Background: an optimization exercise with open tools, aiming at small area, a short achievable clock period and few clock cycles. Do not read the settings as production practice. At most, simulation tests tie the RTL to the original design; equivalence was not proved. The series may have gaps, and a smaller design here may also do less where the tests do not look. Only the layout flow was run in runs 2 and 4; the RTL was not checked for function there.

===== flow/run.sh =====
#!/bin/bash
# synth_recipe.tcl (not shown) runs the flow's synth.tcl, then flattens the netlist and writes it again
# the make line also repeats each setting of config.mk as NAME=value (left out here)
make -C /OpenROAD-flow-scripts/flow DESIGN_CONFIG=/design/flow/config.mk WORK_HOME=/design/flow/orfs CLKGATE_MAP_FILE= SYNTH_SCRIPT=/design/flow/synth_recipe.tcl finish

===== flow/config.mk =====
export PLATFORM = sky130hd
export DESIGN_NAME = mmm_r2mm_2n
export DESIGN_NICKNAME = mmm_r2mm_2n
export VERILOG_FILES = /design/flow/design.v
export SDC_FILE = /design/flow/constraint.sdc
export NUM_CORES = 8
export LEC_CHECK = 0
export CAP_MARGIN = 20
export CORE_MARGIN = 2
export CORE_UTILIZATION = 40
export SETUP_SLACK_MARGIN = 2
export SLEW_MARGIN = 20

===== flow/constraint.sdc =====
create_clock -name core_clock -period 30.0 [get_ports {clk}]
set_input_delay 6.0000 -clock core_clock [delete_from_list [all_inputs] [get_ports {clk}]]
set_output_delay 6.0000 -clock core_clock [all_outputs]
set_load 0.01 [all_outputs]

===== flow/design.v =====
module mmm_r2mm
#(
    parameter K = 64
)
(
    input   wire            xi  ,
    input   wire [K-1  :0]  y   ,
    input   wire [K-1  :0]  m   ,
    input   wire [K+1-1:0]  si  ,
    output  wire [K+1-1:0]  so  
);
wire [K+2-1:0]a;
wire [K-1  :0]ximuly;
wire [K+2-1:0]buf0;
assign        ximuly =  xi  ==1'd1 ? y            : {(K){1'd0}} ;
assign        a      =  si + {1'd0,ximuly};
assign        buf0   =  a[0]==1'd1 ? ({2'd0,m}+a) : a           ;
assign        so     =  buf0>>1;
endmodule
module mmm_r2mm_2n
#(
    parameter K = 256  
)
(
    input   wire            clk     ,
    input   wire            rst_n   ,
    input   wire [K-1  :0]  x       ,
    input   wire [K-1  :0]  y       ,
    input   wire [K-1  :0]  m       ,
    input   wire            req     ,
    output  reg  [K-1  :0]  res     ,
    output  reg             val     
);
wire [K+1-1 :0]s_mid_w;
wire [K+1-1 :0]s_sid_w;
reg  [K+1-1 :0]s_sid_r;
reg  [12    :0]sel    ;
reg  [1     :0]buf0   ;
wire           req_pp = buf0 == 2'b01;
mmm_r2mm #(.K ( K ))mm_r2mm_0
(
    .xi                      ( x[sel]        ),
    .y                       ( y   [K-1  :0] ),
    .m                       ( m   [K-1  :0] ),
    .si                      ( s_sid_r       ),
    .so                      ( s_mid_w       )
);
mmm_r2mm #(.K ( K ))mm_r2mm_1
(
    .xi                      ( x[sel+1]      ),
    .y                       ( y   [K-1  :0] ),
    .m                       ( m   [K-1  :0] ),
    .si                      ( s_mid_w       ),
    .so                      ( s_sid_w       )
);
always@(posedge clk or negedge rst_n)begin if(!rst_n) buf0 <= 'd0;else buf0 <= {buf0[0],req};end
always@(posedge clk or negedge rst_n)begin
    if(!rst_n)begin
        sel     <= 'd0;
        val     <= 'd0;
        s_sid_r <= {(K+1){1'd0}};
        res     <= {(K  ){1'd0}};
    end else begin
        if (req_pp && sel=='d0) begin
            sel     <= sel + 'd2;
            s_sid_r <= s_sid_w;
        end else if(sel>0)begin
            if(sel==K-2)begin
                res     <= (s_sid_w >= m)? s_sid_w-m : s_sid_w;  
                val     <= 1'd1;
                sel     <=  'd0;
            end else begin
                sel     <= sel + 'd2;
                s_sid_r <= s_sid_w;
            end
        end else begin
            val     <= 1'd0;
            s_sid_r <= {(K+1){1'd0}};
        end
    end
end
endmodule

==> run summary, run 1 <==
Final max-slew violation count -> 0
Area Overhead vs Synth -> 19.2%
CTS tree -> built
Post-synthesis sequential area ratio -> 11.2%
Die Y -> 547 um
DP Area -> 137,000 um2
First-pass GRT wire length -> 982 mm
Top_reg_cell synth -> dfrtp_1
Element type at the critical path end -> register
H-tree depth -> 3
Final hold violation count -> 0
Placed Instances -> 22,200
Vias in the first global route -> 136,000
Fin crit share -> 92.7%
RSZ-0062 raised after global routing -> false
Hold-fix buffer count after cts -> 0
Clk buf depth -> 4
Initial antenna violation count -> 52
Die area -> 300,000 um2
Status -> timing/DRC/antenna clean
Yosys top cell by area -> ha_1
Initial drt markers -> 16,000
Largest net degree at the start of global routing -> 135
Startpoint types -> input pin
Avg Cell Area, Syn -> 6.87 um2
Clock latency on the worst-skew pair -> 0.89 ns
Crit path max-delay family -> compound AO/OA/AOI/OAI gates
FFs w/ async S/R, synth -> 100%
Global Route Usage Sum -> 45.0%
Initial Util -> 40.2%
Max Clk Rate -> 35.9 MHz
DP HPWL -> 607 mm
Gp weighted congestion -> 1.08
Total iterations of the first detailed-routing run -> 29
Worst hold path class -> register to register
Netlist Area Pre-Place -> 118,000 um2
FF+latch count, synth -> 528
Slowest CP cell -> nor3_1
Setup violations, final -> 0
Via count -> 142,000
Fillers -> 30,700
Post-synth EDFFs -> 0
Vias/cell -> 6.35
Root buffer cell -> clkbuf_16
# nets final -> 20,400
Distinct cells, synth -> 102
Most frequent cell on the critical path -> o21ai_0
Testbench counts for the RTL of run 1, summed over its fixed seeds: cycles 123,848.
-- run 1: metrics by stage --
step	TNS, ns	hold slack [ns]	util, %
2_1_floorplan	0	0.355	-
3_3_place_gp	-170.14	0.378	46.7
3_5_place_dp	-128.64	0.384	46.7
4_1_cts	0	0.397	47.7
5_1_grt	0	0.406	47.9
6_report	0	0.398	47.9
-- run 1: routing by layer --
metal	share of wire [%]	up-vias	track usage (%)
li1	-	64900	-
met3	8.6	2163	9.28
met1	36	67300	50.7
met2	43	7573	69.4
met5	0.022	-	0
met4	12	22	45.8
-- run 1: final cells by class --
class                           count  area [um2]  share of cell area, %
Inverter                          757        2860                   2.03
Sequential cell                   528       13200                   9.39
Multi-Input combinational cell  14900       98700                   70.1
Tap cell                         3919        4900                   3.48
Antenna cell                       33        82.6                 0.0586
Clock inverter                     35         572                  0.406
Timing Repair Buffer             2040       18200                   12.9
Clock buffer                      107        2280                   1.62
-- run 1: registers in the layout (all words and copies together) (netlist names) --
name	cells
buf0	2
sel	12
val	1
s_sid_r	257
res	256
-- run 1: worst reg2reg max path: cells and delay by family (launching register included) --
family	cells	cell delay [ns]
AOI/OAI and AO/OA	29	9.80
muxes	6	2.44
DFF	1	0.81
buffers and inverters	5	1.62
xor gates and xnor gates	5	0.88
adders and majority gates	5	2.05
and+or+nand+nor	20	6.01
-- run 1: logic make-up (layout without fill, tap and decap cells) --
group                    after synthesis  after routing  share of synthesized area [%]
adder cells (fa/ha/maj)             1287           1287                           13.7
AND/OR/NAND/NOR                     5534           5534                           22.1
XOR/XNOR                            1268           1268                           9.41
flip-flops                           528            528                           11.2
other                                  0             33                              0
AO/OA/AOI/OAI                       6343           6343                           32.4
multiplexers                         517            517                           5.52
buffers and inverters               1702           2939                           5.73
-- run 1: worst paths after layout --
kind,start,end,slack (ns),depth (start not counted)
setup reg to reg,sel[1],res[166],6.23,70
min in group asynchronous,rst_n,s_sid_r[247],5.13,1
setup / recovery,x[0],res[166],2.18,70
max in group asynchronous,rst_n,s_sid_r[91],22.07,4
hold / removal,buf0[0],buf0[1],0.40,0
hold reg to reg,buf0[0],buf0[1],0.40,0
-- run 1: synthesized netlist by cell type, drive strengths merged, types with 78 or more instances --
master / count
a21o: 596
buf: 103
nor2b: 358
nor4: 102
a21boi: 99
inv: 757
xor2: 447
o21bai: 451
o21a: 169
nand2: 2026
and2: 322
nand2b: 113
o31ai: 103
mux2: 231
dfrtp: 528
mux2i: 202
a31oi: 144
ha: 1282
and3: 78
xnor2: 821
a21oi: 2319
nand4: 605
mux4: 84
clkbuf: 833
o21ai: 1742
nor3: 264
nor2: 1236
a22o: 206
nand3: 203
-- run 1: what timing repair did --
| action | 4_1_cts | 5_1_grt |
|---|---|---|
| buffers inserted | 1 | 14 |
| gates cloned | 0 | 0 |
| endpoints found under the setup margin | 256 | 256 |
| pin swaps | 1 | 11 |
| gates resized for setup | 15 | 73 |
-- run 1: cells in the final DEF (no fill, tap or decap), types with 596 or more instances in the layout --
master | Yosys | layout
a21oi_1 | 2318 | 2310
nand2_1 | 2024 | 2021
o21ai_0 | 1454 | 1415
ha_1 | 1282 | 1280
nor2_1 | 1236 | 1228
clkdlybuf4s50_1 | 0 | 1025
buf_4 | 17 | 979
xnor2_1 | 821 | 820
inv_1 | 757 | 755
nand4_1 | 605 | 605
a21o_1 | 596 | 596
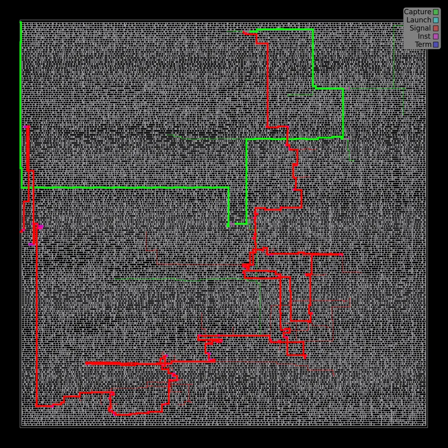
Run 1: path with the least slack
final setup margin: 2.18 ns
accumulated negative setup slack: 0 ns
final std cells w/o fill: 22,400
fin util: 47.9%
Tmin final: 27.82 ns

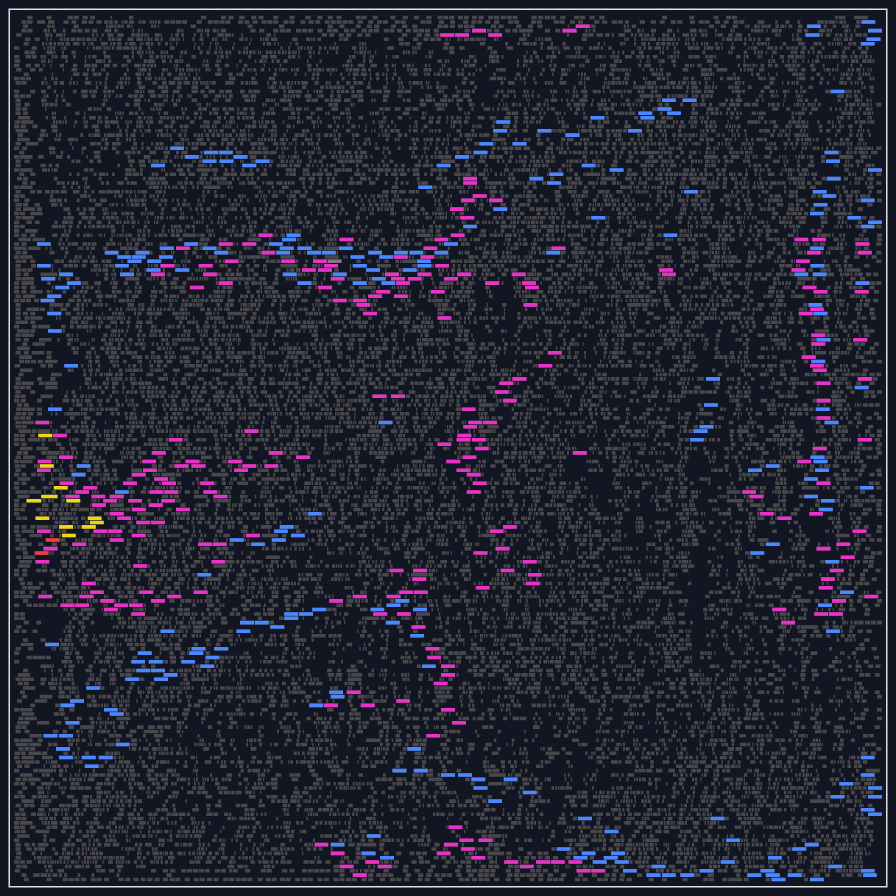
Run 1: sequential cells grouped by signal name
Other sequential cells in the stronger grey, the rest of the logic in the fainter grey.
Key: yellow = sel [placed flops 12, where west]; red = buf0 [placed flops 2]; magenta = res [placed flops 256]; blue = s_sid_r [placed flops 257, where all over the die]
sequential fraction of total cell area: 9.39%
register area: 13,200 um2

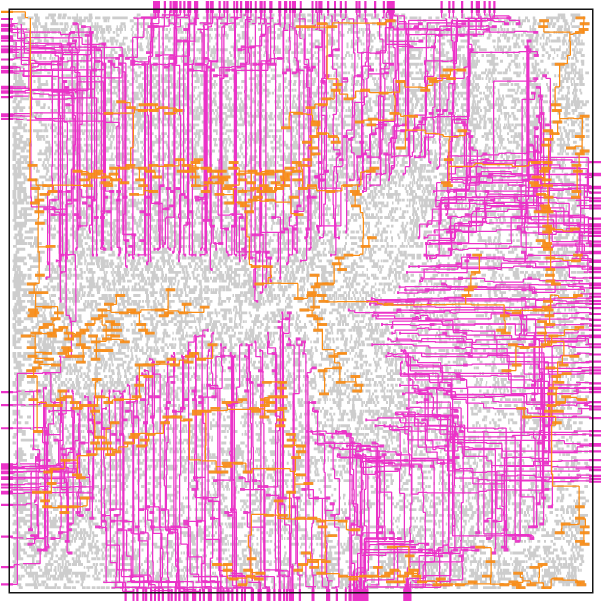
Run 1: port wiring
Key: magenta = m [direction input, edge 73 north, 71 south, 68 east, 44 west, end cells 773, buffers 256, wire 65.9 mm]; orange = rst_n [direction input, edge west, end cells 528, buffers 7, wire 6,440 um]
port bufs: 1,027
I/O Pins: 1,028

--- run 2: outline of the changes from run 1 ---
flow/design.v: 82 -> 10932 lines; modules unchanged: 0
  mmm_q: new, 174 lines
  mmm_fa: new, 10 lines
  mmm_ha: new, 9 lines
  mmm_r2mm_2n: edited, 63 -> 10739 lines
  removed: mmm_r2mm
==> module mmm_ha as of run 2 <==
module mmm_ha (
    input  wire a,
    input  wire b,
    output wire s,
    output wire co
);
assign s  = a ^ b;
assign co = a & b;
endmodule
==> module mmm_fa as of run 2 <==
module mmm_fa (
    input  wire a,
    input  wire b,
    input  wire c,
    output wire s,
    output wire co
);
assign s  = a ^ b ^ c;
assign co = (a & b) | (a & c) | (b & c);
endmodule
==> module mmm_q as of run 2 <==
module mmm_q (
    input  wire [7:0] sr,
    input  wire [7:0] cr,
    input  wire       ci,
    input  wire [7:0] Minv,
    input  wire [7:0] Minv3,
    output wire [7:0] q
);
wire q_Sr0_0 = sr[0];
wire q_Sr0_1 = sr[1] ? (sr[0] ? Minv3[1] : Minv[0]) : (sr[0] ? Minv[1] : 1'b0);
wire q_Sr0_2 = sr[1] ? (sr[0] ? Minv3[2] : Minv[1]) : (sr[0] ? Minv[2] : 1'b0);
wire q_Sr0_3 = sr[1] ? (sr[0] ? Minv3[3] : Minv[2]) : (sr[0] ? Minv[3] : 1'b0);
wire q_Sr0_4 = sr[1] ? (sr[0] ? Minv3[4] : Minv[3]) : (sr[0] ? Minv[4] : 1'b0);
wire q_Sr0_5 = sr[1] ? (sr[0] ? Minv3[5] : Minv[4]) : (sr[0] ? Minv[5] : 1'b0);
wire q_Sr0_6 = sr[1] ? (sr[0] ? Minv3[6] : Minv[5]) : (sr[0] ? Minv[6] : 1'b0);
wire q_Sr0_7 = sr[1] ? (sr[0] ? Minv3[7] : Minv[6]) : (sr[0] ? Minv[7] : 1'b0);
wire q_Sr1_0 = sr[2];
wire q_Sr1_1 = sr[3] ? (sr[2] ? Minv3[1] : Minv[0]) : (sr[2] ? Minv[1] : 1'b0);
wire q_Sr1_2 = sr[3] ? (sr[2] ? Minv3[2] : Minv[1]) : (sr[2] ? Minv[2] : 1'b0);
wire q_Sr1_3 = sr[3] ? (sr[2] ? Minv3[3] : Minv[2]) : (sr[2] ? Minv[3] : 1'b0);
wire q_Sr1_4 = sr[3] ? (sr[2] ? Minv3[4] : Minv[3]) : (sr[2] ? Minv[4] : 1'b0);
wire q_Sr1_5 = sr[3] ? (sr[2] ? Minv3[5] : Minv[4]) : (sr[2] ? Minv[5] : 1'b0);
wire q_Sr2_0 = sr[4];
wire q_Sr2_1 = sr[5] ? (sr[4] ? Minv3[1] : Minv[0]) : (sr[4] ? Minv[1] : 1'b0);
wire q_Sr2_2 = sr[5] ? (sr[4] ? Minv3[2] : Minv[1]) : (sr[4] ? Minv[2] : 1'b0);
wire q_Sr2_3 = sr[5] ? (sr[4] ? Minv3[3] : Minv[2]) : (sr[4] ? Minv[3] : 1'b0);
wire q_Sr3_0 = sr[6];
wire q_Sr3_1 = sr[7] ? (sr[6] ? Minv3[1] : Minv[0]) : (sr[6] ? Minv[1] : 1'b0);
wire q_Cr0_0 = cr[0];
wire q_Cr0_1 = cr[1] ? (cr[0] ? Minv3[1] : Minv[0]) : (cr[0] ? Minv[1] : 1'b0);
wire q_Cr0_2 = cr[1] ? (cr[0] ? Minv3[2] : Minv[1]) : (cr[0] ? Minv[2] : 1'b0);
wire q_Cr0_3 = cr[1] ? (cr[0] ? Minv3[3] : Minv[2]) : (cr[0] ? Minv[3] : 1'b0);
wire q_Cr0_4 = cr[1] ? (cr[0] ? Minv3[4] : Minv[3]) : (cr[0] ? Minv[4] : 1'b0);
wire q_Cr0_5 = cr[1] ? (cr[0] ? Minv3[5] : Minv[4]) : (cr[0] ? Minv[5] : 1'b0);
wire q_Cr0_6 = cr[1] ? (cr[0] ? Minv3[6] : Minv[5]) : (cr[0] ? Minv[6] : 1'b0);
wire q_Cr0_7 = cr[1] ? (cr[0] ? Minv3[7] : Minv[6]) : (cr[0] ? Minv[7] : 1'b0);
wire q_Cr1_0 = cr[2];
wire q_Cr1_1 = cr[3] ? (cr[2] ? Minv3[1] : Minv[0]) : (cr[2] ? Minv[1] : 1'b0);
wire q_Cr1_2 = cr[3] ? (cr[2] ? Minv3[2] : Minv[1]) : (cr[2] ? Minv[2] : 1'b0);
wire q_Cr1_3 = cr[3] ? (cr[2] ? Minv3[3] : Minv[2]) : (cr[2] ? Minv[3] : 1'b0);
wire q_Cr1_4 = cr[3] ? (cr[2] ? Minv3[4] : Minv[3]) : (cr[2] ? Minv[4] : 1'b0);
wire q_Cr1_5 = cr[3] ? (cr[2] ? Minv3[5] : Minv[4]) : (cr[2] ? Minv[5] : 1'b0);
wire q_Cr2_0 = cr[4];
wire q_Cr2_1 = cr[5] ? (cr[4] ? Minv3[1] : Minv[0]) : (cr[4] ? Minv[1] : 1'b0);
wire q_Cr2_2 = cr[5] ? (cr[4] ? Minv3[2] : Minv[1]) : (cr[4] ? Minv[2] : 1'b0);
wire q_Cr2_3 = cr[5] ? (cr[4] ? Minv3[3] : Minv[2]) : (cr[4] ? Minv[3] : 1'b0);
wire q_Cr3_0 = cr[6];
wire q_Cr3_1 = cr[7] ? (cr[6] ? Minv3[1] : Minv[0]) : (cr[6] ? Minv[1] : 1'b0);
wire q_ci0 = ~ci;
wire q_ci1 = ci ? Minv[0] : Minv[1];
wire q_ci2 = ci ? Minv[1] : Minv[2];
wire q_ci3 = ci ? Minv[2] : Minv[3];
wire q_ci4 = ci ? Minv[3] : Minv[4];
wire q_ci5 = ci ? Minv[4] : Minv[5];
wire q_ci6 = ci ? Minv[5] : Minv[6];
wire q_ci7 = ci ? Minv[6] : Minv[7];
wire q_hs0, q_hc0;
mmm_ha u_q_hs0 (.a(q_ci0), .b(q_Sr0_0), .s(q_hs0), .co(q_hc0));
wire q_s0, q_c0;
mmm_fa u_q_s0 (.a(q_ci1), .b(q_Sr0_1), .c(q_Cr0_1), .s(q_s0), .co(q_c0));
wire q_s1, q_c1;
mmm_fa u_q_s1 (.a(q_ci2), .b(q_Sr0_2), .c(q_Sr1_0), .s(q_s1), .co(q_c1));
wire q_s2, q_c2;
mmm_fa u_q_s2 (.a(q_Cr0_2), .b(q_Cr1_0), .c(q_c0), .s(q_s2), .co(q_c2));
wire q_s3, q_c3;
mmm_fa u_q_s3 (.a(q_ci3), .b(q_Sr0_3), .c(q_Sr1_1), .s(q_s3), .co(q_c3));
wire q_s4, q_c4;
mmm_fa u_q_s4 (.a(q_Cr0_3), .b(q_Cr1_1), .c(q_c1), .s(q_s4), .co(q_c4));
wire q_hs1, q_hc1;
mmm_ha u_q_hs1 (.a(q_s3), .b(q_c2), .s(q_hs1), .co(q_hc1));
wire q_s5, q_c5;
mmm_fa u_q_s5 (.a(q_ci4), .b(q_Sr0_4), .c(q_Sr1_2), .s(q_s5), .co(q_c5));
wire q_s6, q_c6;
mmm_fa u_q_s6 (.a(q_Sr2_0), .b(q_Cr0_4), .c(q_Cr1_2), .s(q_s6), .co(q_c6));
wire q_s7, q_c7;
mmm_fa u_q_s7 (.a(q_Cr2_0), .b(q_c3), .c(q_s5), .s(q_s7), .co(q_c7));
wire q_s8, q_c8;
mmm_fa u_q_s8 (.a(q_s6), .b(q_c4), .c(q_s7), .s(q_s8), .co(q_c8));
wire q_s9, q_c9;
mmm_fa u_q_s9 (.a(q_ci5), .b(q_Sr0_5), .c(q_Sr1_3), .s(q_s9), .co(q_c9));
wire q_s10, q_c10;
mmm_fa u_q_s10 (.a(q_Sr2_1), .b(q_Cr0_5), .c(q_Cr1_3), .s(q_s10), .co(q_c10));
wire q_s11, q_c11;
mmm_fa u_q_s11 (.a(q_Cr2_1), .b(q_c5), .c(q_c6), .s(q_s11), .co(q_c11));
wire q_s12, q_c12;
mmm_fa u_q_s12 (.a(q_s9), .b(q_s10), .c(q_c7), .s(q_s12), .co(q_c12));
wire q_hs2, q_hc2;
mmm_ha u_q_hs2 (.a(q_s11), .b(q_c8), .s(q_hs2), .co(q_hc2));
wire q_s13, q_c13;
mmm_fa u_q_s13 (.a(q_ci6), .b(q_Sr0_6), .c(q_Sr1_4), .s(q_s13), .co(q_c13));
wire q_s14, q_c14;
mmm_fa u_q_s14 (.a(q_Sr2_2), .b(q_Sr3_0), .c(q_Cr0_6), .s(q_s14), .co(q_c14));
wire q_s15, q_c15;
mmm_fa u_q_s15 (.a(q_Cr1_4), .b(q_Cr2_2), .c(q_Cr3_0), .s(q_s15), .co(q_c15));
wire q_s16, q_c16;
mmm_fa u_q_s16 (.a(q_c9), .b(q_c10), .c(q_s13), .s(q_s16), .co(q_c16));
wire q_s17, q_c17;
mmm_fa u_q_s17 (.a(q_s14), .b(q_s15), .c(q_c11), .s(q_s17), .co(q_c17));
wire q_s18, q_c18;
mmm_fa u_q_s18 (.a(q_s16), .b(q_c12), .c(q_s17), .s(q_s18), .co(q_c18));
wire q_s19, q_c19;
mmm_fa u_q_s19 (.a(q_ci7), .b(q_Sr0_7), .c(q_Sr1_5), .s(q_s19), .co(q_c19));
wire q_s20, q_c20;
mmm_fa u_q_s20 (.a(q_Sr2_3), .b(q_Sr3_1), .c(q_Cr0_7), .s(q_s20), .co(q_c20));
wire q_s21, q_c21;
mmm_fa u_q_s21 (.a(q_Cr1_5), .b(q_Cr2_3), .c(q_Cr3_1), .s(q_s21), .co(q_c21));
wire q_s22, q_c22;
mmm_fa u_q_s22 (.a(q_c13), .b(q_c14), .c(q_c15), .s(q_s22), .co(q_c22));
wire q_s23, q_c23;
mmm_fa u_q_s23 (.a(q_s19), .b(q_s20), .c(q_s21), .s(q_s23), .co(q_c23));
wire q_s24, q_c24;
mmm_fa u_q_s24 (.a(q_c16), .b(q_s22), .c(q_s23), .s(q_s24), .co(q_c24));
wire q_hs3, q_hc3;
mmm_ha u_q_hs3 (.a(q_c17), .b(q_s24), .s(q_hs3), .co(q_hc3));
wire qa_g0 = q_Cr0_0 & q_hs0;
wire qa_p0 = q_Cr0_0 ^ q_hs0;
wire qa_g1 = q_hc0 & q_s0;
wire qa_p1 = q_hc0 ^ q_s0;
wire qa_g2 = q_s1 & q_s2;
wire qa_p2 = q_s1 ^ q_s2;
wire qa_g3 = q_s4 & q_hs1;
wire qa_p3 = q_s4 ^ q_hs1;
wire qa_g4 = q_hc1 & q_s8;
wire qa_p4 = q_hc1 ^ q_s8;
wire qa_g5 = q_s12 & q_hs2;
wire qa_p5 = q_s12 ^ q_hs2;
wire qa_g6 = q_hc2 & q_s18;
wire qa_p6 = q_hc2 ^ q_s18;
wire qa_g7 = q_c18 & q_hs3;
wire qa_p7 = q_c18 ^ q_hs3;
wire qa_G1 = qa_g7 | (qa_p7 & qa_g6);
wire qa_P1 = qa_p7 & qa_p6;
wire qa_G2 = qa_g6 | (qa_p6 & qa_g5);
wire qa_P2 = qa_p6 & qa_p5;
wire qa_G3 = qa_g5 | (qa_p5 & qa_g4);
wire qa_P3 = qa_p5 & qa_p4;
wire qa_G4 = qa_g4 | (qa_p4 & qa_g3);
wire qa_P4 = qa_p4 & qa_p3;
wire qa_G5 = qa_g3 | (qa_p3 & qa_g2);
wire qa_P5 = qa_p3 & qa_p2;
wire qa_G6 = qa_g2 | (qa_p2 & qa_g1);
wire qa_P6 = qa_p2 & qa_p1;
wire qa_G7 = qa_g1 | (qa_p1 & qa_g0);
wire qa_P7 = qa_p1 & qa_p0;
wire qa_G8 = qa_G1 | (qa_P1 & qa_G3);
wire qa_P8 = qa_P1 & qa_P3;
wire qa_G9 = qa_G2 | (qa_P2 & qa_G4);
wire qa_P9 = qa_P2 & qa_P4;
wire qa_G10 = qa_G3 | (qa_P3 & qa_G5);
wire qa_P10 = qa_P3 & qa_P5;
wire qa_G11 = qa_G4 | (qa_P4 & qa_G6);
wire qa_P11 = qa_P4 & qa_P6;
wire qa_G12 = qa_G5 | (qa_P5 & qa_G7);
wire qa_P12 = qa_P5 & qa_P7;
wire qa_G13 = qa_G6 | (qa_P6 & qa_g0);
wire qa_P13 = qa_P6 & qa_p0;
wire qa_G14 = qa_G8 | (qa_P8 & qa_G12);
wire qa_P14 = qa_P8 & qa_P12;
wire qa_G15 = qa_G9 | (qa_P9 & qa_G13);
wire qa_P15 = qa_P9 & qa_P13;
wire qa_G16 = qa_G10 | (qa_P10 & qa_G7);
wire qa_P16 = qa_P10 & qa_P7;
wire qa_G17 = qa_G11 | (qa_P11 & qa_g0);
wire qa_P17 = qa_P11 & qa_p0;
wire qa_sum0 = qa_p0;
wire qa_sum1 = qa_p1 ^ qa_g0;
wire qa_sum2 = qa_p2 ^ qa_G7;
wire qa_sum3 = qa_p3 ^ qa_G13;
wire qa_sum4 = qa_p4 ^ qa_G12;
wire qa_sum5 = qa_p5 ^ qa_G17;
wire qa_sum6 = qa_p6 ^ qa_G16;
wire qa_sum7 = qa_p7 ^ qa_G15;
assign q = {qa_sum7, qa_sum6, qa_sum5, qa_sum4, qa_sum3, qa_sum2, qa_sum1, qa_sum0};
endmodule
==> flow/flow/run.sh (new file) <==
#!/bin/bash
set -uo pipefail
bash standard.sh SETUP_SLACK_MARGIN=22 finish > standard_flow.log 2>&1
==> flow/standard.sh (new file) <==
#!/bin/bash
# synth_recipe.tcl (not shown) runs the flow's synth.tcl, then flattens the netlist and writes it again
# the make line also repeats each setting of config.mk as NAME=value (left out here)
make -C /OpenROAD-flow-scripts/flow DESIGN_CONFIG=/design/flow/config.mk WORK_HOME=/design/flow/orfs CLKGATE_MAP_FILE= SYNTH_SCRIPT=/design/flow/synth_recipe.tcl "${@:-finish}"
--- a/flow/config.mk
+++ b/flow/config.mk
@@ -8,5 +8,8 @@
 export CAP_MARGIN = 20
 export CORE_MARGIN = 2
-export CORE_UTILIZATION = 40
+export CORE_UTILIZATION = 50
 export SETUP_SLACK_MARGIN = 2
 export SLEW_MARGIN = 20
+export SYNTH_HIERARCHICAL = 1
+export SYNTH_MINIMUM_KEEP_SIZE = 0
+export TNS_END_PERCENT = 10
removed: flow/run.sh
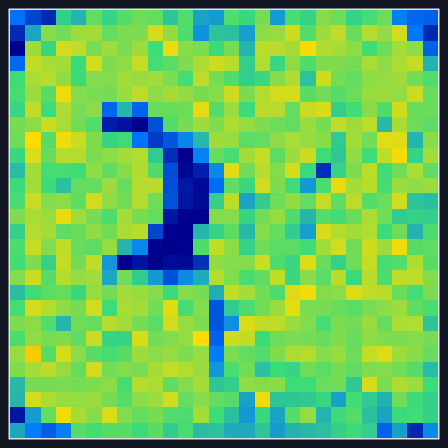
Run 2: local utilization
The die is cut into 28 by 28 equal tiles; dark blue is low, red is high, 0 to 100% covered.
The mean over all tiles is 53%. The fullest tile reaches 77%. 0.40% of the tiles are over 75% full. 2.0% of the tiles are nearly empty.
Initial Util: 50.2%
core area: 312,000 um2

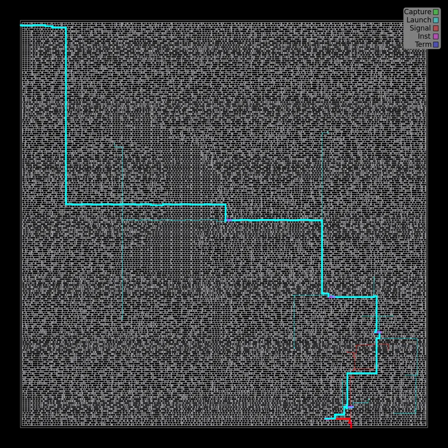
Run 2: path with the least slack
final std cells w/o fill: 19,700
Tmin final: 8.28 ns

==> run summary, run 2 <==
Largest net degree at the start of global routing -> 174 (+29%)
Global Route Usage Sum -> 36.2% (-8.8 points)
WHS Path Cells -> 1 (+1)
Initial antenna violation count -> 79 (+52%)
Netlist Area Pre-Place -> 156,000 um2 (+32%)
Post-CTS Setup Inserts -> 0 (-1)
Element type at the critical path end -> output port
Root buffer cell -> clkbuf_16
Hold Path Sink -> sel[11]
Commonest cells after routing, fill and taps aside -> nand2_1, fa_1, dfxtp_1, clkdlybuf4s50_1, a21oi_1
Final hold violation count -> 0 (unchanged)
Total iterations of the first detailed-routing run -> 5 (-83%)
Crit path max-delay family -> flip-flops
Gp weighted congestion -> 0.977 (-9.5%)
Top Registers -> Cr x264, Sr x264
I/O Pins -> 1,028 (unchanged)
Clock latency on the worst-skew pair -> 0.88 ns (about the same)
FF+latch count, synth -> 1,101 (+110%)
Post-synthesis sequential area ratio -> 14.1% (+2.9 points)
Yosys top cell by area -> fa_1
CTS tree -> built
DP HPWL -> 434 mm (-29%)
Vias in the first global route -> 128,000 (-5.3%)
Via count -> 118,000 (-17%)
Top_reg_cell synth -> dfxtp_1
R2r setup slk -> 21.93 ns (+15.70 ns)
Slowest CP cell -> dfxtp_1
Vias/cell -> 6.01 (-5.4%)
Accumulated negative setup slack -> 0 ns (unchanged)
DP Area -> 168,000 um2 (+22%)
Max Clk Rate -> 121 MHz (+240%)
Die Y -> 563 um (+2.9%)
Fin crit share -> 27.6% (-65 points)
Distinct cells, synth -> 95 (-6.9%)
Worst flop-to-flop path endpoint -> Cr[188]
Clk buf depth -> 4 (unchanged)
Final max-slew violation count -> 0 (unchanged)
Die area -> 317,000 um2 (+5.9%)
Initial drt markers -> 10,800 (-32%)
Post-synth EDFFs -> 0 (unchanged)
RSZ-0062 raised after global routing -> true
Port bufs -> 1,027 (unchanged)
Area Overhead vs Synth -> 11.2%
Status -> timing/DRC/antenna clean
Most common cell after layout, fill and taps aside -> nand2_1
R2R cell count -> 16 (-77%)
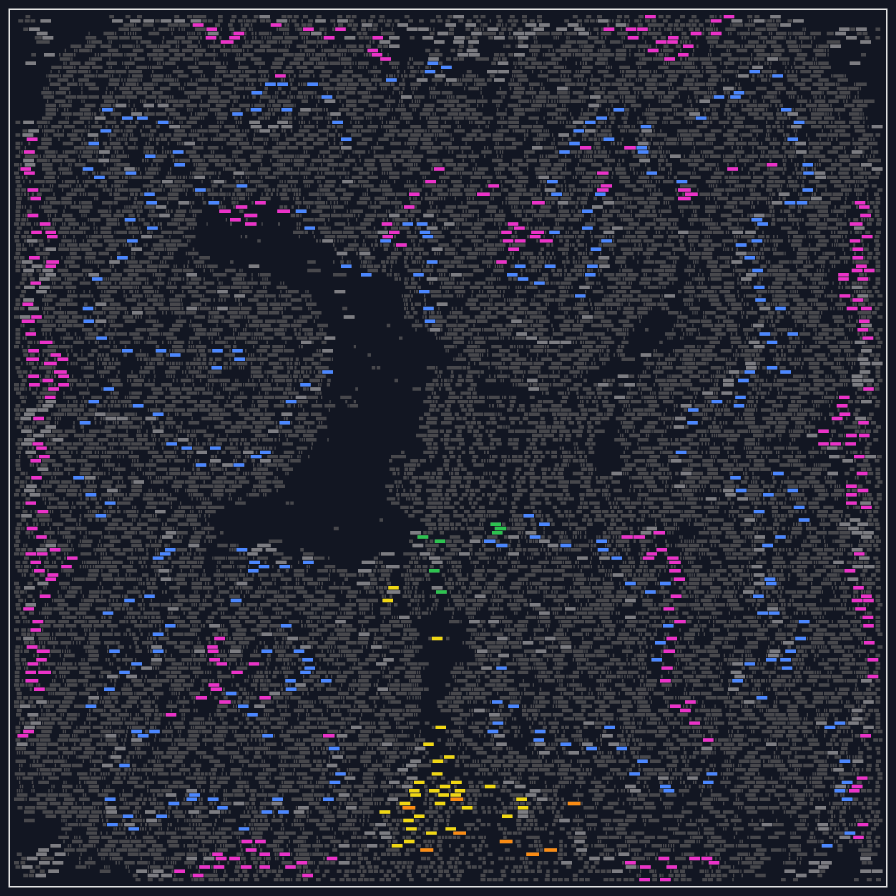
Run 2: sequential cells grouped by signal name
Other sequential cells in the stronger grey, the rest of the logic in the fainter grey.
Key: yellow = sel [placed flops 32, where south]; magenta = Yr [placed flops 256, where all over the die]; orange = Xd [placed flops 8, where south]; blue = Sr [placed flops 264, where all over the die]; green = Minv3 [placed flops 7, where centre]
Another 534 sequential cells are not coloured.
sequential fraction of total cell area: 12.8%

run 2: changes by cell type in the layout (fill, tap and decap cells not counted), sizes merged, moves of 893 or more:
cell | previous run | this run
a21oi | 2319 | 417
dfxtp | 0 | 1094
fa | 5 | 4318
ha | 1282 | 327
nand2 | 2026 | 5272
nor2 | 1236 | 343
o21ai | 1742 | 350
run 2: worst max-delay path by stage:
stage,start,to,depth (start not counted)
3_5_place_dp,x[77],Xd[5],4
5_1_grt,Yr[218],res[218],1
4_1_cts,Yr[2],res[2],1
3_3_place_gp,x[245],Xd[5],4
2_1_floorplan,Sr[2],Sr[7],23
6_report,Yr[29],res[29],1
run 2: metrics by stage:
| stage | util, % | instances | worst slack [ns] |
|---|---|---|---|
| 2_1_floorplan | - | 15400 | 22.89 |
| 3_3_place_gp | 54.0 | 19400 | 21.72 |
| 3_5_place_dp | 54.0 | 19400 | 21.74 |
| 4_1_cts | 55.7 | 19700 | 21.70 |
| 5_1_grt | 55.8 | 19700 | 21.75 |
| 6_report | 55.8 | 19700 | 21.72 |
run 2: area by class of cell:
| class | count | area [um2] |
|---|---|---|
| antenna | 34 | 85.1 |
| clock buffer | 220 | 4590 |
| clock inverter | 65 | 843 |
| fill | 27700 | 138000 |
| inverter | 369 | 1390 |
| multi-input combinational | 12600 | 128000 |
| sequential | 1101 | 22200 |
| tap | 4140 | 5180 |
| timing repair buffer | 1200 | 11700 |
run 2: repair_timing:
action	in CTS	in global routing
pin swaps	0	0
endpoints found under the setup margin	254	311
hold buffers	0	0
gates resized for setup	48	52
run 2: kinds of logic (layout without fill, tap and decap cells):
logic type / count (synthesis) / after routing / synth area share [%]
fa+ha+maj: 4645 / 4645 / 57.9
flops: 1101 / 1101 / 14.1
buf+inv: 1735 / 1854 / 4.27
other cells: 1 / 39 / 0.00240
compound gates: 1493 / 1493 / 6.24
simple gates: 6125 / 6125 / 15.4
mux: 159 / 159 / 1.14
xor+xnor: 166 / 166 / 0.930
run 2: per-layer routing:
metal  part of all wire [%]  routed length, um  global-route usage [%]
met3                     12              69100                    12.9
met1                     40             228000                    49.9
met5                   0.10                568                       0
met2                     44             247000                    53.4
met4                    3.5              19800                    12.0
run 2: modules after synthesis (local to each module, per instance):
| module | cells inside | cell area [um2] | times used |
|---|---|---|---|
| mmm_ha | 1 | 12.5 | 16 |
| mmm_fa | 1 | 20.0 | 4184 |
| mmm_q | 143 | 1180 | 4 |
| mmm_r2mm_2n | 10700 | 67700 | 1 |
--- run 3 (diff from run 2) ---
--- a/flow/design.v
+++ b/flow/design.v
@@ -1,177 +1,3 @@
-module mmm_q (
-    input  wire [7:0] sr,
-    input  wire [7:0] cr,
-    input  wire       ci,
-    input  wire [7:0] Minv,
-    input  wire [7:0] Minv3,
-    output wire [7:0] q
-);
-wire q_Sr0_0 = sr[0];
-wire q_Sr0_1 = sr[1] ? (sr[0] ? Minv3[1] : Minv[0]) : (sr[0] ? Minv[1] : 1'b0);
-wire q_Sr0_2 = sr[1] ? (sr[0] ? Minv3[2] : Minv[1]) : (sr[0] ? Minv[2] : 1'b0);
-wire q_Sr0_3 = sr[1] ? (sr[0] ? Minv3[3] : Minv[2]) : (sr[0] ? Minv[3] : 1'b0);
-wire q_Sr0_4 = sr[1] ? (sr[0] ? Minv3[4] : Minv[3]) : (sr[0] ? Minv[4] : 1'b0);
-wire q_Sr0_5 = sr[1] ? (sr[0] ? Minv3[5] : Minv[4]) : (sr[0] ? Minv[5] : 1'b0);
-wire q_Sr0_6 = sr[1] ? (sr[0] ? Minv3[6] : Minv[5]) : (sr[0] ? Minv[6] : 1'b0);
-wire q_Sr0_7 = sr[1] ? (sr[0] ? Minv3[7] : Minv[6]) : (sr[0] ? Minv[7] : 1'b0);
-wire q_Sr1_0 = sr[2];
-wire q_Sr1_1 = sr[3] ? (sr[2] ? Minv3[1] : Minv[0]) : (sr[2] ? Minv[1] : 1'b0);
-wire q_Sr1_2 = sr[3] ? (sr[2] ? Minv3[2] : Minv[1]) : (sr[2] ? Minv[2] : 1'b0);
-wire q_Sr1_3 = sr[3] ? (sr[2] ? Minv3[3] : Minv[2]) : (sr[2] ? Minv[3] : 1'b0);
-wire q_Sr1_4 = sr[3] ? (sr[2] ? Minv3[4] : Minv[3]) : (sr[2] ? Minv[4] : 1'b0);
-wire q_Sr1_5 = sr[3] ? (sr[2] ? Minv3[5] : Minv[4]) : (sr[2] ? Minv[5] : 1'b0);
-wire q_Sr2_0 = sr[4];
-wire q_Sr2_1 = sr[5] ? (sr[4] ? Minv3[1] : Minv[0]) : (sr[4] ? Minv[1] : 1'b0);
-wire q_Sr2_2 = sr[5] ? (sr[4] ? Minv3[2] : Minv[1]) : (sr[4] ? Minv[2] : 1'b0);
-wire q_Sr2_3 = sr[5] ? (sr[4] ? Minv3[3] : Minv[2]) : (sr[4] ? Minv[3] : 1'b0);
-wire q_Sr3_0 = sr[6];
-wire q_Sr3_1 = sr[7] ? (sr[6] ? Minv3[1] : Minv[0]) : (sr[6] ? Minv[1] : 1'b0);
-wire q_Cr0_0 = cr[0];
-wire q_Cr0_1 = cr[1] ? (cr[0] ? Minv3[1] : Minv[0]) : (cr[0] ? Minv[1] : 1'b0);
-wire q_Cr0_2 = cr[1] ? (cr[0] ? Minv3[2] : Minv[1]) : (cr[0] ? Minv[2] : 1'b0);
-wire q_Cr0_3 = cr[1] ? (cr[0] ? Minv3[3] : Minv[2]) : (cr[0] ? Minv[3] : 1'b0);
-wire q_Cr0_4 = cr[1] ? (cr[0] ? Minv3[4] : Minv[3]) : (cr[0] ? Minv[4] : 1'b0);
-wire q_Cr0_5 = cr[1] ? (cr[0] ? Minv3[5] : Minv[4]) : (cr[0] ? Minv[5] : 1'b0);
-wire q_Cr0_6 = cr[1] ? (cr[0] ? Minv3[6] : Minv[5]) : (cr[0] ? Minv[6] : 1'b0);
-wire q_Cr0_7 = cr[1] ? (cr[0] ? Minv3[7] : Minv[6]) : (cr[0] ? Minv[7] : 1'b0);
-wire q_Cr1_0 = cr[2];
-wire q_Cr1_1 = cr[3] ? (cr[2] ? Minv3[1] : Minv[0]) : (cr[2] ? Minv[1] : 1'b0);
-wire q_Cr1_2 = cr[3] ? (cr[2] ? Minv3[2] : Minv[1]) : (cr[2] ? Minv[2] : 1'b0);
-wire q_Cr1_3 = cr[3] ? (cr[2] ? Minv3[3] : Minv[2]) : (cr[2] ? Minv[3] : 1'b0);
-wire q_Cr1_4 = cr[3] ? (cr[2] ? Minv3[4] : Minv[3]) : (cr[2] ? Minv[4] : 1'b0);
-wire q_Cr1_5 = cr[3] ? (cr[2] ? Minv3[5] : Minv[4]) : (cr[2] ? Minv[5] : 1'b0);
-wire q_Cr2_0 = cr[4];
-wire q_Cr2_1 = cr[5] ? (cr[4] ? Minv3[1] : Minv[0]) : (cr[4] ? Minv[1] : 1'b0);
-wire q_Cr2_2 = cr[5] ? (cr[4] ? Minv3[2] : Minv[1]) : (cr[4] ? Minv[2] : 1'b0);
-wire q_Cr2_3 = cr[5] ? (cr[4] ? Minv3[3] : Minv[2]) : (cr[4] ? Minv[3] : 1'b0);
-wire q_Cr3_0 = cr[6];
-wire q_Cr3_1 = cr[7] ? (cr[6] ? Minv3[1] : Minv[0]) : (cr[6] ? Minv[1] : 1'b0);
-wire q_ci0 = ~ci;
-wire q_ci1 = ci ? Minv[0] : Minv[1];
-wire q_ci2 = ci ? Minv[1] : Minv[2];
-wire q_ci3 = ci ? Minv[2] : Minv[3];
-wire q_ci4 = ci ? Minv[3] : Minv[4];
-wire q_ci5 = ci ? Minv[4] : Minv[5];
-wire q_ci6 = ci ? Minv[5] : Minv[6];
-wire q_ci7 = ci ? Minv[6] : Minv[7];
-wire q_hs0, q_hc0;
-mmm_ha u_q_hs0 (.a(q_ci0), .b(q_Sr0_0), .s(q_hs0), .co(q_hc0));
-wire q_s0, q_c0;
-mmm_fa u_q_s0 (.a(q_ci1), .b(q_Sr0_1), .c(q_Cr0_1), .s(q_s0), .co(q_c0));
-wire q_s1, q_c1;
-mmm_fa u_q_s1 (.a(q_ci2), .b(q_Sr0_2), .c(q_Sr1_0), .s(q_s1), .co(q_c1));
-wire q_s2, q_c2;
-mmm_fa u_q_s2 (.a(q_Cr0_2), .b(q_Cr1_0), .c(q_c0), .s(q_s2), .co(q_c2));
-wire q_s3, q_c3;
-mmm_fa u_q_s3 (.a(q_ci3), .b(q_Sr0_3), .c(q_Sr1_1), .s(q_s3), .co(q_c3));
-wire q_s4, q_c4;
-mmm_fa u_q_s4 (.a(q_Cr0_3), .b(q_Cr1_1), .c(q_c1), .s(q_s4), .co(q_c4));
-wire q_hs1, q_hc1;
-mmm_ha u_q_hs1 (.a(q_s3), .b(q_c2), .s(q_hs1), .co(q_hc1));
-wire q_s5, q_c5;
-mmm_fa u_q_s5 (.a(q_ci4), .b(q_Sr0_4), .c(q_Sr1_2), .s(q_s5), .co(q_c5));
-wire q_s6, q_c6;
-mmm_fa u_q_s6 (.a(q_Sr2_0), .b(q_Cr0_4), .c(q_Cr1_2), .s(q_s6), .co(q_c6));
-wire q_s7, q_c7;
-mmm_fa u_q_s7 (.a(q_Cr2_0), .b(q_c3), .c(q_s5), .s(q_s7), .co(q_c7));
-wire q_s8, q_c8;
-mmm_fa u_q_s8 (.a(q_s6), .b(q_c4), .c(q_s7), .s(q_s8), .co(q_c8));
-wire q_s9, q_c9;
-mmm_fa u_q_s9 (.a(q_ci5), .b(q_Sr0_5), .c(q_Sr1_3), .s(q_s9), .co(q_c9));
-wire q_s10, q_c10;
-mmm_fa u_q_s10 (.a(q_Sr2_1), .b(q_Cr0_5), .c(q_Cr1_3), .s(q_s10), .co(q_c10));
-wire q_s11, q_c11;
-mmm_fa u_q_s11 (.a(q_Cr2_1), .b(q_c5), .c(q_c6), .s(q_s11), .co(q_c11));
-wire q_s12, q_c12;
-mmm_fa u_q_s12 (.a(q_s9), .b(q_s10), .c(q_c7), .s(q_s12), .co(q_c12));
-wire q_hs2, q_hc2;
-mmm_ha u_q_hs2 (.a(q_s11), .b(q_c8), .s(q_hs2), .co(q_hc2));
-wire q_s13, q_c13;
-mmm_fa u_q_s13 (.a(q_ci6), .b(q_Sr0_6), .c(q_Sr1_4), .s(q_s13), .co(q_c13));
-wire q_s14, q_c14;
-mmm_fa u_q_s14 (.a(q_Sr2_2), .b(q_Sr3_0), .c(q_Cr0_6), .s(q_s14), .co(q_c14));
-wire q_s15, q_c15;
-mmm_fa u_q_s15 (.a(q_Cr1_4), .b(q_Cr2_2), .c(q_Cr3_0), .s(q_s15), .co(q_c15));
-wire q_s16, q_c16;
-mmm_fa u_q_s16 (.a(q_c9), .b(q_c10), .c(q_s13), .s(q_s16), .co(q_c16));
-wire q_s17, q_c17;
-mmm_fa u_q_s17 (.a(q_s14), .b(q_s15), .c(q_c11), .s(q_s17), .co(q_c17));
-wire q_s18, q_c18;
-mmm_fa u_q_s18 (.a(q_s16), .b(q_c12), .c(q_s17), .s(q_s18), .co(q_c18));
-wire q_s19, q_c19;
-mmm_fa u_q_s19 (.a(q_ci7), .b(q_Sr0_7), .c(q_Sr1_5), .s(q_s19), .co(q_c19));
-wire q_s20, q_c20;
-mmm_fa u_q_s20 (.a(q_Sr2_3), .b(q_Sr3_1), .c(q_Cr0_7), .s(q_s20), .co(q_c20));
-wire q_s21, q_c21;
-mmm_fa u_q_s21 (.a(q_Cr1_5), .b(q_Cr2_3), .c(q_Cr3_1), .s(q_s21), .co(q_c21));
-wire q_s22, q_c22;
-mmm_fa u_q_s22 (.a(q_c13), .b(q_c14), .c(q_c15), .s(q_s22), .co(q_c22));
-wire q_s23, q_c23;
-mmm_fa u_q_s23 (.a(q_s19), .b(q_s20), .c(q_s21), .s(q_s23), .co(q_c23));
-wire q_s24, q_c24;
-mmm_fa u_q_s24 (.a(q_c16), .b(q_s22), .c(q_s23), .s(q_s24), .co(q_c24));
-wire q_hs3, q_hc3;
-mmm_ha u_q_hs3 (.a(q_c17), .b(q_s24), .s(q_hs3), .co(q_hc3));
-wire qa_g0 = q_Cr0_0 & q_hs0;
-wire qa_p0 = q_Cr0_0 ^ q_hs0;
-wire qa_g1 = q_hc0 & q_s0;
-wire qa_p1 = q_hc0 ^ q_s0;
-wire qa_g2 = q_s1 & q_s2;
-wire qa_p2 = q_s1 ^ q_s2;
-wire qa_g3 = q_s4 & q_hs1;
-wire qa_p3 = q_s4 ^ q_hs1;
-wire qa_g4 = q_hc1 & q_s8;
-wire qa_p4 = q_hc1 ^ q_s8;
-wire qa_g5 = q_s12 & q_hs2;
-wire qa_p5 = q_s12 ^ q_hs2;
-wire qa_g6 = q_hc2 & q_s18;
-wire qa_p6 = q_hc2 ^ q_s18;
-wire qa_g7 = q_c18 & q_hs3;
-wire qa_p7 = q_c18 ^ q_hs3;
-wire qa_G1 = qa_g7 | (qa_p7 & qa_g6);
-wire qa_P1 = qa_p7 & qa_p6;
-wire qa_G2 = qa_g6 | (qa_p6 & qa_g5);
-wire qa_P2 = qa_p6 & qa_p5;
-wire qa_G3 = qa_g5 | (qa_p5 & qa_g4);
-wire qa_P3 = qa_p5 & qa_p4;
-wire qa_G4 = qa_g4 | (qa_p4 & qa_g3);
-wire qa_P4 = qa_p4 & qa_p3;
-wire qa_G5 = qa_g3 | (qa_p3 & qa_g2);
-wire qa_P5 = qa_p3 & qa_p2;
-wire qa_G6 = qa_g2 | (qa_p2 & qa_g1);
-wire qa_P6 = qa_p2 & qa_p1;
-wire qa_G7 = qa_g1 | (qa_p1 & qa_g0);
-wire qa_P7 = qa_p1 & qa_p0;
-wire qa_G8 = qa_G1 | (qa_P1 & qa_G3);
-wire qa_P8 = qa_P1 & qa_P3;
-wire qa_G9 = qa_G2 | (qa_P2 & qa_G4);
-wire qa_P9 = qa_P2 & qa_P4;
-wire qa_G10 = qa_G3 | (qa_P3 & qa_G5);
-wire qa_P10 = qa_P3 & qa_P5;
-wire qa_G11 = qa_G4 | (qa_P4 & qa_G6);
-wire qa_P11 = qa_P4 & qa_P6;
-wire qa_G12 = qa_G5 | (qa_P5 & qa_G7);
-wire qa_P12 = qa_P5 & qa_P7;
-wire qa_G13 = qa_G6 | (qa_P6 & qa_g0);
-wire qa_P13 = qa_P6 & qa_p0;
-wire qa_G14 = qa_G8 | (qa_P8 & qa_G12);
-wire qa_P14 = qa_P8 & qa_P12;
-wire qa_G15 = qa_G9 | (qa_P9 & qa_G13);
-wire qa_P15 = qa_P9 & qa_P13;
-wire qa_G16 = qa_G10 | (qa_P10 & qa_G7);
-wire qa_P16 = qa_P10 & qa_P7;
-wire qa_G17 = qa_G11 | (qa_P11 & qa_g0);
-wire qa_P17 = qa_P11 & qa_p0;
-wire qa_sum0 = qa_p0;
-wire qa_sum1 = qa_p1 ^ qa_g0;
-wire qa_sum2 = qa_p2 ^ qa_G7;
-wire qa_sum3 = qa_p3 ^ qa_G13;
-wire qa_sum4 = qa_p4 ^ qa_G12;
-wire qa_sum5 = qa_p5 ^ qa_G17;
-wire qa_sum6 = qa_p6 ^ qa_G16;
-wire qa_sum7 = qa_p7 ^ qa_G15;
-assign q = {qa_sum7, qa_sum6, qa_sum5, qa_sum4, qa_sum3, qa_sum2, qa_sum1, qa_sum0};
-endmodule
 module mmm_fa (
     input  wire a,
     input  wire b,
@@ -354,14 +180,171 @@
     endcase
 end
 always @(posedge clk) begin Minv <= inv_t; Minv3 <= inv3_t; end
-wire [KD-1:0] q_0;
-mmm_q u_q0 (.sr(Sr[KD-1:0]), .cr(Cr[KD-1:0]), .ci(cinr), .Minv(Minv), .Minv3(Minv3), .q(q_0));
-wire [KD-1:0] q_1;
-mmm_q u_q1 (.sr(Sr[KD-1:0]), .cr(Cr[KD-1:0]), .ci(cinr), .Minv(Minv), .Minv3(Minv3), .q(q_1));
-wire [KD-1:0] q_2;
-mmm_q u_q2 (.sr(Sr[KD-1:0]), .cr(Cr[KD-1:0]), .ci(cinr), .Minv(Minv), .Minv3(Minv3), .q(q_2));
-wire [KD-1:0] q_3;
-mmm_q u_q3 (.sr(Sr[KD-1:0]), .cr(Cr[KD-1:0]), .ci(cinr), .Minv(Minv), .Minv3(Minv3), .q(q_3));
+wire q_Sr0_0 = Sr[0];
+wire q_Sr0_1 = Sr[1] ? (Sr[0] ? Minv3[1] : Minv[0]) : (Sr[0] ? Minv[1] : 1'b0);
+wire q_Sr0_2 = Sr[1] ? (Sr[0] ? Minv3[2] : Minv[1]) : (Sr[0] ? Minv[2] : 1'b0);
+wire q_Sr0_3 = Sr[1] ? (Sr[0] ? Minv3[3] : Minv[2]) : (Sr[0] ? Minv[3] : 1'b0);
+wire q_Sr0_4 = Sr[1] ? (Sr[0] ? Minv3[4] : Minv[3]) : (Sr[0] ? Minv[4] : 1'b0);
+wire q_Sr0_5 = Sr[1] ? (Sr[0] ? Minv3[5] : Minv[4]) : (Sr[0] ? Minv[5] : 1'b0);
+wire q_Sr0_6 = Sr[1] ? (Sr[0] ? Minv3[6] : Minv[5]) : (Sr[0] ? Minv[6] : 1'b0);
+wire q_Sr0_7 = Sr[1] ? (Sr[0] ? Minv3[7] : Minv[6]) : (Sr[0] ? Minv[7] : 1'b0);
+wire q_Sr1_0 = Sr[2];
+wire q_Sr1_1 = Sr[3] ? (Sr[2] ? Minv3[1] : Minv[0]) : (Sr[2] ? Minv[1] : 1'b0);
+wire q_Sr1_2 = Sr[3] ? (Sr[2] ? Minv3[2] : Minv[1]) : (Sr[2] ? Minv[2] : 1'b0);
+wire q_Sr1_3 = Sr[3] ? (Sr[2] ? Minv3[3] : Minv[2]) : (Sr[2] ? Minv[3] : 1'b0);
+wire q_Sr1_4 = Sr[3] ? (Sr[2] ? Minv3[4] : Minv[3]) : (Sr[2] ? Minv[4] : 1'b0);
+wire q_Sr1_5 = Sr[3] ? (Sr[2] ? Minv3[5] : Minv[4]) : (Sr[2] ? Minv[5] : 1'b0);
+wire q_Sr2_0 = Sr[4];
+wire q_Sr2_1 = Sr[5] ? (Sr[4] ? Minv3[1] : Minv[0]) : (Sr[4] ? Minv[1] : 1'b0);
+wire q_Sr2_2 = Sr[5] ? (Sr[4] ? Minv3[2] : Minv[1]) : (Sr[4] ? Minv[2] : 1'b0);
+wire q_Sr2_3 = Sr[5] ? (Sr[4] ? Minv3[3] : Minv[2]) : (Sr[4] ? Minv[3] : 1'b0);
+wire q_Sr3_0 = Sr[6];
+wire q_Sr3_1 = Sr[7] ? (Sr[6] ? Minv3[1] : Minv[0]) : (Sr[6] ? Minv[1] : 1'b0);
+wire q_Cr0_0 = Cr[0];
+wire q_Cr0_1 = Cr[1] ? (Cr[0] ? Minv3[1] : Minv[0]) : (Cr[0] ? Minv[1] : 1'b0);
+wire q_Cr0_2 = Cr[1] ? (Cr[0] ? Minv3[2] : Minv[1]) : (Cr[0] ? Minv[2] : 1'b0);
+wire q_Cr0_3 = Cr[1] ? (Cr[0] ? Minv3[3] : Minv[2]) : (Cr[0] ? Minv[3] : 1'b0);
+wire q_Cr0_4 = Cr[1] ? (Cr[0] ? Minv3[4] : Minv[3]) : (Cr[0] ? Minv[4] : 1'b0);
+wire q_Cr0_5 = Cr[1] ? (Cr[0] ? Minv3[5] : Minv[4]) : (Cr[0] ? Minv[5] : 1'b0);
+wire q_Cr0_6 = Cr[1] ? (Cr[0] ? Minv3[6] : Minv[5]) : (Cr[0] ? Minv[6] : 1'b0);
+wire q_Cr0_7 = Cr[1] ? (Cr[0] ? Minv3[7] : Minv[6]) : (Cr[0] ? Minv[7] : 1'b0);
+wire q_Cr1_0 = Cr[2];
+wire q_Cr1_1 = Cr[3] ? (Cr[2] ? Minv3[1] : Minv[0]) : (Cr[2] ? Minv[1] : 1'b0);
+wire q_Cr1_2 = Cr[3] ? (Cr[2] ? Minv3[2] : Minv[1]) : (Cr[2] ? Minv[2] : 1'b0);
+wire q_Cr1_3 = Cr[3] ? (Cr[2] ? Minv3[3] : Minv[2]) : (Cr[2] ? Minv[3] : 1'b0);
+wire q_Cr1_4 = Cr[3] ? (Cr[2] ? Minv3[4] : Minv[3]) : (Cr[2] ? Minv[4] : 1'b0);
+wire q_Cr1_5 = Cr[3] ? (Cr[2] ? Minv3[5] : Minv[4]) : (Cr[2] ? Minv[5] : 1'b0);
+wire q_Cr2_0 = Cr[4];
+wire q_Cr2_1 = Cr[5] ? (Cr[4] ? Minv3[1] : Minv[0]) : (Cr[4] ? Minv[1] : 1'b0);
+wire q_Cr2_2 = Cr[5] ? (Cr[4] ? Minv3[2] : Minv[1]) : (Cr[4] ? Minv[2] : 1'b0);
+wire q_Cr2_3 = Cr[5] ? (Cr[4] ? Minv3[3] : Minv[2]) : (Cr[4] ? Minv[3] : 1'b0);
+wire q_Cr3_0 = Cr[6];
+wire q_Cr3_1 = Cr[7] ? (Cr[6] ? Minv3[1] : Minv[0]) : (Cr[6] ? Minv[1] : 1'b0);
+wire q_ci0 = ~cinr;
+wire q_ci1 = cinr ? Minv[0] : Minv[1];
+wire q_ci2 = cinr ? Minv[1] : Minv[2];
+wire q_ci3 = cinr ? Minv[2] : Minv[3];
+wire q_ci4 = cinr ? Minv[3] : Minv[4];
+wire q_ci5 = cinr ? Minv[4] : Minv[5];
+wire q_ci6 = cinr ? Minv[5] : Minv[6];
+wire q_ci7 = cinr ? Minv[6] : Minv[7];
+wire q_hs0, q_hc0;
+mmm_ha u_q_hs0 (.a(q_ci0), .b(q_Sr0_0), .s(q_hs0), .co(q_hc0));
+wire q_s0, q_c0;
+mmm_fa u_q_s0 (.a(q_ci1), .b(q_Sr0_1), .c(q_Cr0_1), .s(q_s0), .co(q_c0));
+wire q_s1, q_c1;
+mmm_fa u_q_s1 (.a(q_ci2), .b(q_Sr0_2), .c(q_Sr1_0), .s(q_s1), .co(q_c1));
+wire q_s2, q_c2;
+mmm_fa u_q_s2 (.a(q_Cr0_2), .b(q_Cr1_0), .c(q_c0), .s(q_s2), .co(q_c2));
+wire q_s3, q_c3;
+mmm_fa u_q_s3 (.a(q_ci3), .b(q_Sr0_3), .c(q_Sr1_1), .s(q_s3), .co(q_c3));
+wire q_s4, q_c4;
+mmm_fa u_q_s4 (.a(q_Cr0_3), .b(q_Cr1_1), .c(q_c1), .s(q_s4), .co(q_c4));
+wire q_hs1, q_hc1;
+mmm_ha u_q_hs1 (.a(q_s3), .b(q_c2), .s(q_hs1), .co(q_hc1));
+wire q_s5, q_c5;
+mmm_fa u_q_s5 (.a(q_ci4), .b(q_Sr0_4), .c(q_Sr1_2), .s(q_s5), .co(q_c5));
+wire q_s6, q_c6;
+mmm_fa u_q_s6 (.a(q_Sr2_0), .b(q_Cr0_4), .c(q_Cr1_2), .s(q_s6), .co(q_c6));
+wire q_s7, q_c7;
+mmm_fa u_q_s7 (.a(q_Cr2_0), .b(q_c3), .c(q_s5), .s(q_s7), .co(q_c7));
+wire q_s8, q_c8;
+mmm_fa u_q_s8 (.a(q_s6), .b(q_c4), .c(q_s7), .s(q_s8), .co(q_c8));
+wire q_s9, q_c9;
+mmm_fa u_q_s9 (.a(q_ci5), .b(q_Sr0_5), .c(q_Sr1_3), .s(q_s9), .co(q_c9));
+wire q_s10, q_c10;
+mmm_fa u_q_s10 (.a(q_Sr2_1), .b(q_Cr0_5), .c(q_Cr1_3), .s(q_s10), .co(q_c10));
+wire q_s11, q_c11;
+mmm_fa u_q_s11 (.a(q_Cr2_1), .b(q_c5), .c(q_c6), .s(q_s11), .co(q_c11));
+wire q_s12, q_c12;
+mmm_fa u_q_s12 (.a(q_s9), .b(q_s10), .c(q_c7), .s(q_s12), .co(q_c12));
+wire q_hs2, q_hc2;
+mmm_ha u_q_hs2 (.a(q_s11), .b(q_c8), .s(q_hs2), .co(q_hc2));
+wire q_s13, q_c13;
+mmm_fa u_q_s13 (.a(q_ci6), .b(q_Sr0_6), .c(q_Sr1_4), .s(q_s13), .co(q_c13));
+wire q_s14, q_c14;
+mmm_fa u_q_s14 (.a(q_Sr2_2), .b(q_Sr3_0), .c(q_Cr0_6), .s(q_s14), .co(q_c14));
+wire q_s15, q_c15;
+mmm_fa u_q_s15 (.a(q_Cr1_4), .b(q_Cr2_2), .c(q_Cr3_0), .s(q_s15), .co(q_c15));
+wire q_s16, q_c16;
+mmm_fa u_q_s16 (.a(q_c9), .b(q_c10), .c(q_s13), .s(q_s16), .co(q_c16));
+wire q_s17, q_c17;
+mmm_fa u_q_s17 (.a(q_s14), .b(q_s15), .c(q_c11), .s(q_s17), .co(q_c17));
+wire q_s18, q_c18;
+mmm_fa u_q_s18 (.a(q_s16), .b(q_c12), .c(q_s17), .s(q_s18), .co(q_c18));
+wire q_s19, q_c19;
+mmm_fa u_q_s19 (.a(q_ci7), .b(q_Sr0_7), .c(q_Sr1_5), .s(q_s19), .co(q_c19));
+wire q_s20, q_c20;
+mmm_fa u_q_s20 (.a(q_Sr2_3), .b(q_Sr3_1), .c(q_Cr0_7), .s(q_s20), .co(q_c20));
+wire q_s21, q_c21;
+mmm_fa u_q_s21 (.a(q_Cr1_5), .b(q_Cr2_3), .c(q_Cr3_1), .s(q_s21), .co(q_c21));
+wire q_s22, q_c22;
+mmm_fa u_q_s22 (.a(q_c13), .b(q_c14), .c(q_c15), .s(q_s22), .co(q_c22));
+wire q_s23, q_c23;
+mmm_fa u_q_s23 (.a(q_s19), .b(q_s20), .c(q_s21), .s(q_s23), .co(q_c23));
+wire q_s24, q_c24;
+mmm_fa u_q_s24 (.a(q_c16), .b(q_s22), .c(q_s23), .s(q_s24), .co(q_c24));
+wire q_hs3, q_hc3;
+mmm_ha u_q_hs3 (.a(q_c17), .b(q_s24), .s(q_hs3), .co(q_hc3));
+wire qa_g0 = q_Cr0_0 & q_hs0;
+wire qa_p0 = q_Cr0_0 ^ q_hs0;
+wire qa_g1 = q_hc0 & q_s0;
+wire qa_p1 = q_hc0 ^ q_s0;
+wire qa_g2 = q_s1 & q_s2;
+wire qa_p2 = q_s1 ^ q_s2;
+wire qa_g3 = q_s4 & q_hs1;
+wire qa_p3 = q_s4 ^ q_hs1;
+wire qa_g4 = q_hc1 & q_s8;
+wire qa_p4 = q_hc1 ^ q_s8;
+wire qa_g5 = q_s12 & q_hs2;
+wire qa_p5 = q_s12 ^ q_hs2;
+wire qa_g6 = q_hc2 & q_s18;
+wire qa_p6 = q_hc2 ^ q_s18;
+wire qa_g7 = q_c18 & q_hs3;
+wire qa_p7 = q_c18 ^ q_hs3;
+wire qa_G1 = qa_g7 | (qa_p7 & qa_g6);
+wire qa_P1 = qa_p7 & qa_p6;
+wire qa_G2 = qa_g6 | (qa_p6 & qa_g5);
+wire qa_P2 = qa_p6 & qa_p5;
+wire qa_G3 = qa_g5 | (qa_p5 & qa_g4);
+wire qa_P3 = qa_p5 & qa_p4;
+wire qa_G4 = qa_g4 | (qa_p4 & qa_g3);
+wire qa_P4 = qa_p4 & qa_p3;
+wire qa_G5 = qa_g3 | (qa_p3 & qa_g2);
+wire qa_P5 = qa_p3 & qa_p2;
+wire qa_G6 = qa_g2 | (qa_p2 & qa_g1);
+wire qa_P6 = qa_p2 & qa_p1;
+wire qa_G7 = qa_g1 | (qa_p1 & qa_g0);
+wire qa_P7 = qa_p1 & qa_p0;
+wire qa_G8 = qa_G1 | (qa_P1 & qa_G3);
+wire qa_P8 = qa_P1 & qa_P3;
+wire qa_G9 = qa_G2 | (qa_P2 & qa_G4);
+wire qa_P9 = qa_P2 & qa_P4;
+wire qa_G10 = qa_G3 | (qa_P3 & qa_G5);
+wire qa_P10 = qa_P3 & qa_P5;
+wire qa_G11 = qa_G4 | (qa_P4 & qa_G6);
+wire qa_P11 = qa_P4 & qa_P6;
+wire qa_G12 = qa_G5 | (qa_P5 & qa_G7);
+wire qa_P12 = qa_P5 & qa_P7;
+wire qa_G13 = qa_G6 | (qa_P6 & qa_g0);
+wire qa_P13 = qa_P6 & qa_p0;
+wire qa_G14 = qa_G8 | (qa_P8 & qa_G12);
+wire qa_P14 = qa_P8 & qa_P12;
+wire qa_G15 = qa_G9 | (qa_P9 & qa_G13);
+wire qa_P15 = qa_P9 & qa_P13;
+wire qa_G16 = qa_G10 | (qa_P10 & qa_G7);
+wire qa_P16 = qa_P10 & qa_P7;
+wire qa_G17 = qa_G11 | (qa_P11 & qa_g0);
+wire qa_P17 = qa_P11 & qa_p0;
+wire qa_sum0 = qa_p0;
+wire qa_sum1 = qa_p1 ^ qa_g0;
+wire qa_sum2 = qa_p2 ^ qa_G7;
+wire qa_sum3 = qa_p3 ^ qa_G13;
+wire qa_sum4 = qa_p4 ^ qa_G12;
+wire qa_sum5 = qa_p5 ^ qa_G17;
+wire qa_sum6 = qa_p6 ^ qa_G16;
+wire qa_sum7 = qa_p7 ^ qa_G15;
+wire [KD-1:0] q = {qa_sum7, qa_sum6, qa_sum5, qa_sum4, qa_sum3, qa_sum2, qa_sum1, qa_sum0};
 integer i;
 reg [KD-1:0] xn;
 always @* begin
@@ -377,10 +360,7 @@
 wire [2047:0] pq, px;
 genvar gj;
 generate for (gj = 0; gj < KD; gj = gj + 1) begin : g_pp
-    assign pq[gj*256+0 +: 64] = ~({64{q_0[gj]}} & Mr[63:0]);
-    assign pq[gj*256+64 +: 64] = ~({64{q_1[gj]}} & Mr[127:64]);
-    assign pq[gj*256+128 +: 64] = ~({64{q_2[gj]}} & Mr[191:128]);
-    assign pq[gj*256+192 +: 64] = ~({64{q_3[gj]}} & Mr[255:192]);
+    assign pq[gj*256 +: 256] = ~({256{q[gj]}}  & Mr);
     assign px[gj*256 +: 256] = ~({256{Xd[gj]}} & Yr);
 end endgenerate
 wire t_s0, t_c0;
==> flow/run.sh (new file) <==
#!/bin/bash
# synth_recipe.tcl (not shown) runs the flow's synth.tcl, then flattens the netlist and writes it again
# the make line also repeats each setting of config.mk as NAME=value (left out here)
make -C /OpenROAD-flow-scripts/flow DESIGN_CONFIG=/design/flow/config.mk WORK_HOME=/design/flow/orfs CLKGATE_MAP_FILE= SYNTH_SCRIPT=/design/flow/synth_recipe.tcl finish
--- a/flow/config.mk
+++ b/flow/config.mk
@@ -12,4 +12,3 @@
 export SLEW_MARGIN = 20
 export SYNTH_HIERARCHICAL = 1
 export SYNTH_MINIMUM_KEEP_SIZE = 0
-export TNS_END_PERCENT = 10
removed: flow/flow/run.sh
removed: flow/standard.sh
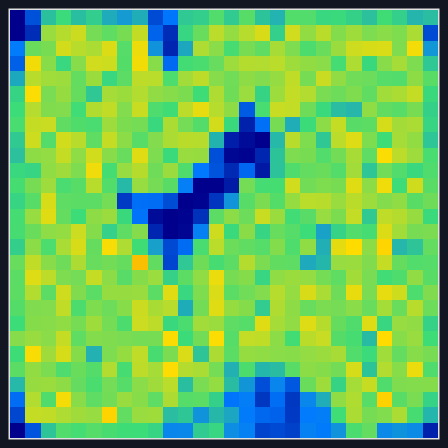
Run 3: local utilization
The die is cut into 28 by 28 equal tiles; dark blue is low, red is high, 0 to 100% covered.
0.80% of the tiles are over 75% full. The fullest tile reaches 78%. 1.8% of the tiles are nearly empty.
Initial Util: 50.3%
core area: 300,000 um2
fin util: 55.9%

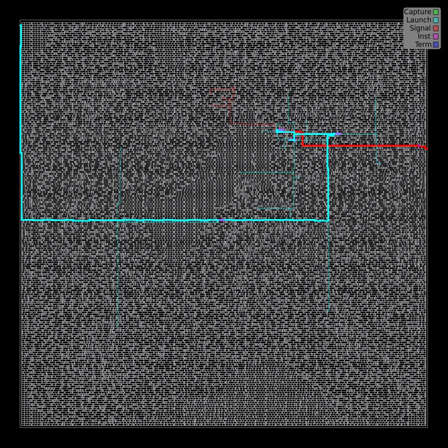
Run 3: path with the least slack
final std cells w/o fill: 19,000
final setup margin: 21.49 ns
Tmin final: 8.51 ns

==> run summary, run 3 <==
Gp weighted congestion -> 0.965 (-1.3%)
Top Registers -> Cr x264, Sr x264
WHS Path Cells -> 1 (unchanged)
Vias/cell -> 5.98 (-0.35%)
Routed wl met2 -> 244 mm (-1.1%)
Post-synth EDFFs -> 0 (unchanged)
Worst flop-to-flop path endpoint -> Cr[51]
Die area -> 306,000 um2 (-3.6%)
Final hold violation count -> 0 (unchanged)
Crit path max-delay family -> flip-flops
Yosys top cell by area -> fa_1
FF+latch count, synth -> 1,101 (unchanged)
Initial drt markers -> 10,400 (-4.2%)
Global Route Usage Sum -> 36.2% (about the same)
Largest net degree at the start of global routing -> 166 (-4.6%)
Distinct cells, synth -> 74 (-22%)
Max Clk Rate -> 118 MHz (-2.7%)
Accumulated negative setup slack -> 0 ns (unchanged)
Vias in the first global route -> 124,000 (-3.3%)
CTS tree -> built
Clock latency on the worst-skew pair -> 0.88 ns (about the same)
Status -> timing/DRC/antenna clean
Clk buf depth -> 4 (unchanged)
Via count -> 114,000 (-4.0%)
Total iterations of the first detailed-routing run -> 6 (+1)
Post-CTS Setup Inserts -> 0 (unchanged)
R2r setup slk -> 21.50 ns (-0.43 ns)
DP HPWL -> 415 mm (-4.5%)
I/O Pins -> 1,028 (unchanged)
Post-synthesis sequential area ratio -> 14.7% (+0.53 points)
Hold Path Sink -> cnt[4]
Met3 wire length -> 58.4 mm (-15%)
R2R cell count -> 16 (unchanged)
Met1 wire length -> 222 mm (-2.7%)
Netlist Area Pre-Place -> 151,000 um2 (-3.6%)
Root buffer cell -> clkbuf_16
Top_reg_cell synth -> dfxtp_1
Testbench counts for the RTL of run 3, summed over its fixed seeds: cycles 34,568.
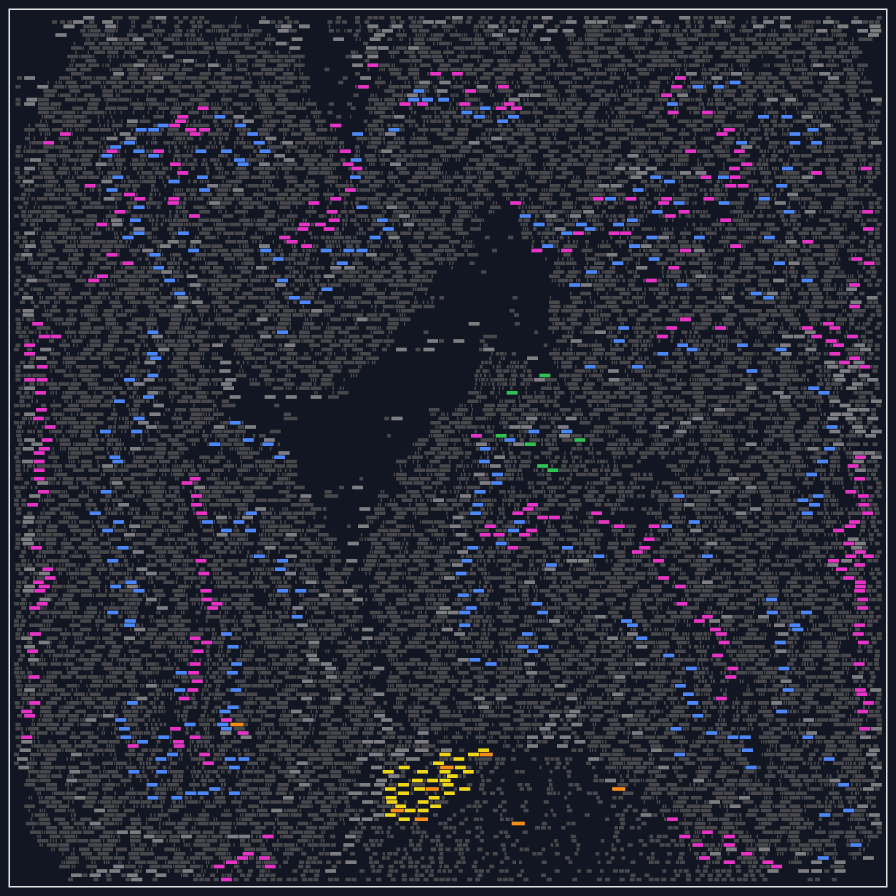
Run 3: sequential cells grouped by signal name
Other sequential cells in the stronger grey, the rest of the logic in the fainter grey.
Key: yellow = sel [placed flops 32, where south]; green = Minv3 [placed flops 7, where centre]; orange = Xd [placed flops 8, where south]; blue = Sr [placed flops 264, where all over the die]; magenta = Yr [placed flops 256, where all over the die]
Another 534 sequential cells are not coloured.
register area: 22,100 um2
sequential fraction of total cell area: 13.2%

[run 3: cell count changes in the layout (fill, tap and decap cells not counted), sizes merged, moves of 18 or more]
cell | before | now
mux2 | 158 | 8
nand2 | 5272 | 5245
clkdlybuf4s50 | 992 | 1027
ha | 327 | 294
dlygate4sd2 | 22 | 0
a21o | 73 | 47
mux2i | 1 | 19
buf | 173 | 102
a22o | 124 | 18
a21oi | 417 | 436
fa | 4318 | 4240
[run 3: metrics by stage]
step | hold slack, ns | cell area [um2] | worst slack [ns] | util, %
6_report | 0.516 | 167000 | 21.49 | 55.9
5_1_grt | 0.538 | 167000 | 21.39 | 55.9
4_1_cts | 0.508 | 167000 | 21.52 | 55.8
3_5_place_dp | 0.493 | 162000 | 21.73 | 54.1
3_3_place_gp | 0.488 | 162000 | 21.86 | 54.1
2_1_floorplan | 0.329 | 151000 | 22.91 | -
[run 3: area by class of cell]
type,instances,area [um2]
timing repair buffer,1129,11200
fill,26500,132000
clock inverter,61,813
multi-input combinational,12100,123000
inverter,367,1380
sequential,1101,22100
tap,3958,4950
antenna,25,62.6
clock buffer,212,4460
[run 3: Yosys stat by module, one instance, submodules excluded]
module	copies in the design	cells inside	flip-flops and latches	cell area, um2
mmm_fa	4109	1	0	20.0
mmm_r2mm_2n	1	10800	1101	68400
mmm_ha	4	1	0	12.5
[run 3: worst max path at each step]
stage	from	slack, ns	endpoint	cells after the start
after floorplan	x[152]	22.91	Xd[0]	4
final	Yr[129]	21.49	res[129]	1
after CTS	Yr[19]	21.52	res[19]	1
after detailed placement	Xd[3]	21.73	Cr[96]	16
after global placement	Xd[3]	21.86	Cr[103]	16
after global routing	Sr[0]	21.39	Sr[249]	21
[run 3: logic make-up after synthesis]
family | Yosys count | synth area share, %
XOR/XNOR | 149 | 0.866
buffers and inverters | 1664 | 4.14
flip-flops | 1101 | 14.7
AO/OA/AOI/OAI | 1383 | 5.72
other | 1 | 0.00249
AND/OR/NAND/NOR | 6055 | 15.7
multiplexers | 27 | 0.186
adder cells (fa/ha/maj) | 4534 | 58.8
[run 3: metal layers]
layer | up-vias | GRT usage (%)
li1 | 46200 | -
met1 | 60500 | 50.3
met2 | 6139 | 54.5
met3 | 909 | 10.7
met4 | 20 | 12.4
met5 | - | 0
--- run 4: outline of the changes from run 3 ---
flow/design.v: 10912 -> 10964 lines; modules unchanged: 2
  mmm_q: new, 183 lines
  mmm_inv: new, 139 lines
  mmm_dreg: new, 7 lines
  mmm_r2mm_2n: edited, 10893 -> 10616 lines
==> module mmm_dreg as of run 4 <==
module mmm_dreg #(parameter W = 8) (
    input  wire         clk,
    input  wire [W-1:0] d,
    output reg  [W-1:0] q
);
always @(posedge clk) q <= d;
endmodule
==> module mmm_q as of run 4 <==
module mmm_q (
    input  wire       clk,
    input  wire       clr,
    input  wire [7:0] ns,
    input  wire [7:0] nc,
    input  wire       ncin,
    input  wire [7:0] inv,
    input  wire [7:0] inv3,
    output wire [7:0] q
);
reg [7:0] sr, cr, Minv, Minv3;
reg       ci;
always @(posedge clk) begin
    Minv <= inv; Minv3 <= inv3;
    if (clr) begin sr <= {8{1'b1}}; cr <= {8{1'b1}}; ci <= 1'b1; end
    else begin sr <= ns; cr <= nc; ci <= ncin; end
end
wire q_Sr0_0 = sr[0];
wire q_Sr0_1 = sr[1] ? (sr[0] ? Minv3[1] : Minv[0]) : (sr[0] ? Minv[1] : 1'b0);
wire q_Sr0_2 = sr[1] ? (sr[0] ? Minv3[2] : Minv[1]) : (sr[0] ? Minv[2] : 1'b0);
wire q_Sr0_3 = sr[1] ? (sr[0] ? Minv3[3] : Minv[2]) : (sr[0] ? Minv[3] : 1'b0);
wire q_Sr0_4 = sr[1] ? (sr[0] ? Minv3[4] : Minv[3]) : (sr[0] ? Minv[4] : 1'b0);
wire q_Sr0_5 = sr[1] ? (sr[0] ? Minv3[5] : Minv[4]) : (sr[0] ? Minv[5] : 1'b0);
wire q_Sr0_6 = sr[1] ? (sr[0] ? Minv3[6] : Minv[5]) : (sr[0] ? Minv[6] : 1'b0);
wire q_Sr0_7 = sr[1] ? (sr[0] ? Minv3[7] : Minv[6]) : (sr[0] ? Minv[7] : 1'b0);
wire q_Sr1_0 = sr[2];
wire q_Sr1_1 = sr[3] ? (sr[2] ? Minv3[1] : Minv[0]) : (sr[2] ? Minv[1] : 1'b0);
wire q_Sr1_2 = sr[3] ? (sr[2] ? Minv3[2] : Minv[1]) : (sr[2] ? Minv[2] : 1'b0);
wire q_Sr1_3 = sr[3] ? (sr[2] ? Minv3[3] : Minv[2]) : (sr[2] ? Minv[3] : 1'b0);
wire q_Sr1_4 = sr[3] ? (sr[2] ? Minv3[4] : Minv[3]) : (sr[2] ? Minv[4] : 1'b0);
wire q_Sr1_5 = sr[3] ? (sr[2] ? Minv3[5] : Minv[4]) : (sr[2] ? Minv[5] : 1'b0);
wire q_Sr2_0 = sr[4];
wire q_Sr2_1 = sr[5] ? (sr[4] ? Minv3[1] : Minv[0]) : (sr[4] ? Minv[1] : 1'b0);
wire q_Sr2_2 = sr[5] ? (sr[4] ? Minv3[2] : Minv[1]) : (sr[4] ? Minv[2] : 1'b0);
wire q_Sr2_3 = sr[5] ? (sr[4] ? Minv3[3] : Minv[2]) : (sr[4] ? Minv[3] : 1'b0);
wire q_Sr3_0 = sr[6];
wire q_Sr3_1 = sr[7] ? (sr[6] ? Minv3[1] : Minv[0]) : (sr[6] ? Minv[1] : 1'b0);
wire q_Cr0_0 = cr[0];
wire q_Cr0_1 = cr[1] ? (cr[0] ? Minv3[1] : Minv[0]) : (cr[0] ? Minv[1] : 1'b0);
wire q_Cr0_2 = cr[1] ? (cr[0] ? Minv3[2] : Minv[1]) : (cr[0] ? Minv[2] : 1'b0);
wire q_Cr0_3 = cr[1] ? (cr[0] ? Minv3[3] : Minv[2]) : (cr[0] ? Minv[3] : 1'b0);
wire q_Cr0_4 = cr[1] ? (cr[0] ? Minv3[4] : Minv[3]) : (cr[0] ? Minv[4] : 1'b0);
wire q_Cr0_5 = cr[1] ? (cr[0] ? Minv3[5] : Minv[4]) : (cr[0] ? Minv[5] : 1'b0);
wire q_Cr0_6 = cr[1] ? (cr[0] ? Minv3[6] : Minv[5]) : (cr[0] ? Minv[6] : 1'b0);
wire q_Cr0_7 = cr[1] ? (cr[0] ? Minv3[7] : Minv[6]) : (cr[0] ? Minv[7] : 1'b0);
wire q_Cr1_0 = cr[2];
wire q_Cr1_1 = cr[3] ? (cr[2] ? Minv3[1] : Minv[0]) : (cr[2] ? Minv[1] : 1'b0);
wire q_Cr1_2 = cr[3] ? (cr[2] ? Minv3[2] : Minv[1]) : (cr[2] ? Minv[2] : 1'b0);
wire q_Cr1_3 = cr[3] ? (cr[2] ? Minv3[3] : Minv[2]) : (cr[2] ? Minv[3] : 1'b0);
wire q_Cr1_4 = cr[3] ? (cr[2] ? Minv3[4] : Minv[3]) : (cr[2] ? Minv[4] : 1'b0);
wire q_Cr1_5 = cr[3] ? (cr[2] ? Minv3[5] : Minv[4]) : (cr[2] ? Minv[5] : 1'b0);
wire q_Cr2_0 = cr[4];
wire q_Cr2_1 = cr[5] ? (cr[4] ? Minv3[1] : Minv[0]) : (cr[4] ? Minv[1] : 1'b0);
wire q_Cr2_2 = cr[5] ? (cr[4] ? Minv3[2] : Minv[1]) : (cr[4] ? Minv[2] : 1'b0);
wire q_Cr2_3 = cr[5] ? (cr[4] ? Minv3[3] : Minv[2]) : (cr[4] ? Minv[3] : 1'b0);
wire q_Cr3_0 = cr[6];
wire q_Cr3_1 = cr[7] ? (cr[6] ? Minv3[1] : Minv[0]) : (cr[6] ? Minv[1] : 1'b0);
wire q_ci0 = ~ci;
wire q_ci1 = ci ? Minv[0] : Minv[1];
wire q_ci2 = ci ? Minv[1] : Minv[2];
wire q_ci3 = ci ? Minv[2] : Minv[3];
wire q_ci4 = ci ? Minv[3] : Minv[4];
wire q_ci5 = ci ? Minv[4] : Minv[5];
wire q_ci6 = ci ? Minv[5] : Minv[6];
wire q_ci7 = ci ? Minv[6] : Minv[7];
wire q_hs0, q_hc0;
mmm_ha u_q_hs0 (.a(q_ci0), .b(q_Sr0_0), .s(q_hs0), .co(q_hc0));
wire q_s0, q_c0;
mmm_fa u_q_s0 (.a(q_ci1), .b(q_Sr0_1), .c(q_Cr0_1), .s(q_s0), .co(q_c0));
wire q_s1, q_c1;
mmm_fa u_q_s1 (.a(q_ci2), .b(q_Sr0_2), .c(q_Sr1_0), .s(q_s1), .co(q_c1));
wire q_s2, q_c2;
mmm_fa u_q_s2 (.a(q_Cr0_2), .b(q_Cr1_0), .c(q_c0), .s(q_s2), .co(q_c2));
wire q_s3, q_c3;
mmm_fa u_q_s3 (.a(q_ci3), .b(q_Sr0_3), .c(q_Sr1_1), .s(q_s3), .co(q_c3));
wire q_s4, q_c4;
mmm_fa u_q_s4 (.a(q_Cr0_3), .b(q_Cr1_1), .c(q_c1), .s(q_s4), .co(q_c4));
wire q_hs1, q_hc1;
mmm_ha u_q_hs1 (.a(q_s3), .b(q_c2), .s(q_hs1), .co(q_hc1));
wire q_s5, q_c5;
mmm_fa u_q_s5 (.a(q_ci4), .b(q_Sr0_4), .c(q_Sr1_2), .s(q_s5), .co(q_c5));
wire q_s6, q_c6;
mmm_fa u_q_s6 (.a(q_Sr2_0), .b(q_Cr0_4), .c(q_Cr1_2), .s(q_s6), .co(q_c6));
wire q_s7, q_c7;
mmm_fa u_q_s7 (.a(q_Cr2_0), .b(q_c3), .c(q_s5), .s(q_s7), .co(q_c7));
wire q_s8, q_c8;
mmm_fa u_q_s8 (.a(q_s6), .b(q_c4), .c(q_s7), .s(q_s8), .co(q_c8));
wire q_s9, q_c9;
mmm_fa u_q_s9 (.a(q_ci5), .b(q_Sr0_5), .c(q_Sr1_3), .s(q_s9), .co(q_c9));
wire q_s10, q_c10;
mmm_fa u_q_s10 (.a(q_Sr2_1), .b(q_Cr0_5), .c(q_Cr1_3), .s(q_s10), .co(q_c10));
wire q_s11, q_c11;
mmm_fa u_q_s11 (.a(q_Cr2_1), .b(q_c5), .c(q_c6), .s(q_s11), .co(q_c11));
wire q_s12, q_c12;
mmm_fa u_q_s12 (.a(q_s9), .b(q_s10), .c(q_c7), .s(q_s12), .co(q_c12));
wire q_hs2, q_hc2;
mmm_ha u_q_hs2 (.a(q_s11), .b(q_c8), .s(q_hs2), .co(q_hc2));
wire q_s13, q_c13;
mmm_fa u_q_s13 (.a(q_ci6), .b(q_Sr0_6), .c(q_Sr1_4), .s(q_s13), .co(q_c13));
wire q_s14, q_c14;
mmm_fa u_q_s14 (.a(q_Sr2_2), .b(q_Sr3_0), .c(q_Cr0_6), .s(q_s14), .co(q_c14));
wire q_s15, q_c15;
mmm_fa u_q_s15 (.a(q_Cr1_4), .b(q_Cr2_2), .c(q_Cr3_0), .s(q_s15), .co(q_c15));
wire q_s16, q_c16;
mmm_fa u_q_s16 (.a(q_c9), .b(q_c10), .c(q_s13), .s(q_s16), .co(q_c16));
wire q_s17, q_c17;
mmm_fa u_q_s17 (.a(q_s14), .b(q_s15), .c(q_c11), .s(q_s17), .co(q_c17));
wire q_s18, q_c18;
mmm_fa u_q_s18 (.a(q_s16), .b(q_c12), .c(q_s17), .s(q_s18), .co(q_c18));
wire q_s19, q_c19;
mmm_fa u_q_s19 (.a(q_ci7), .b(q_Sr0_7), .c(q_Sr1_5), .s(q_s19), .co(q_c19));
wire q_s20, q_c20;
mmm_fa u_q_s20 (.a(q_Sr2_3), .b(q_Sr3_1), .c(q_Cr0_7), .s(q_s20), .co(q_c20));
wire q_s21, q_c21;
mmm_fa u_q_s21 (.a(q_Cr1_5), .b(q_Cr2_3), .c(q_Cr3_1), .s(q_s21), .co(q_c21));
wire q_s22, q_c22;
mmm_fa u_q_s22 (.a(q_c13), .b(q_c14), .c(q_c15), .s(q_s22), .co(q_c22));
wire q_s23, q_c23;
mmm_fa u_q_s23 (.a(q_s19), .b(q_s20), .c(q_s21), .s(q_s23), .co(q_c23));
wire q_s24, q_c24;
mmm_fa u_q_s24 (.a(q_c16), .b(q_s22), .c(q_s23), .s(q_s24), .co(q_c24));
wire q_hs3, q_hc3;
mmm_ha u_q_hs3 (.a(q_c17), .b(q_s24), .s(q_hs3), .co(q_hc3));
wire qa_g0 = q_Cr0_0 & q_hs0;
wire qa_p0 = q_Cr0_0 ^ q_hs0;
wire qa_g1 = q_hc0 & q_s0;
wire qa_p1 = q_hc0 ^ q_s0;
wire qa_g2 = q_s1 & q_s2;
wire qa_p2 = q_s1 ^ q_s2;
wire qa_g3 = q_s4 & q_hs1;
wire qa_p3 = q_s4 ^ q_hs1;
wire qa_g4 = q_hc1 & q_s8;
wire qa_p4 = q_hc1 ^ q_s8;
wire qa_g5 = q_s12 & q_hs2;
wire qa_p5 = q_s12 ^ q_hs2;
wire qa_g6 = q_hc2 & q_s18;
wire qa_p6 = q_hc2 ^ q_s18;
wire qa_g7 = q_c18 & q_hs3;
wire qa_p7 = q_c18 ^ q_hs3;
wire qa_G1 = qa_g7 | (qa_p7 & qa_g6);
wire qa_P1 = qa_p7 & qa_p6;
wire qa_G2 = qa_g6 | (qa_p6 & qa_g5);
wire qa_P2 = qa_p6 & qa_p5;
wire qa_G3 = qa_g5 | (qa_p5 & qa_g4);
wire qa_P3 = qa_p5 & qa_p4;
wire qa_G4 = qa_g4 | (qa_p4 & qa_g3);
wire qa_P4 = qa_p4 & qa_p3;
wire qa_G5 = qa_g3 | (qa_p3 & qa_g2);
wire qa_P5 = qa_p3 & qa_p2;
wire qa_G6 = qa_g2 | (qa_p2 & qa_g1);
wire qa_P6 = qa_p2 & qa_p1;
wire qa_G7 = qa_g1 | (qa_p1 & qa_g0);
wire qa_P7 = qa_p1 & qa_p0;
wire qa_G8 = qa_G1 | (qa_P1 & qa_G3);
wire qa_P8 = qa_P1 & qa_P3;
wire qa_G9 = qa_G2 | (qa_P2 & qa_G4);
wire qa_P9 = qa_P2 & qa_P4;
wire qa_G10 = qa_G3 | (qa_P3 & qa_G5);
wire qa_P10 = qa_P3 & qa_P5;
wire qa_G11 = qa_G4 | (qa_P4 & qa_G6);
wire qa_P11 = qa_P4 & qa_P6;
wire qa_G12 = qa_G5 | (qa_P5 & qa_G7);
wire qa_P12 = qa_P5 & qa_P7;
wire qa_G13 = qa_G6 | (qa_P6 & qa_g0);
wire qa_P13 = qa_P6 & qa_p0;
wire qa_G14 = qa_G8 | (qa_P8 & qa_G12);
wire qa_P14 = qa_P8 & qa_P12;
wire qa_G15 = qa_G9 | (qa_P9 & qa_G13);
wire qa_P15 = qa_P9 & qa_P13;
wire qa_G16 = qa_G10 | (qa_P10 & qa_G7);
wire qa_P16 = qa_P10 & qa_P7;
wire qa_G17 = qa_G11 | (qa_P11 & qa_g0);
wire qa_P17 = qa_P11 & qa_p0;
wire qa_sum0 = qa_p0;
wire qa_sum1 = qa_p1 ^ qa_g0;
wire qa_sum2 = qa_p2 ^ qa_G7;
wire qa_sum3 = qa_p3 ^ qa_G13;
wire qa_sum4 = qa_p4 ^ qa_G12;
wire qa_sum5 = qa_p5 ^ qa_G17;
wire qa_sum6 = qa_p6 ^ qa_G16;
wire qa_sum7 = qa_p7 ^ qa_G15;
assign q = {qa_sum7, qa_sum6, qa_sum5, qa_sum4, qa_sum3, qa_sum2, qa_sum1, qa_sum0};
endmodule
==> flow/flow/run.sh (new file) <==
#!/bin/bash
set -uo pipefail
bash standard.sh SETUP_SLACK_MARGIN=22.5 MATCH_CELL_FOOTPRINT=0 \
  'BUFFER_PORTS_ARGS=-buffer_cell sky130_fd_sc_hd__buf_2' finish > standard_flow.log 2>&1
==> flow/standard.sh (new file) <==
#!/bin/bash
# synth_recipe.tcl (not shown) runs the flow's synth.tcl, then flattens the netlist and writes it again
# the make line also repeats each setting of config.mk as NAME=value (left out here)
make -C /OpenROAD-flow-scripts/flow DESIGN_CONFIG=/design/flow/config.mk WORK_HOME=/design/flow/orfs CLKGATE_MAP_FILE= SYNTH_SCRIPT=/design/flow/synth_recipe.tcl "${@:-finish}"
--- a/flow/config.mk
+++ b/flow/config.mk
@@ -8,7 +8,10 @@
 export CAP_MARGIN = 20
 export CORE_MARGIN = 2
-export CORE_UTILIZATION = 50
+export CORE_UTILIZATION = 55
+export CTS_CLUSTER_DIAMETER = 100
+export CTS_CLUSTER_SIZE = 30
 export SETUP_SLACK_MARGIN = 2
 export SLEW_MARGIN = 20
 export SYNTH_HIERARCHICAL = 1
 export SYNTH_MINIMUM_KEEP_SIZE = 0
+export TNS_END_PERCENT = 5
removed: flow/run.sh
==> run summary, run 4 <==
Clock latency on the worst-skew pair -> 0.99 ns (+0.11 ns)
Element type at the critical path end -> output port
Max Clk Rate -> 132 MHz (+12%)
Vias in the first global route -> 133,000 (+7.0%)
Hold Crit Start -> Sr[99]
Status -> timing/DRC/antenna clean
Largest net degree at the start of global routing -> 171 (+3.0%)
Gp weighted congestion -> 1.04 (+7.4%)
Hold Worst Slack -> 0.498 ns (-0.0179 ns)
Met1 wire length -> 216 mm (-2.7%)
Via count -> 119,000 (+4.9%)
Tmin final -> 7.60 ns (-0.904 ns)
CTS tree -> built
Accumulated negative setup slack -> 0 ns (unchanged)
Initial drt markers -> 11,000 (+6.0%)
Initial Util -> 55.3% (+5.0 points)
DP HPWL -> 461 mm (+11%)
Die Y -> 548 um
Setup WS pre-CTS -> 21.75 ns (+0.0160 ns)
Vias/cell -> 6.06 (+1.2%)
Number of routed nets with antenna violations -> 0
Crit path max-delay family -> flip-flops
Area of the multi-input gates -> 126,000 um2 (+3.1%)
Final max-slew violation count -> 0
Core area -> 294,000 um2 (-1.9%)
Total iterations of the first detailed-routing run -> 6 (unchanged)
Clk buf depth -> 4 (unchanged)
Worst setup path startpoint -> Rr[135]
Fin crit share -> 25.3%
Fillers -> 24,900 (-6.1%)
Netlist Area Pre-Place -> 163,000 um2 (+7.9%)
Routed wl met2 -> 268 mm (+9.9%)
Top Registers -> Cr x264, Sr x264
DP Area -> 169,000 um2 (+4.2%)
Final hold violation count -> 0 (unchanged)
Root buffer cell -> clkbuf_16
Die area -> 300,000 um2 (-1.9%)
Met3 wire length -> 62.4 mm (+6.8%)
Global Route Usage Sum -> 41.1% (+4.8 points)
Share of post-route cells with drive strength above 1 -> 11.4%
# rows -> 199
CP Buf/Inv Count -> 1
I/O Pins -> 1,028 (unchanged)
Post-route cell area -> 174,000 um2 (+4.2%)
[run 4: cell count changes in the layout (fill, tap and decap cells not counted), sizes merged, moves of 223 or more]
cell,previous run,this run
buf,102,1180
clkdlybuf4s50,1027,0
dfxtp,1094,1489
diode,25,359
a21oi,436,196
nand2,5245,5022
[run 4: cell type report]
class | count | share of cell area, %
inverter | 384 | 0.826
clock inverter | 84 | 0.908
clock buffer | 111 | 1.58
timing repair buffer | 1181 | 3.69
multi-input combinational | 12200 | 72.4
antenna | 359 | 0.515
sequential | 1496 | 17.2
tap | 3919 | 2.81
[run 4: per-layer routing]
metal	vias to the layer above	track usage [%]
met2	7220	60.5
met1	62700	50.3
met4	58	33.1
met3	1570	12.6
met5	-	0
li1	47700	-
[run 4: final timing paths]
| kind | endpoint | slack, ns | depth (start not counted) |
|---|---|---|---|
| max in group asynchronous | cnt[4] | 24.94 | 1 |
| worst min-delay path | Rr[99] | 0.50 | 1 |
| worst max-delay path | res[135] | 22.40 | 1 |
| min in group asynchronous | cnt[5] | 4.88 | 1 |
| worst min register to register | Rr[99] | 0.50 | 1 |
| worst max register to register | Rr[77] | 22.51 | 20 |
[run 4: timing repair]
item / CTS / global route
cloned: 0 / 0
pin swaps: 1 / 0
gates resized for setup: 23 / 25
setup endpoints to repair: 125 / 377
endpoints found under the hold margin: 0 / 0
buffers inserted: 1 / 0
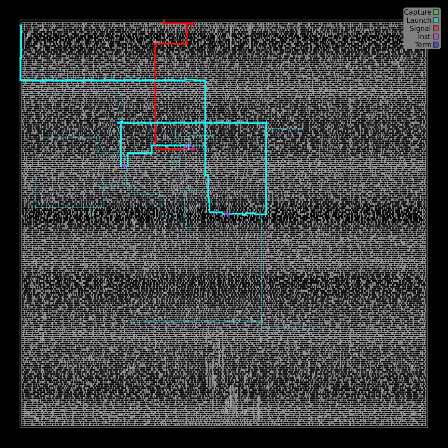
Run 4: path with the least slack
fin util: 59.3%
final std cells w/o fill: 19,700
final setup margin: 22.40 ns

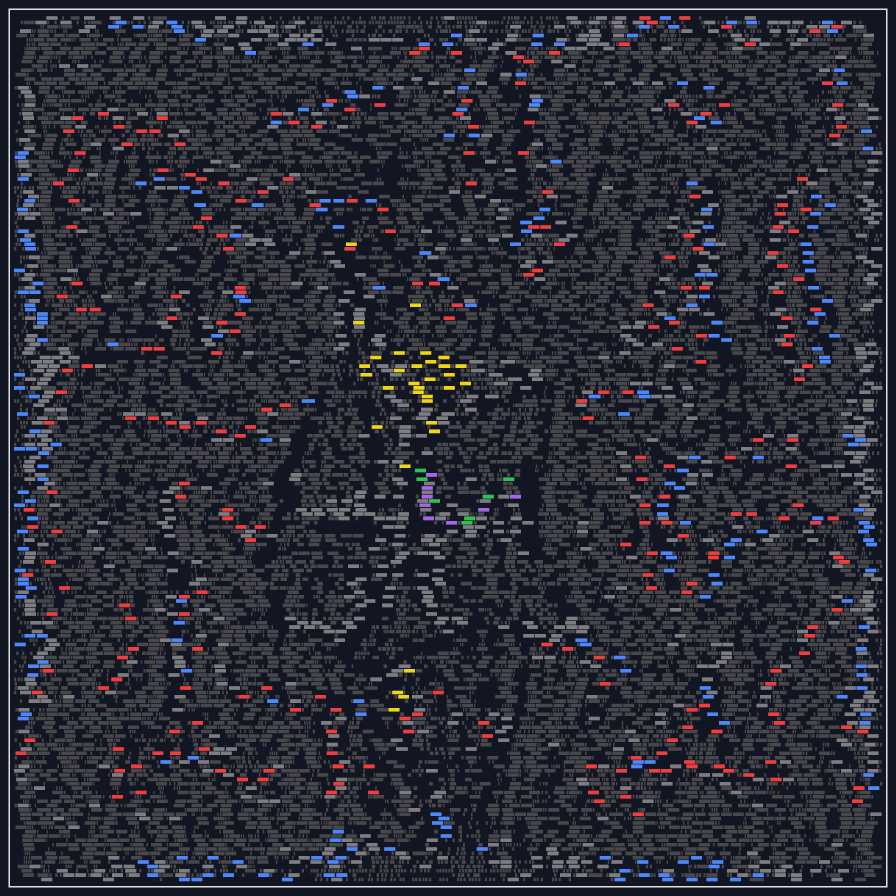
Run 4: sequential cells grouped by signal name
Other sequential cells in the stronger grey, the rest of the logic in the fainter grey.
Key: blue = Rr [placed flops 256, where all over the die]; yellow = sel [placed flops 32]; purple = u_q1.Minv [placed flops 8, where centre]; green = u_q1.Minv3 [placed flops 7, where centre]; red = Sr [placed flops 264, where all over the die]
Another 929 sequential cells are not coloured.
register area: 30,100 um2
sequential fraction of total cell area: 17.2%

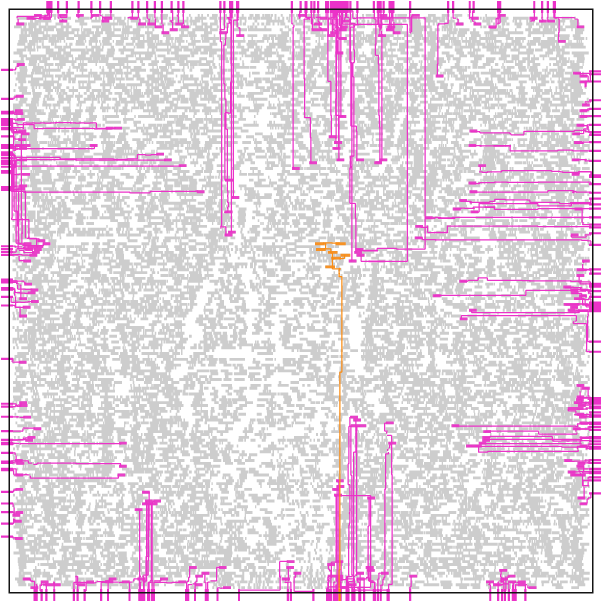
Run 4: port wiring
Key: orange = rst_n [direction input, edge south, end cells 7, buffers 1, wire 379 um]; magenta = m [direction input, edge 69 north, 68 east, 62 south, 57 west, end cells 256, buffers 256, wire 14,200 um]

--- run 5 (diff from run 4) ---
--- a/flow/design.v
+++ b/flow/design.v
@@ -362,7 +362,7 @@
 );
 localparam KD = 8;
 localparam SW = 265;
-reg  [255:0]  Yr, Mr, Rr;
+reg  [255:0]  Yr, Mr;
 reg  [SW-1:0] Sr, Cr;
 reg           cinr;
 reg  [31:0]   sel;
@@ -375,7 +375,7 @@
 wire f1    = (cnt == 6'd34);
 wire f2    = (cnt == 6'd35);
 wire clr   = idle | f2;
-always @(posedge clk) begin Yr <= y; Mr <= m; end
+always @(posedge clk) Mr <= m;
 wire [KD-1:0] inv_t, inv3_t;
 mmm_inv u_inv (.a(Mr[KD-1:1]), .inv(inv_t), .inv3(inv3_t));
 wire [KD-1:0] q_0;
@@ -10949,8 +10949,8 @@
         Sr <= ns; Cr <= nc; cinr <= ncin;
     end
 end
-always @(posedge clk) Rr <= ~(cout ? Sr[255:0] : cpa[255:0]);
-assign res = Rr;
+always @(posedge clk) Yr <= f2 ? ~(cout ? Sr[255:0] : cpa[255:0]) : y;
+assign res = Yr;
 always @(posedge clk or negedge rst_n) begin
     if (!rst_n) begin
         cnt <= 6'd0; val <= 1'b0;
--- a/flow/config.mk
+++ b/flow/config.mk
@@ -8,8 +8,6 @@
 export CAP_MARGIN = 20
 export CORE_MARGIN = 2
 export CORE_UTILIZATION = 55
-export CTS_CLUSTER_DIAMETER = 100
-export CTS_CLUSTER_SIZE = 30
 export SETUP_SLACK_MARGIN = 2
 export SLEW_MARGIN = 20
 export SYNTH_HIERARCHICAL = 1
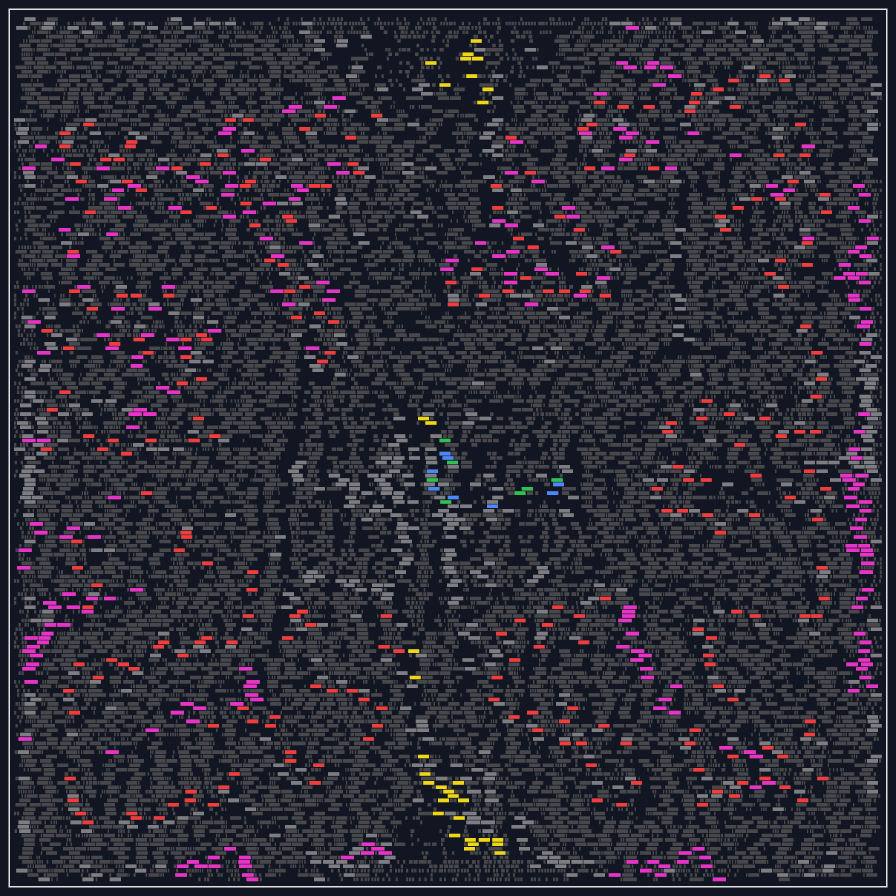
Run 5: sequential cells grouped by signal name
Other sequential cells in the stronger grey, the rest of the logic in the fainter grey.
Key: yellow = sel [placed flops 32, where a vertical strip down the middle]; red = Sr [placed flops 264, where all over the die]; magenta = Yr [placed flops 256, where all over the die]; green = u_q1.Minv3 [placed flops 7, where centre]; blue = u_q1.Minv [placed flops 8, where centre]
Another 673 sequential cells are not coloured.
fin util: 59.9%
register area: 25,600 um2

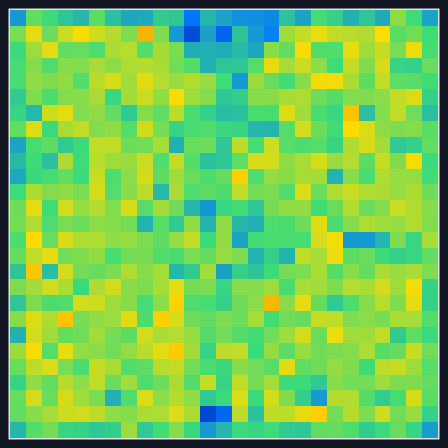
Run 5: local utilization
The die is cut into 27 by 27 equal tiles; dark blue is low, red is high, 0 to 100% covered.
The fullest tile reaches 80%. 1.5% of the tiles are over 75% full. The mean over all tiles is 57%.
core area: 288,000 um2
Initial Util: 55.4%

==> run summary, run 5 <==
Post-route cell area -> 173,000 um2 (-0.93%)
Clock latency on the worst-skew pair -> 0.92 ns (-0.07 ns)
Share of post-route cells with drive strength above 1 -> 13.0% (+1.7 points)
Global Route Usage Sum -> 41.5% (+0.47 points)
Worst flop-to-flop path endpoint -> Cr[140]
Final setup margin -> 22.41 ns (+0.0128 ns)
DP Area -> 166,000 um2 (-2.0%)
Status -> timing/DRC/antenna clean
Hold Path Sink -> cnt[4]
Gp weighted congestion -> 1.01 (-2.5%)
WHS Path Cells -> 1 (unchanged)
Die area -> 295,000 um2 (-1.8%)
Vias in the first global route -> 134,000 (+1.2%)
Tmin final -> 7.59 ns (-0.0128 ns)
Top Registers -> Cr x264, Sr x264
Total iterations of the first detailed-routing run -> 6 (unchanged)
Hold Crit Start -> cnt[4]
Initial drt markers -> 12,000 (+9.3%)
Element type at the critical path end -> output port
Clk buf depth -> 4 (unchanged)
R2R cell count -> 18 (-10%)
Hold Worst Slack -> 0.516 ns (+0.0189 ns)
Crit path max-delay family -> flip-flops
Number of routed nets with antenna violations -> 0 (unchanged)
Root buffer cell -> clkbuf_16
Largest net degree at the start of global routing -> 201 (+18%)
Die Y -> 543 um (-0.89%)
Netlist Area Pre-Place -> 160,000 um2 (-1.8%)
R2r setup slk -> 22.63 ns (+0.12 ns)
Final max-slew violation count -> 0 (unchanged)
Accumulated negative setup slack -> 0 ns (unchanged)
Vias/cell -> 6.22 (+2.7%)
CTS tree -> built
Setup WS pre-CTS -> 20.58 ns (-1.17 ns)
Testbench counts for the RTL of run 5, summed over its fixed seeds: cycles 34,568.
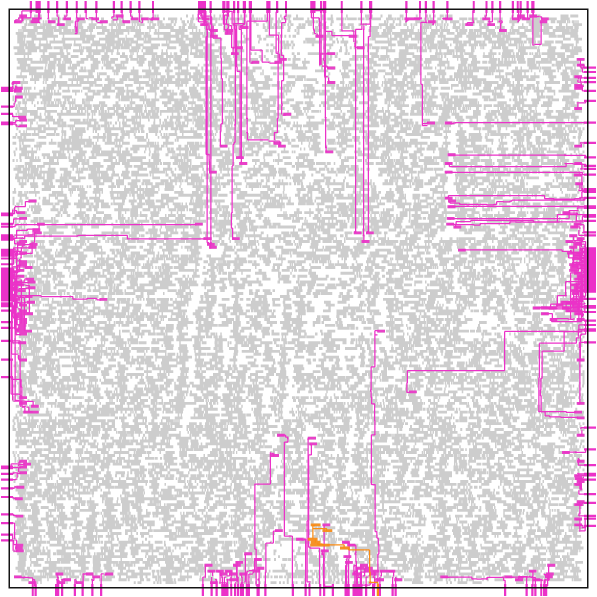
Run 5: port wiring
Key: magenta = m [direction input, edge 74 east, 64 west, 62 north, 56 south, end cells 256, buffers 256, wire 12,000 um]; orange = rst_n [direction input, edge south, end cells 7, buffers 1, wire 125 um]

==> run 5: how the worst max path moves through the flow <==
stage | startpoint | to | slack [ns] | cells after the start
final | Yr[144] | res[144] | 22.41 | 1
after floorplan | x[184] | u_xd0.q[0] | 22.84 | 4
after global routing | Yr[234] | res[234] | 22.39 | 1
after detailed placement | Sr[0] | Yr[125] | 20.58 | 21
after global placement | Sr[0] | Yr[111] | 20.73 | 21
after CTS | Yr[243] | res[243] | 22.39 | 1
==> run 5: final cells by class <==
cell class,instances,area [um2]
Antenna cell,132,330
Clock buffer,209,4560
Clock inverter,84,1250
Fill cell,24400,116000
Inverter,384,1440
Multi-Input combinational cell,12700,128000
Sequential cell,1240,25600
Tap cell,3781,4730
Timing Repair Buffer,1182,6570
==> run 5: per-layer routing <==
layer  share of wire, %  up-vias  track usage [%]
met5              0.030        -                0
li1                   -    48800                -
met1                 38    64800             54.1
met3                 11     1335             11.8
met2                 44     7503             61.3
met4                7.6       30             26.5
==> run 5: what timing repair did <==
action | CTS | global route
hold buffers | 0 | 0
setup endpoints to repair | 369 | 587
resized for setup | 458 | 30
pin swaps | 2 | 0
buffers inserted | 7 | 0

## port drivers added, routing unchanged
The results above use ideal ports. As a check the final layouts listed here were re-extracted and re-timed, cells and wires unchanged.
Step 1 assumes that a clkbuf_16 drives the clock port and a buf_2 every other input.
Step 2 adds t to the input delays and takes it off the output delays; t is the mean of the earliest and latest rising clock arrival at the registers after step 1. Input paths then give back, and output paths get back, about the clock's delay inside the block.
Three values: ideal, step 1, step 2; two values: the first two.
run | shift t [ns] | setup WS [ns] | worst setup path at the end | worst slew at a driven data input, ns | cell pins on the clock port's net
run 1 | 0.969 | 2.175 / 2.281 / 1.312 | input to register | 0.44 | 1
run 2 | 0.968 | 21.721 / 21.605 / 21.767 | input to register | 0.35 | 1
run 3 | 0.949 | 21.493 / 21.394 / 21.503 | register to register | 0.33 | 1
run 4 | 1.053 | 22.398 / 22.282 / 21.444 | input to register | 0.66 | 1
run 5 | 1.008 | 22.410 / 22.291 / 21.679 | input to register | 0.52 | 1
After both steps setup and hold are still met in every run listed. For run 4, which loses most, drivers alone change the setup slack by -0.116 ns; drivers and shift together by -0.954 ns.
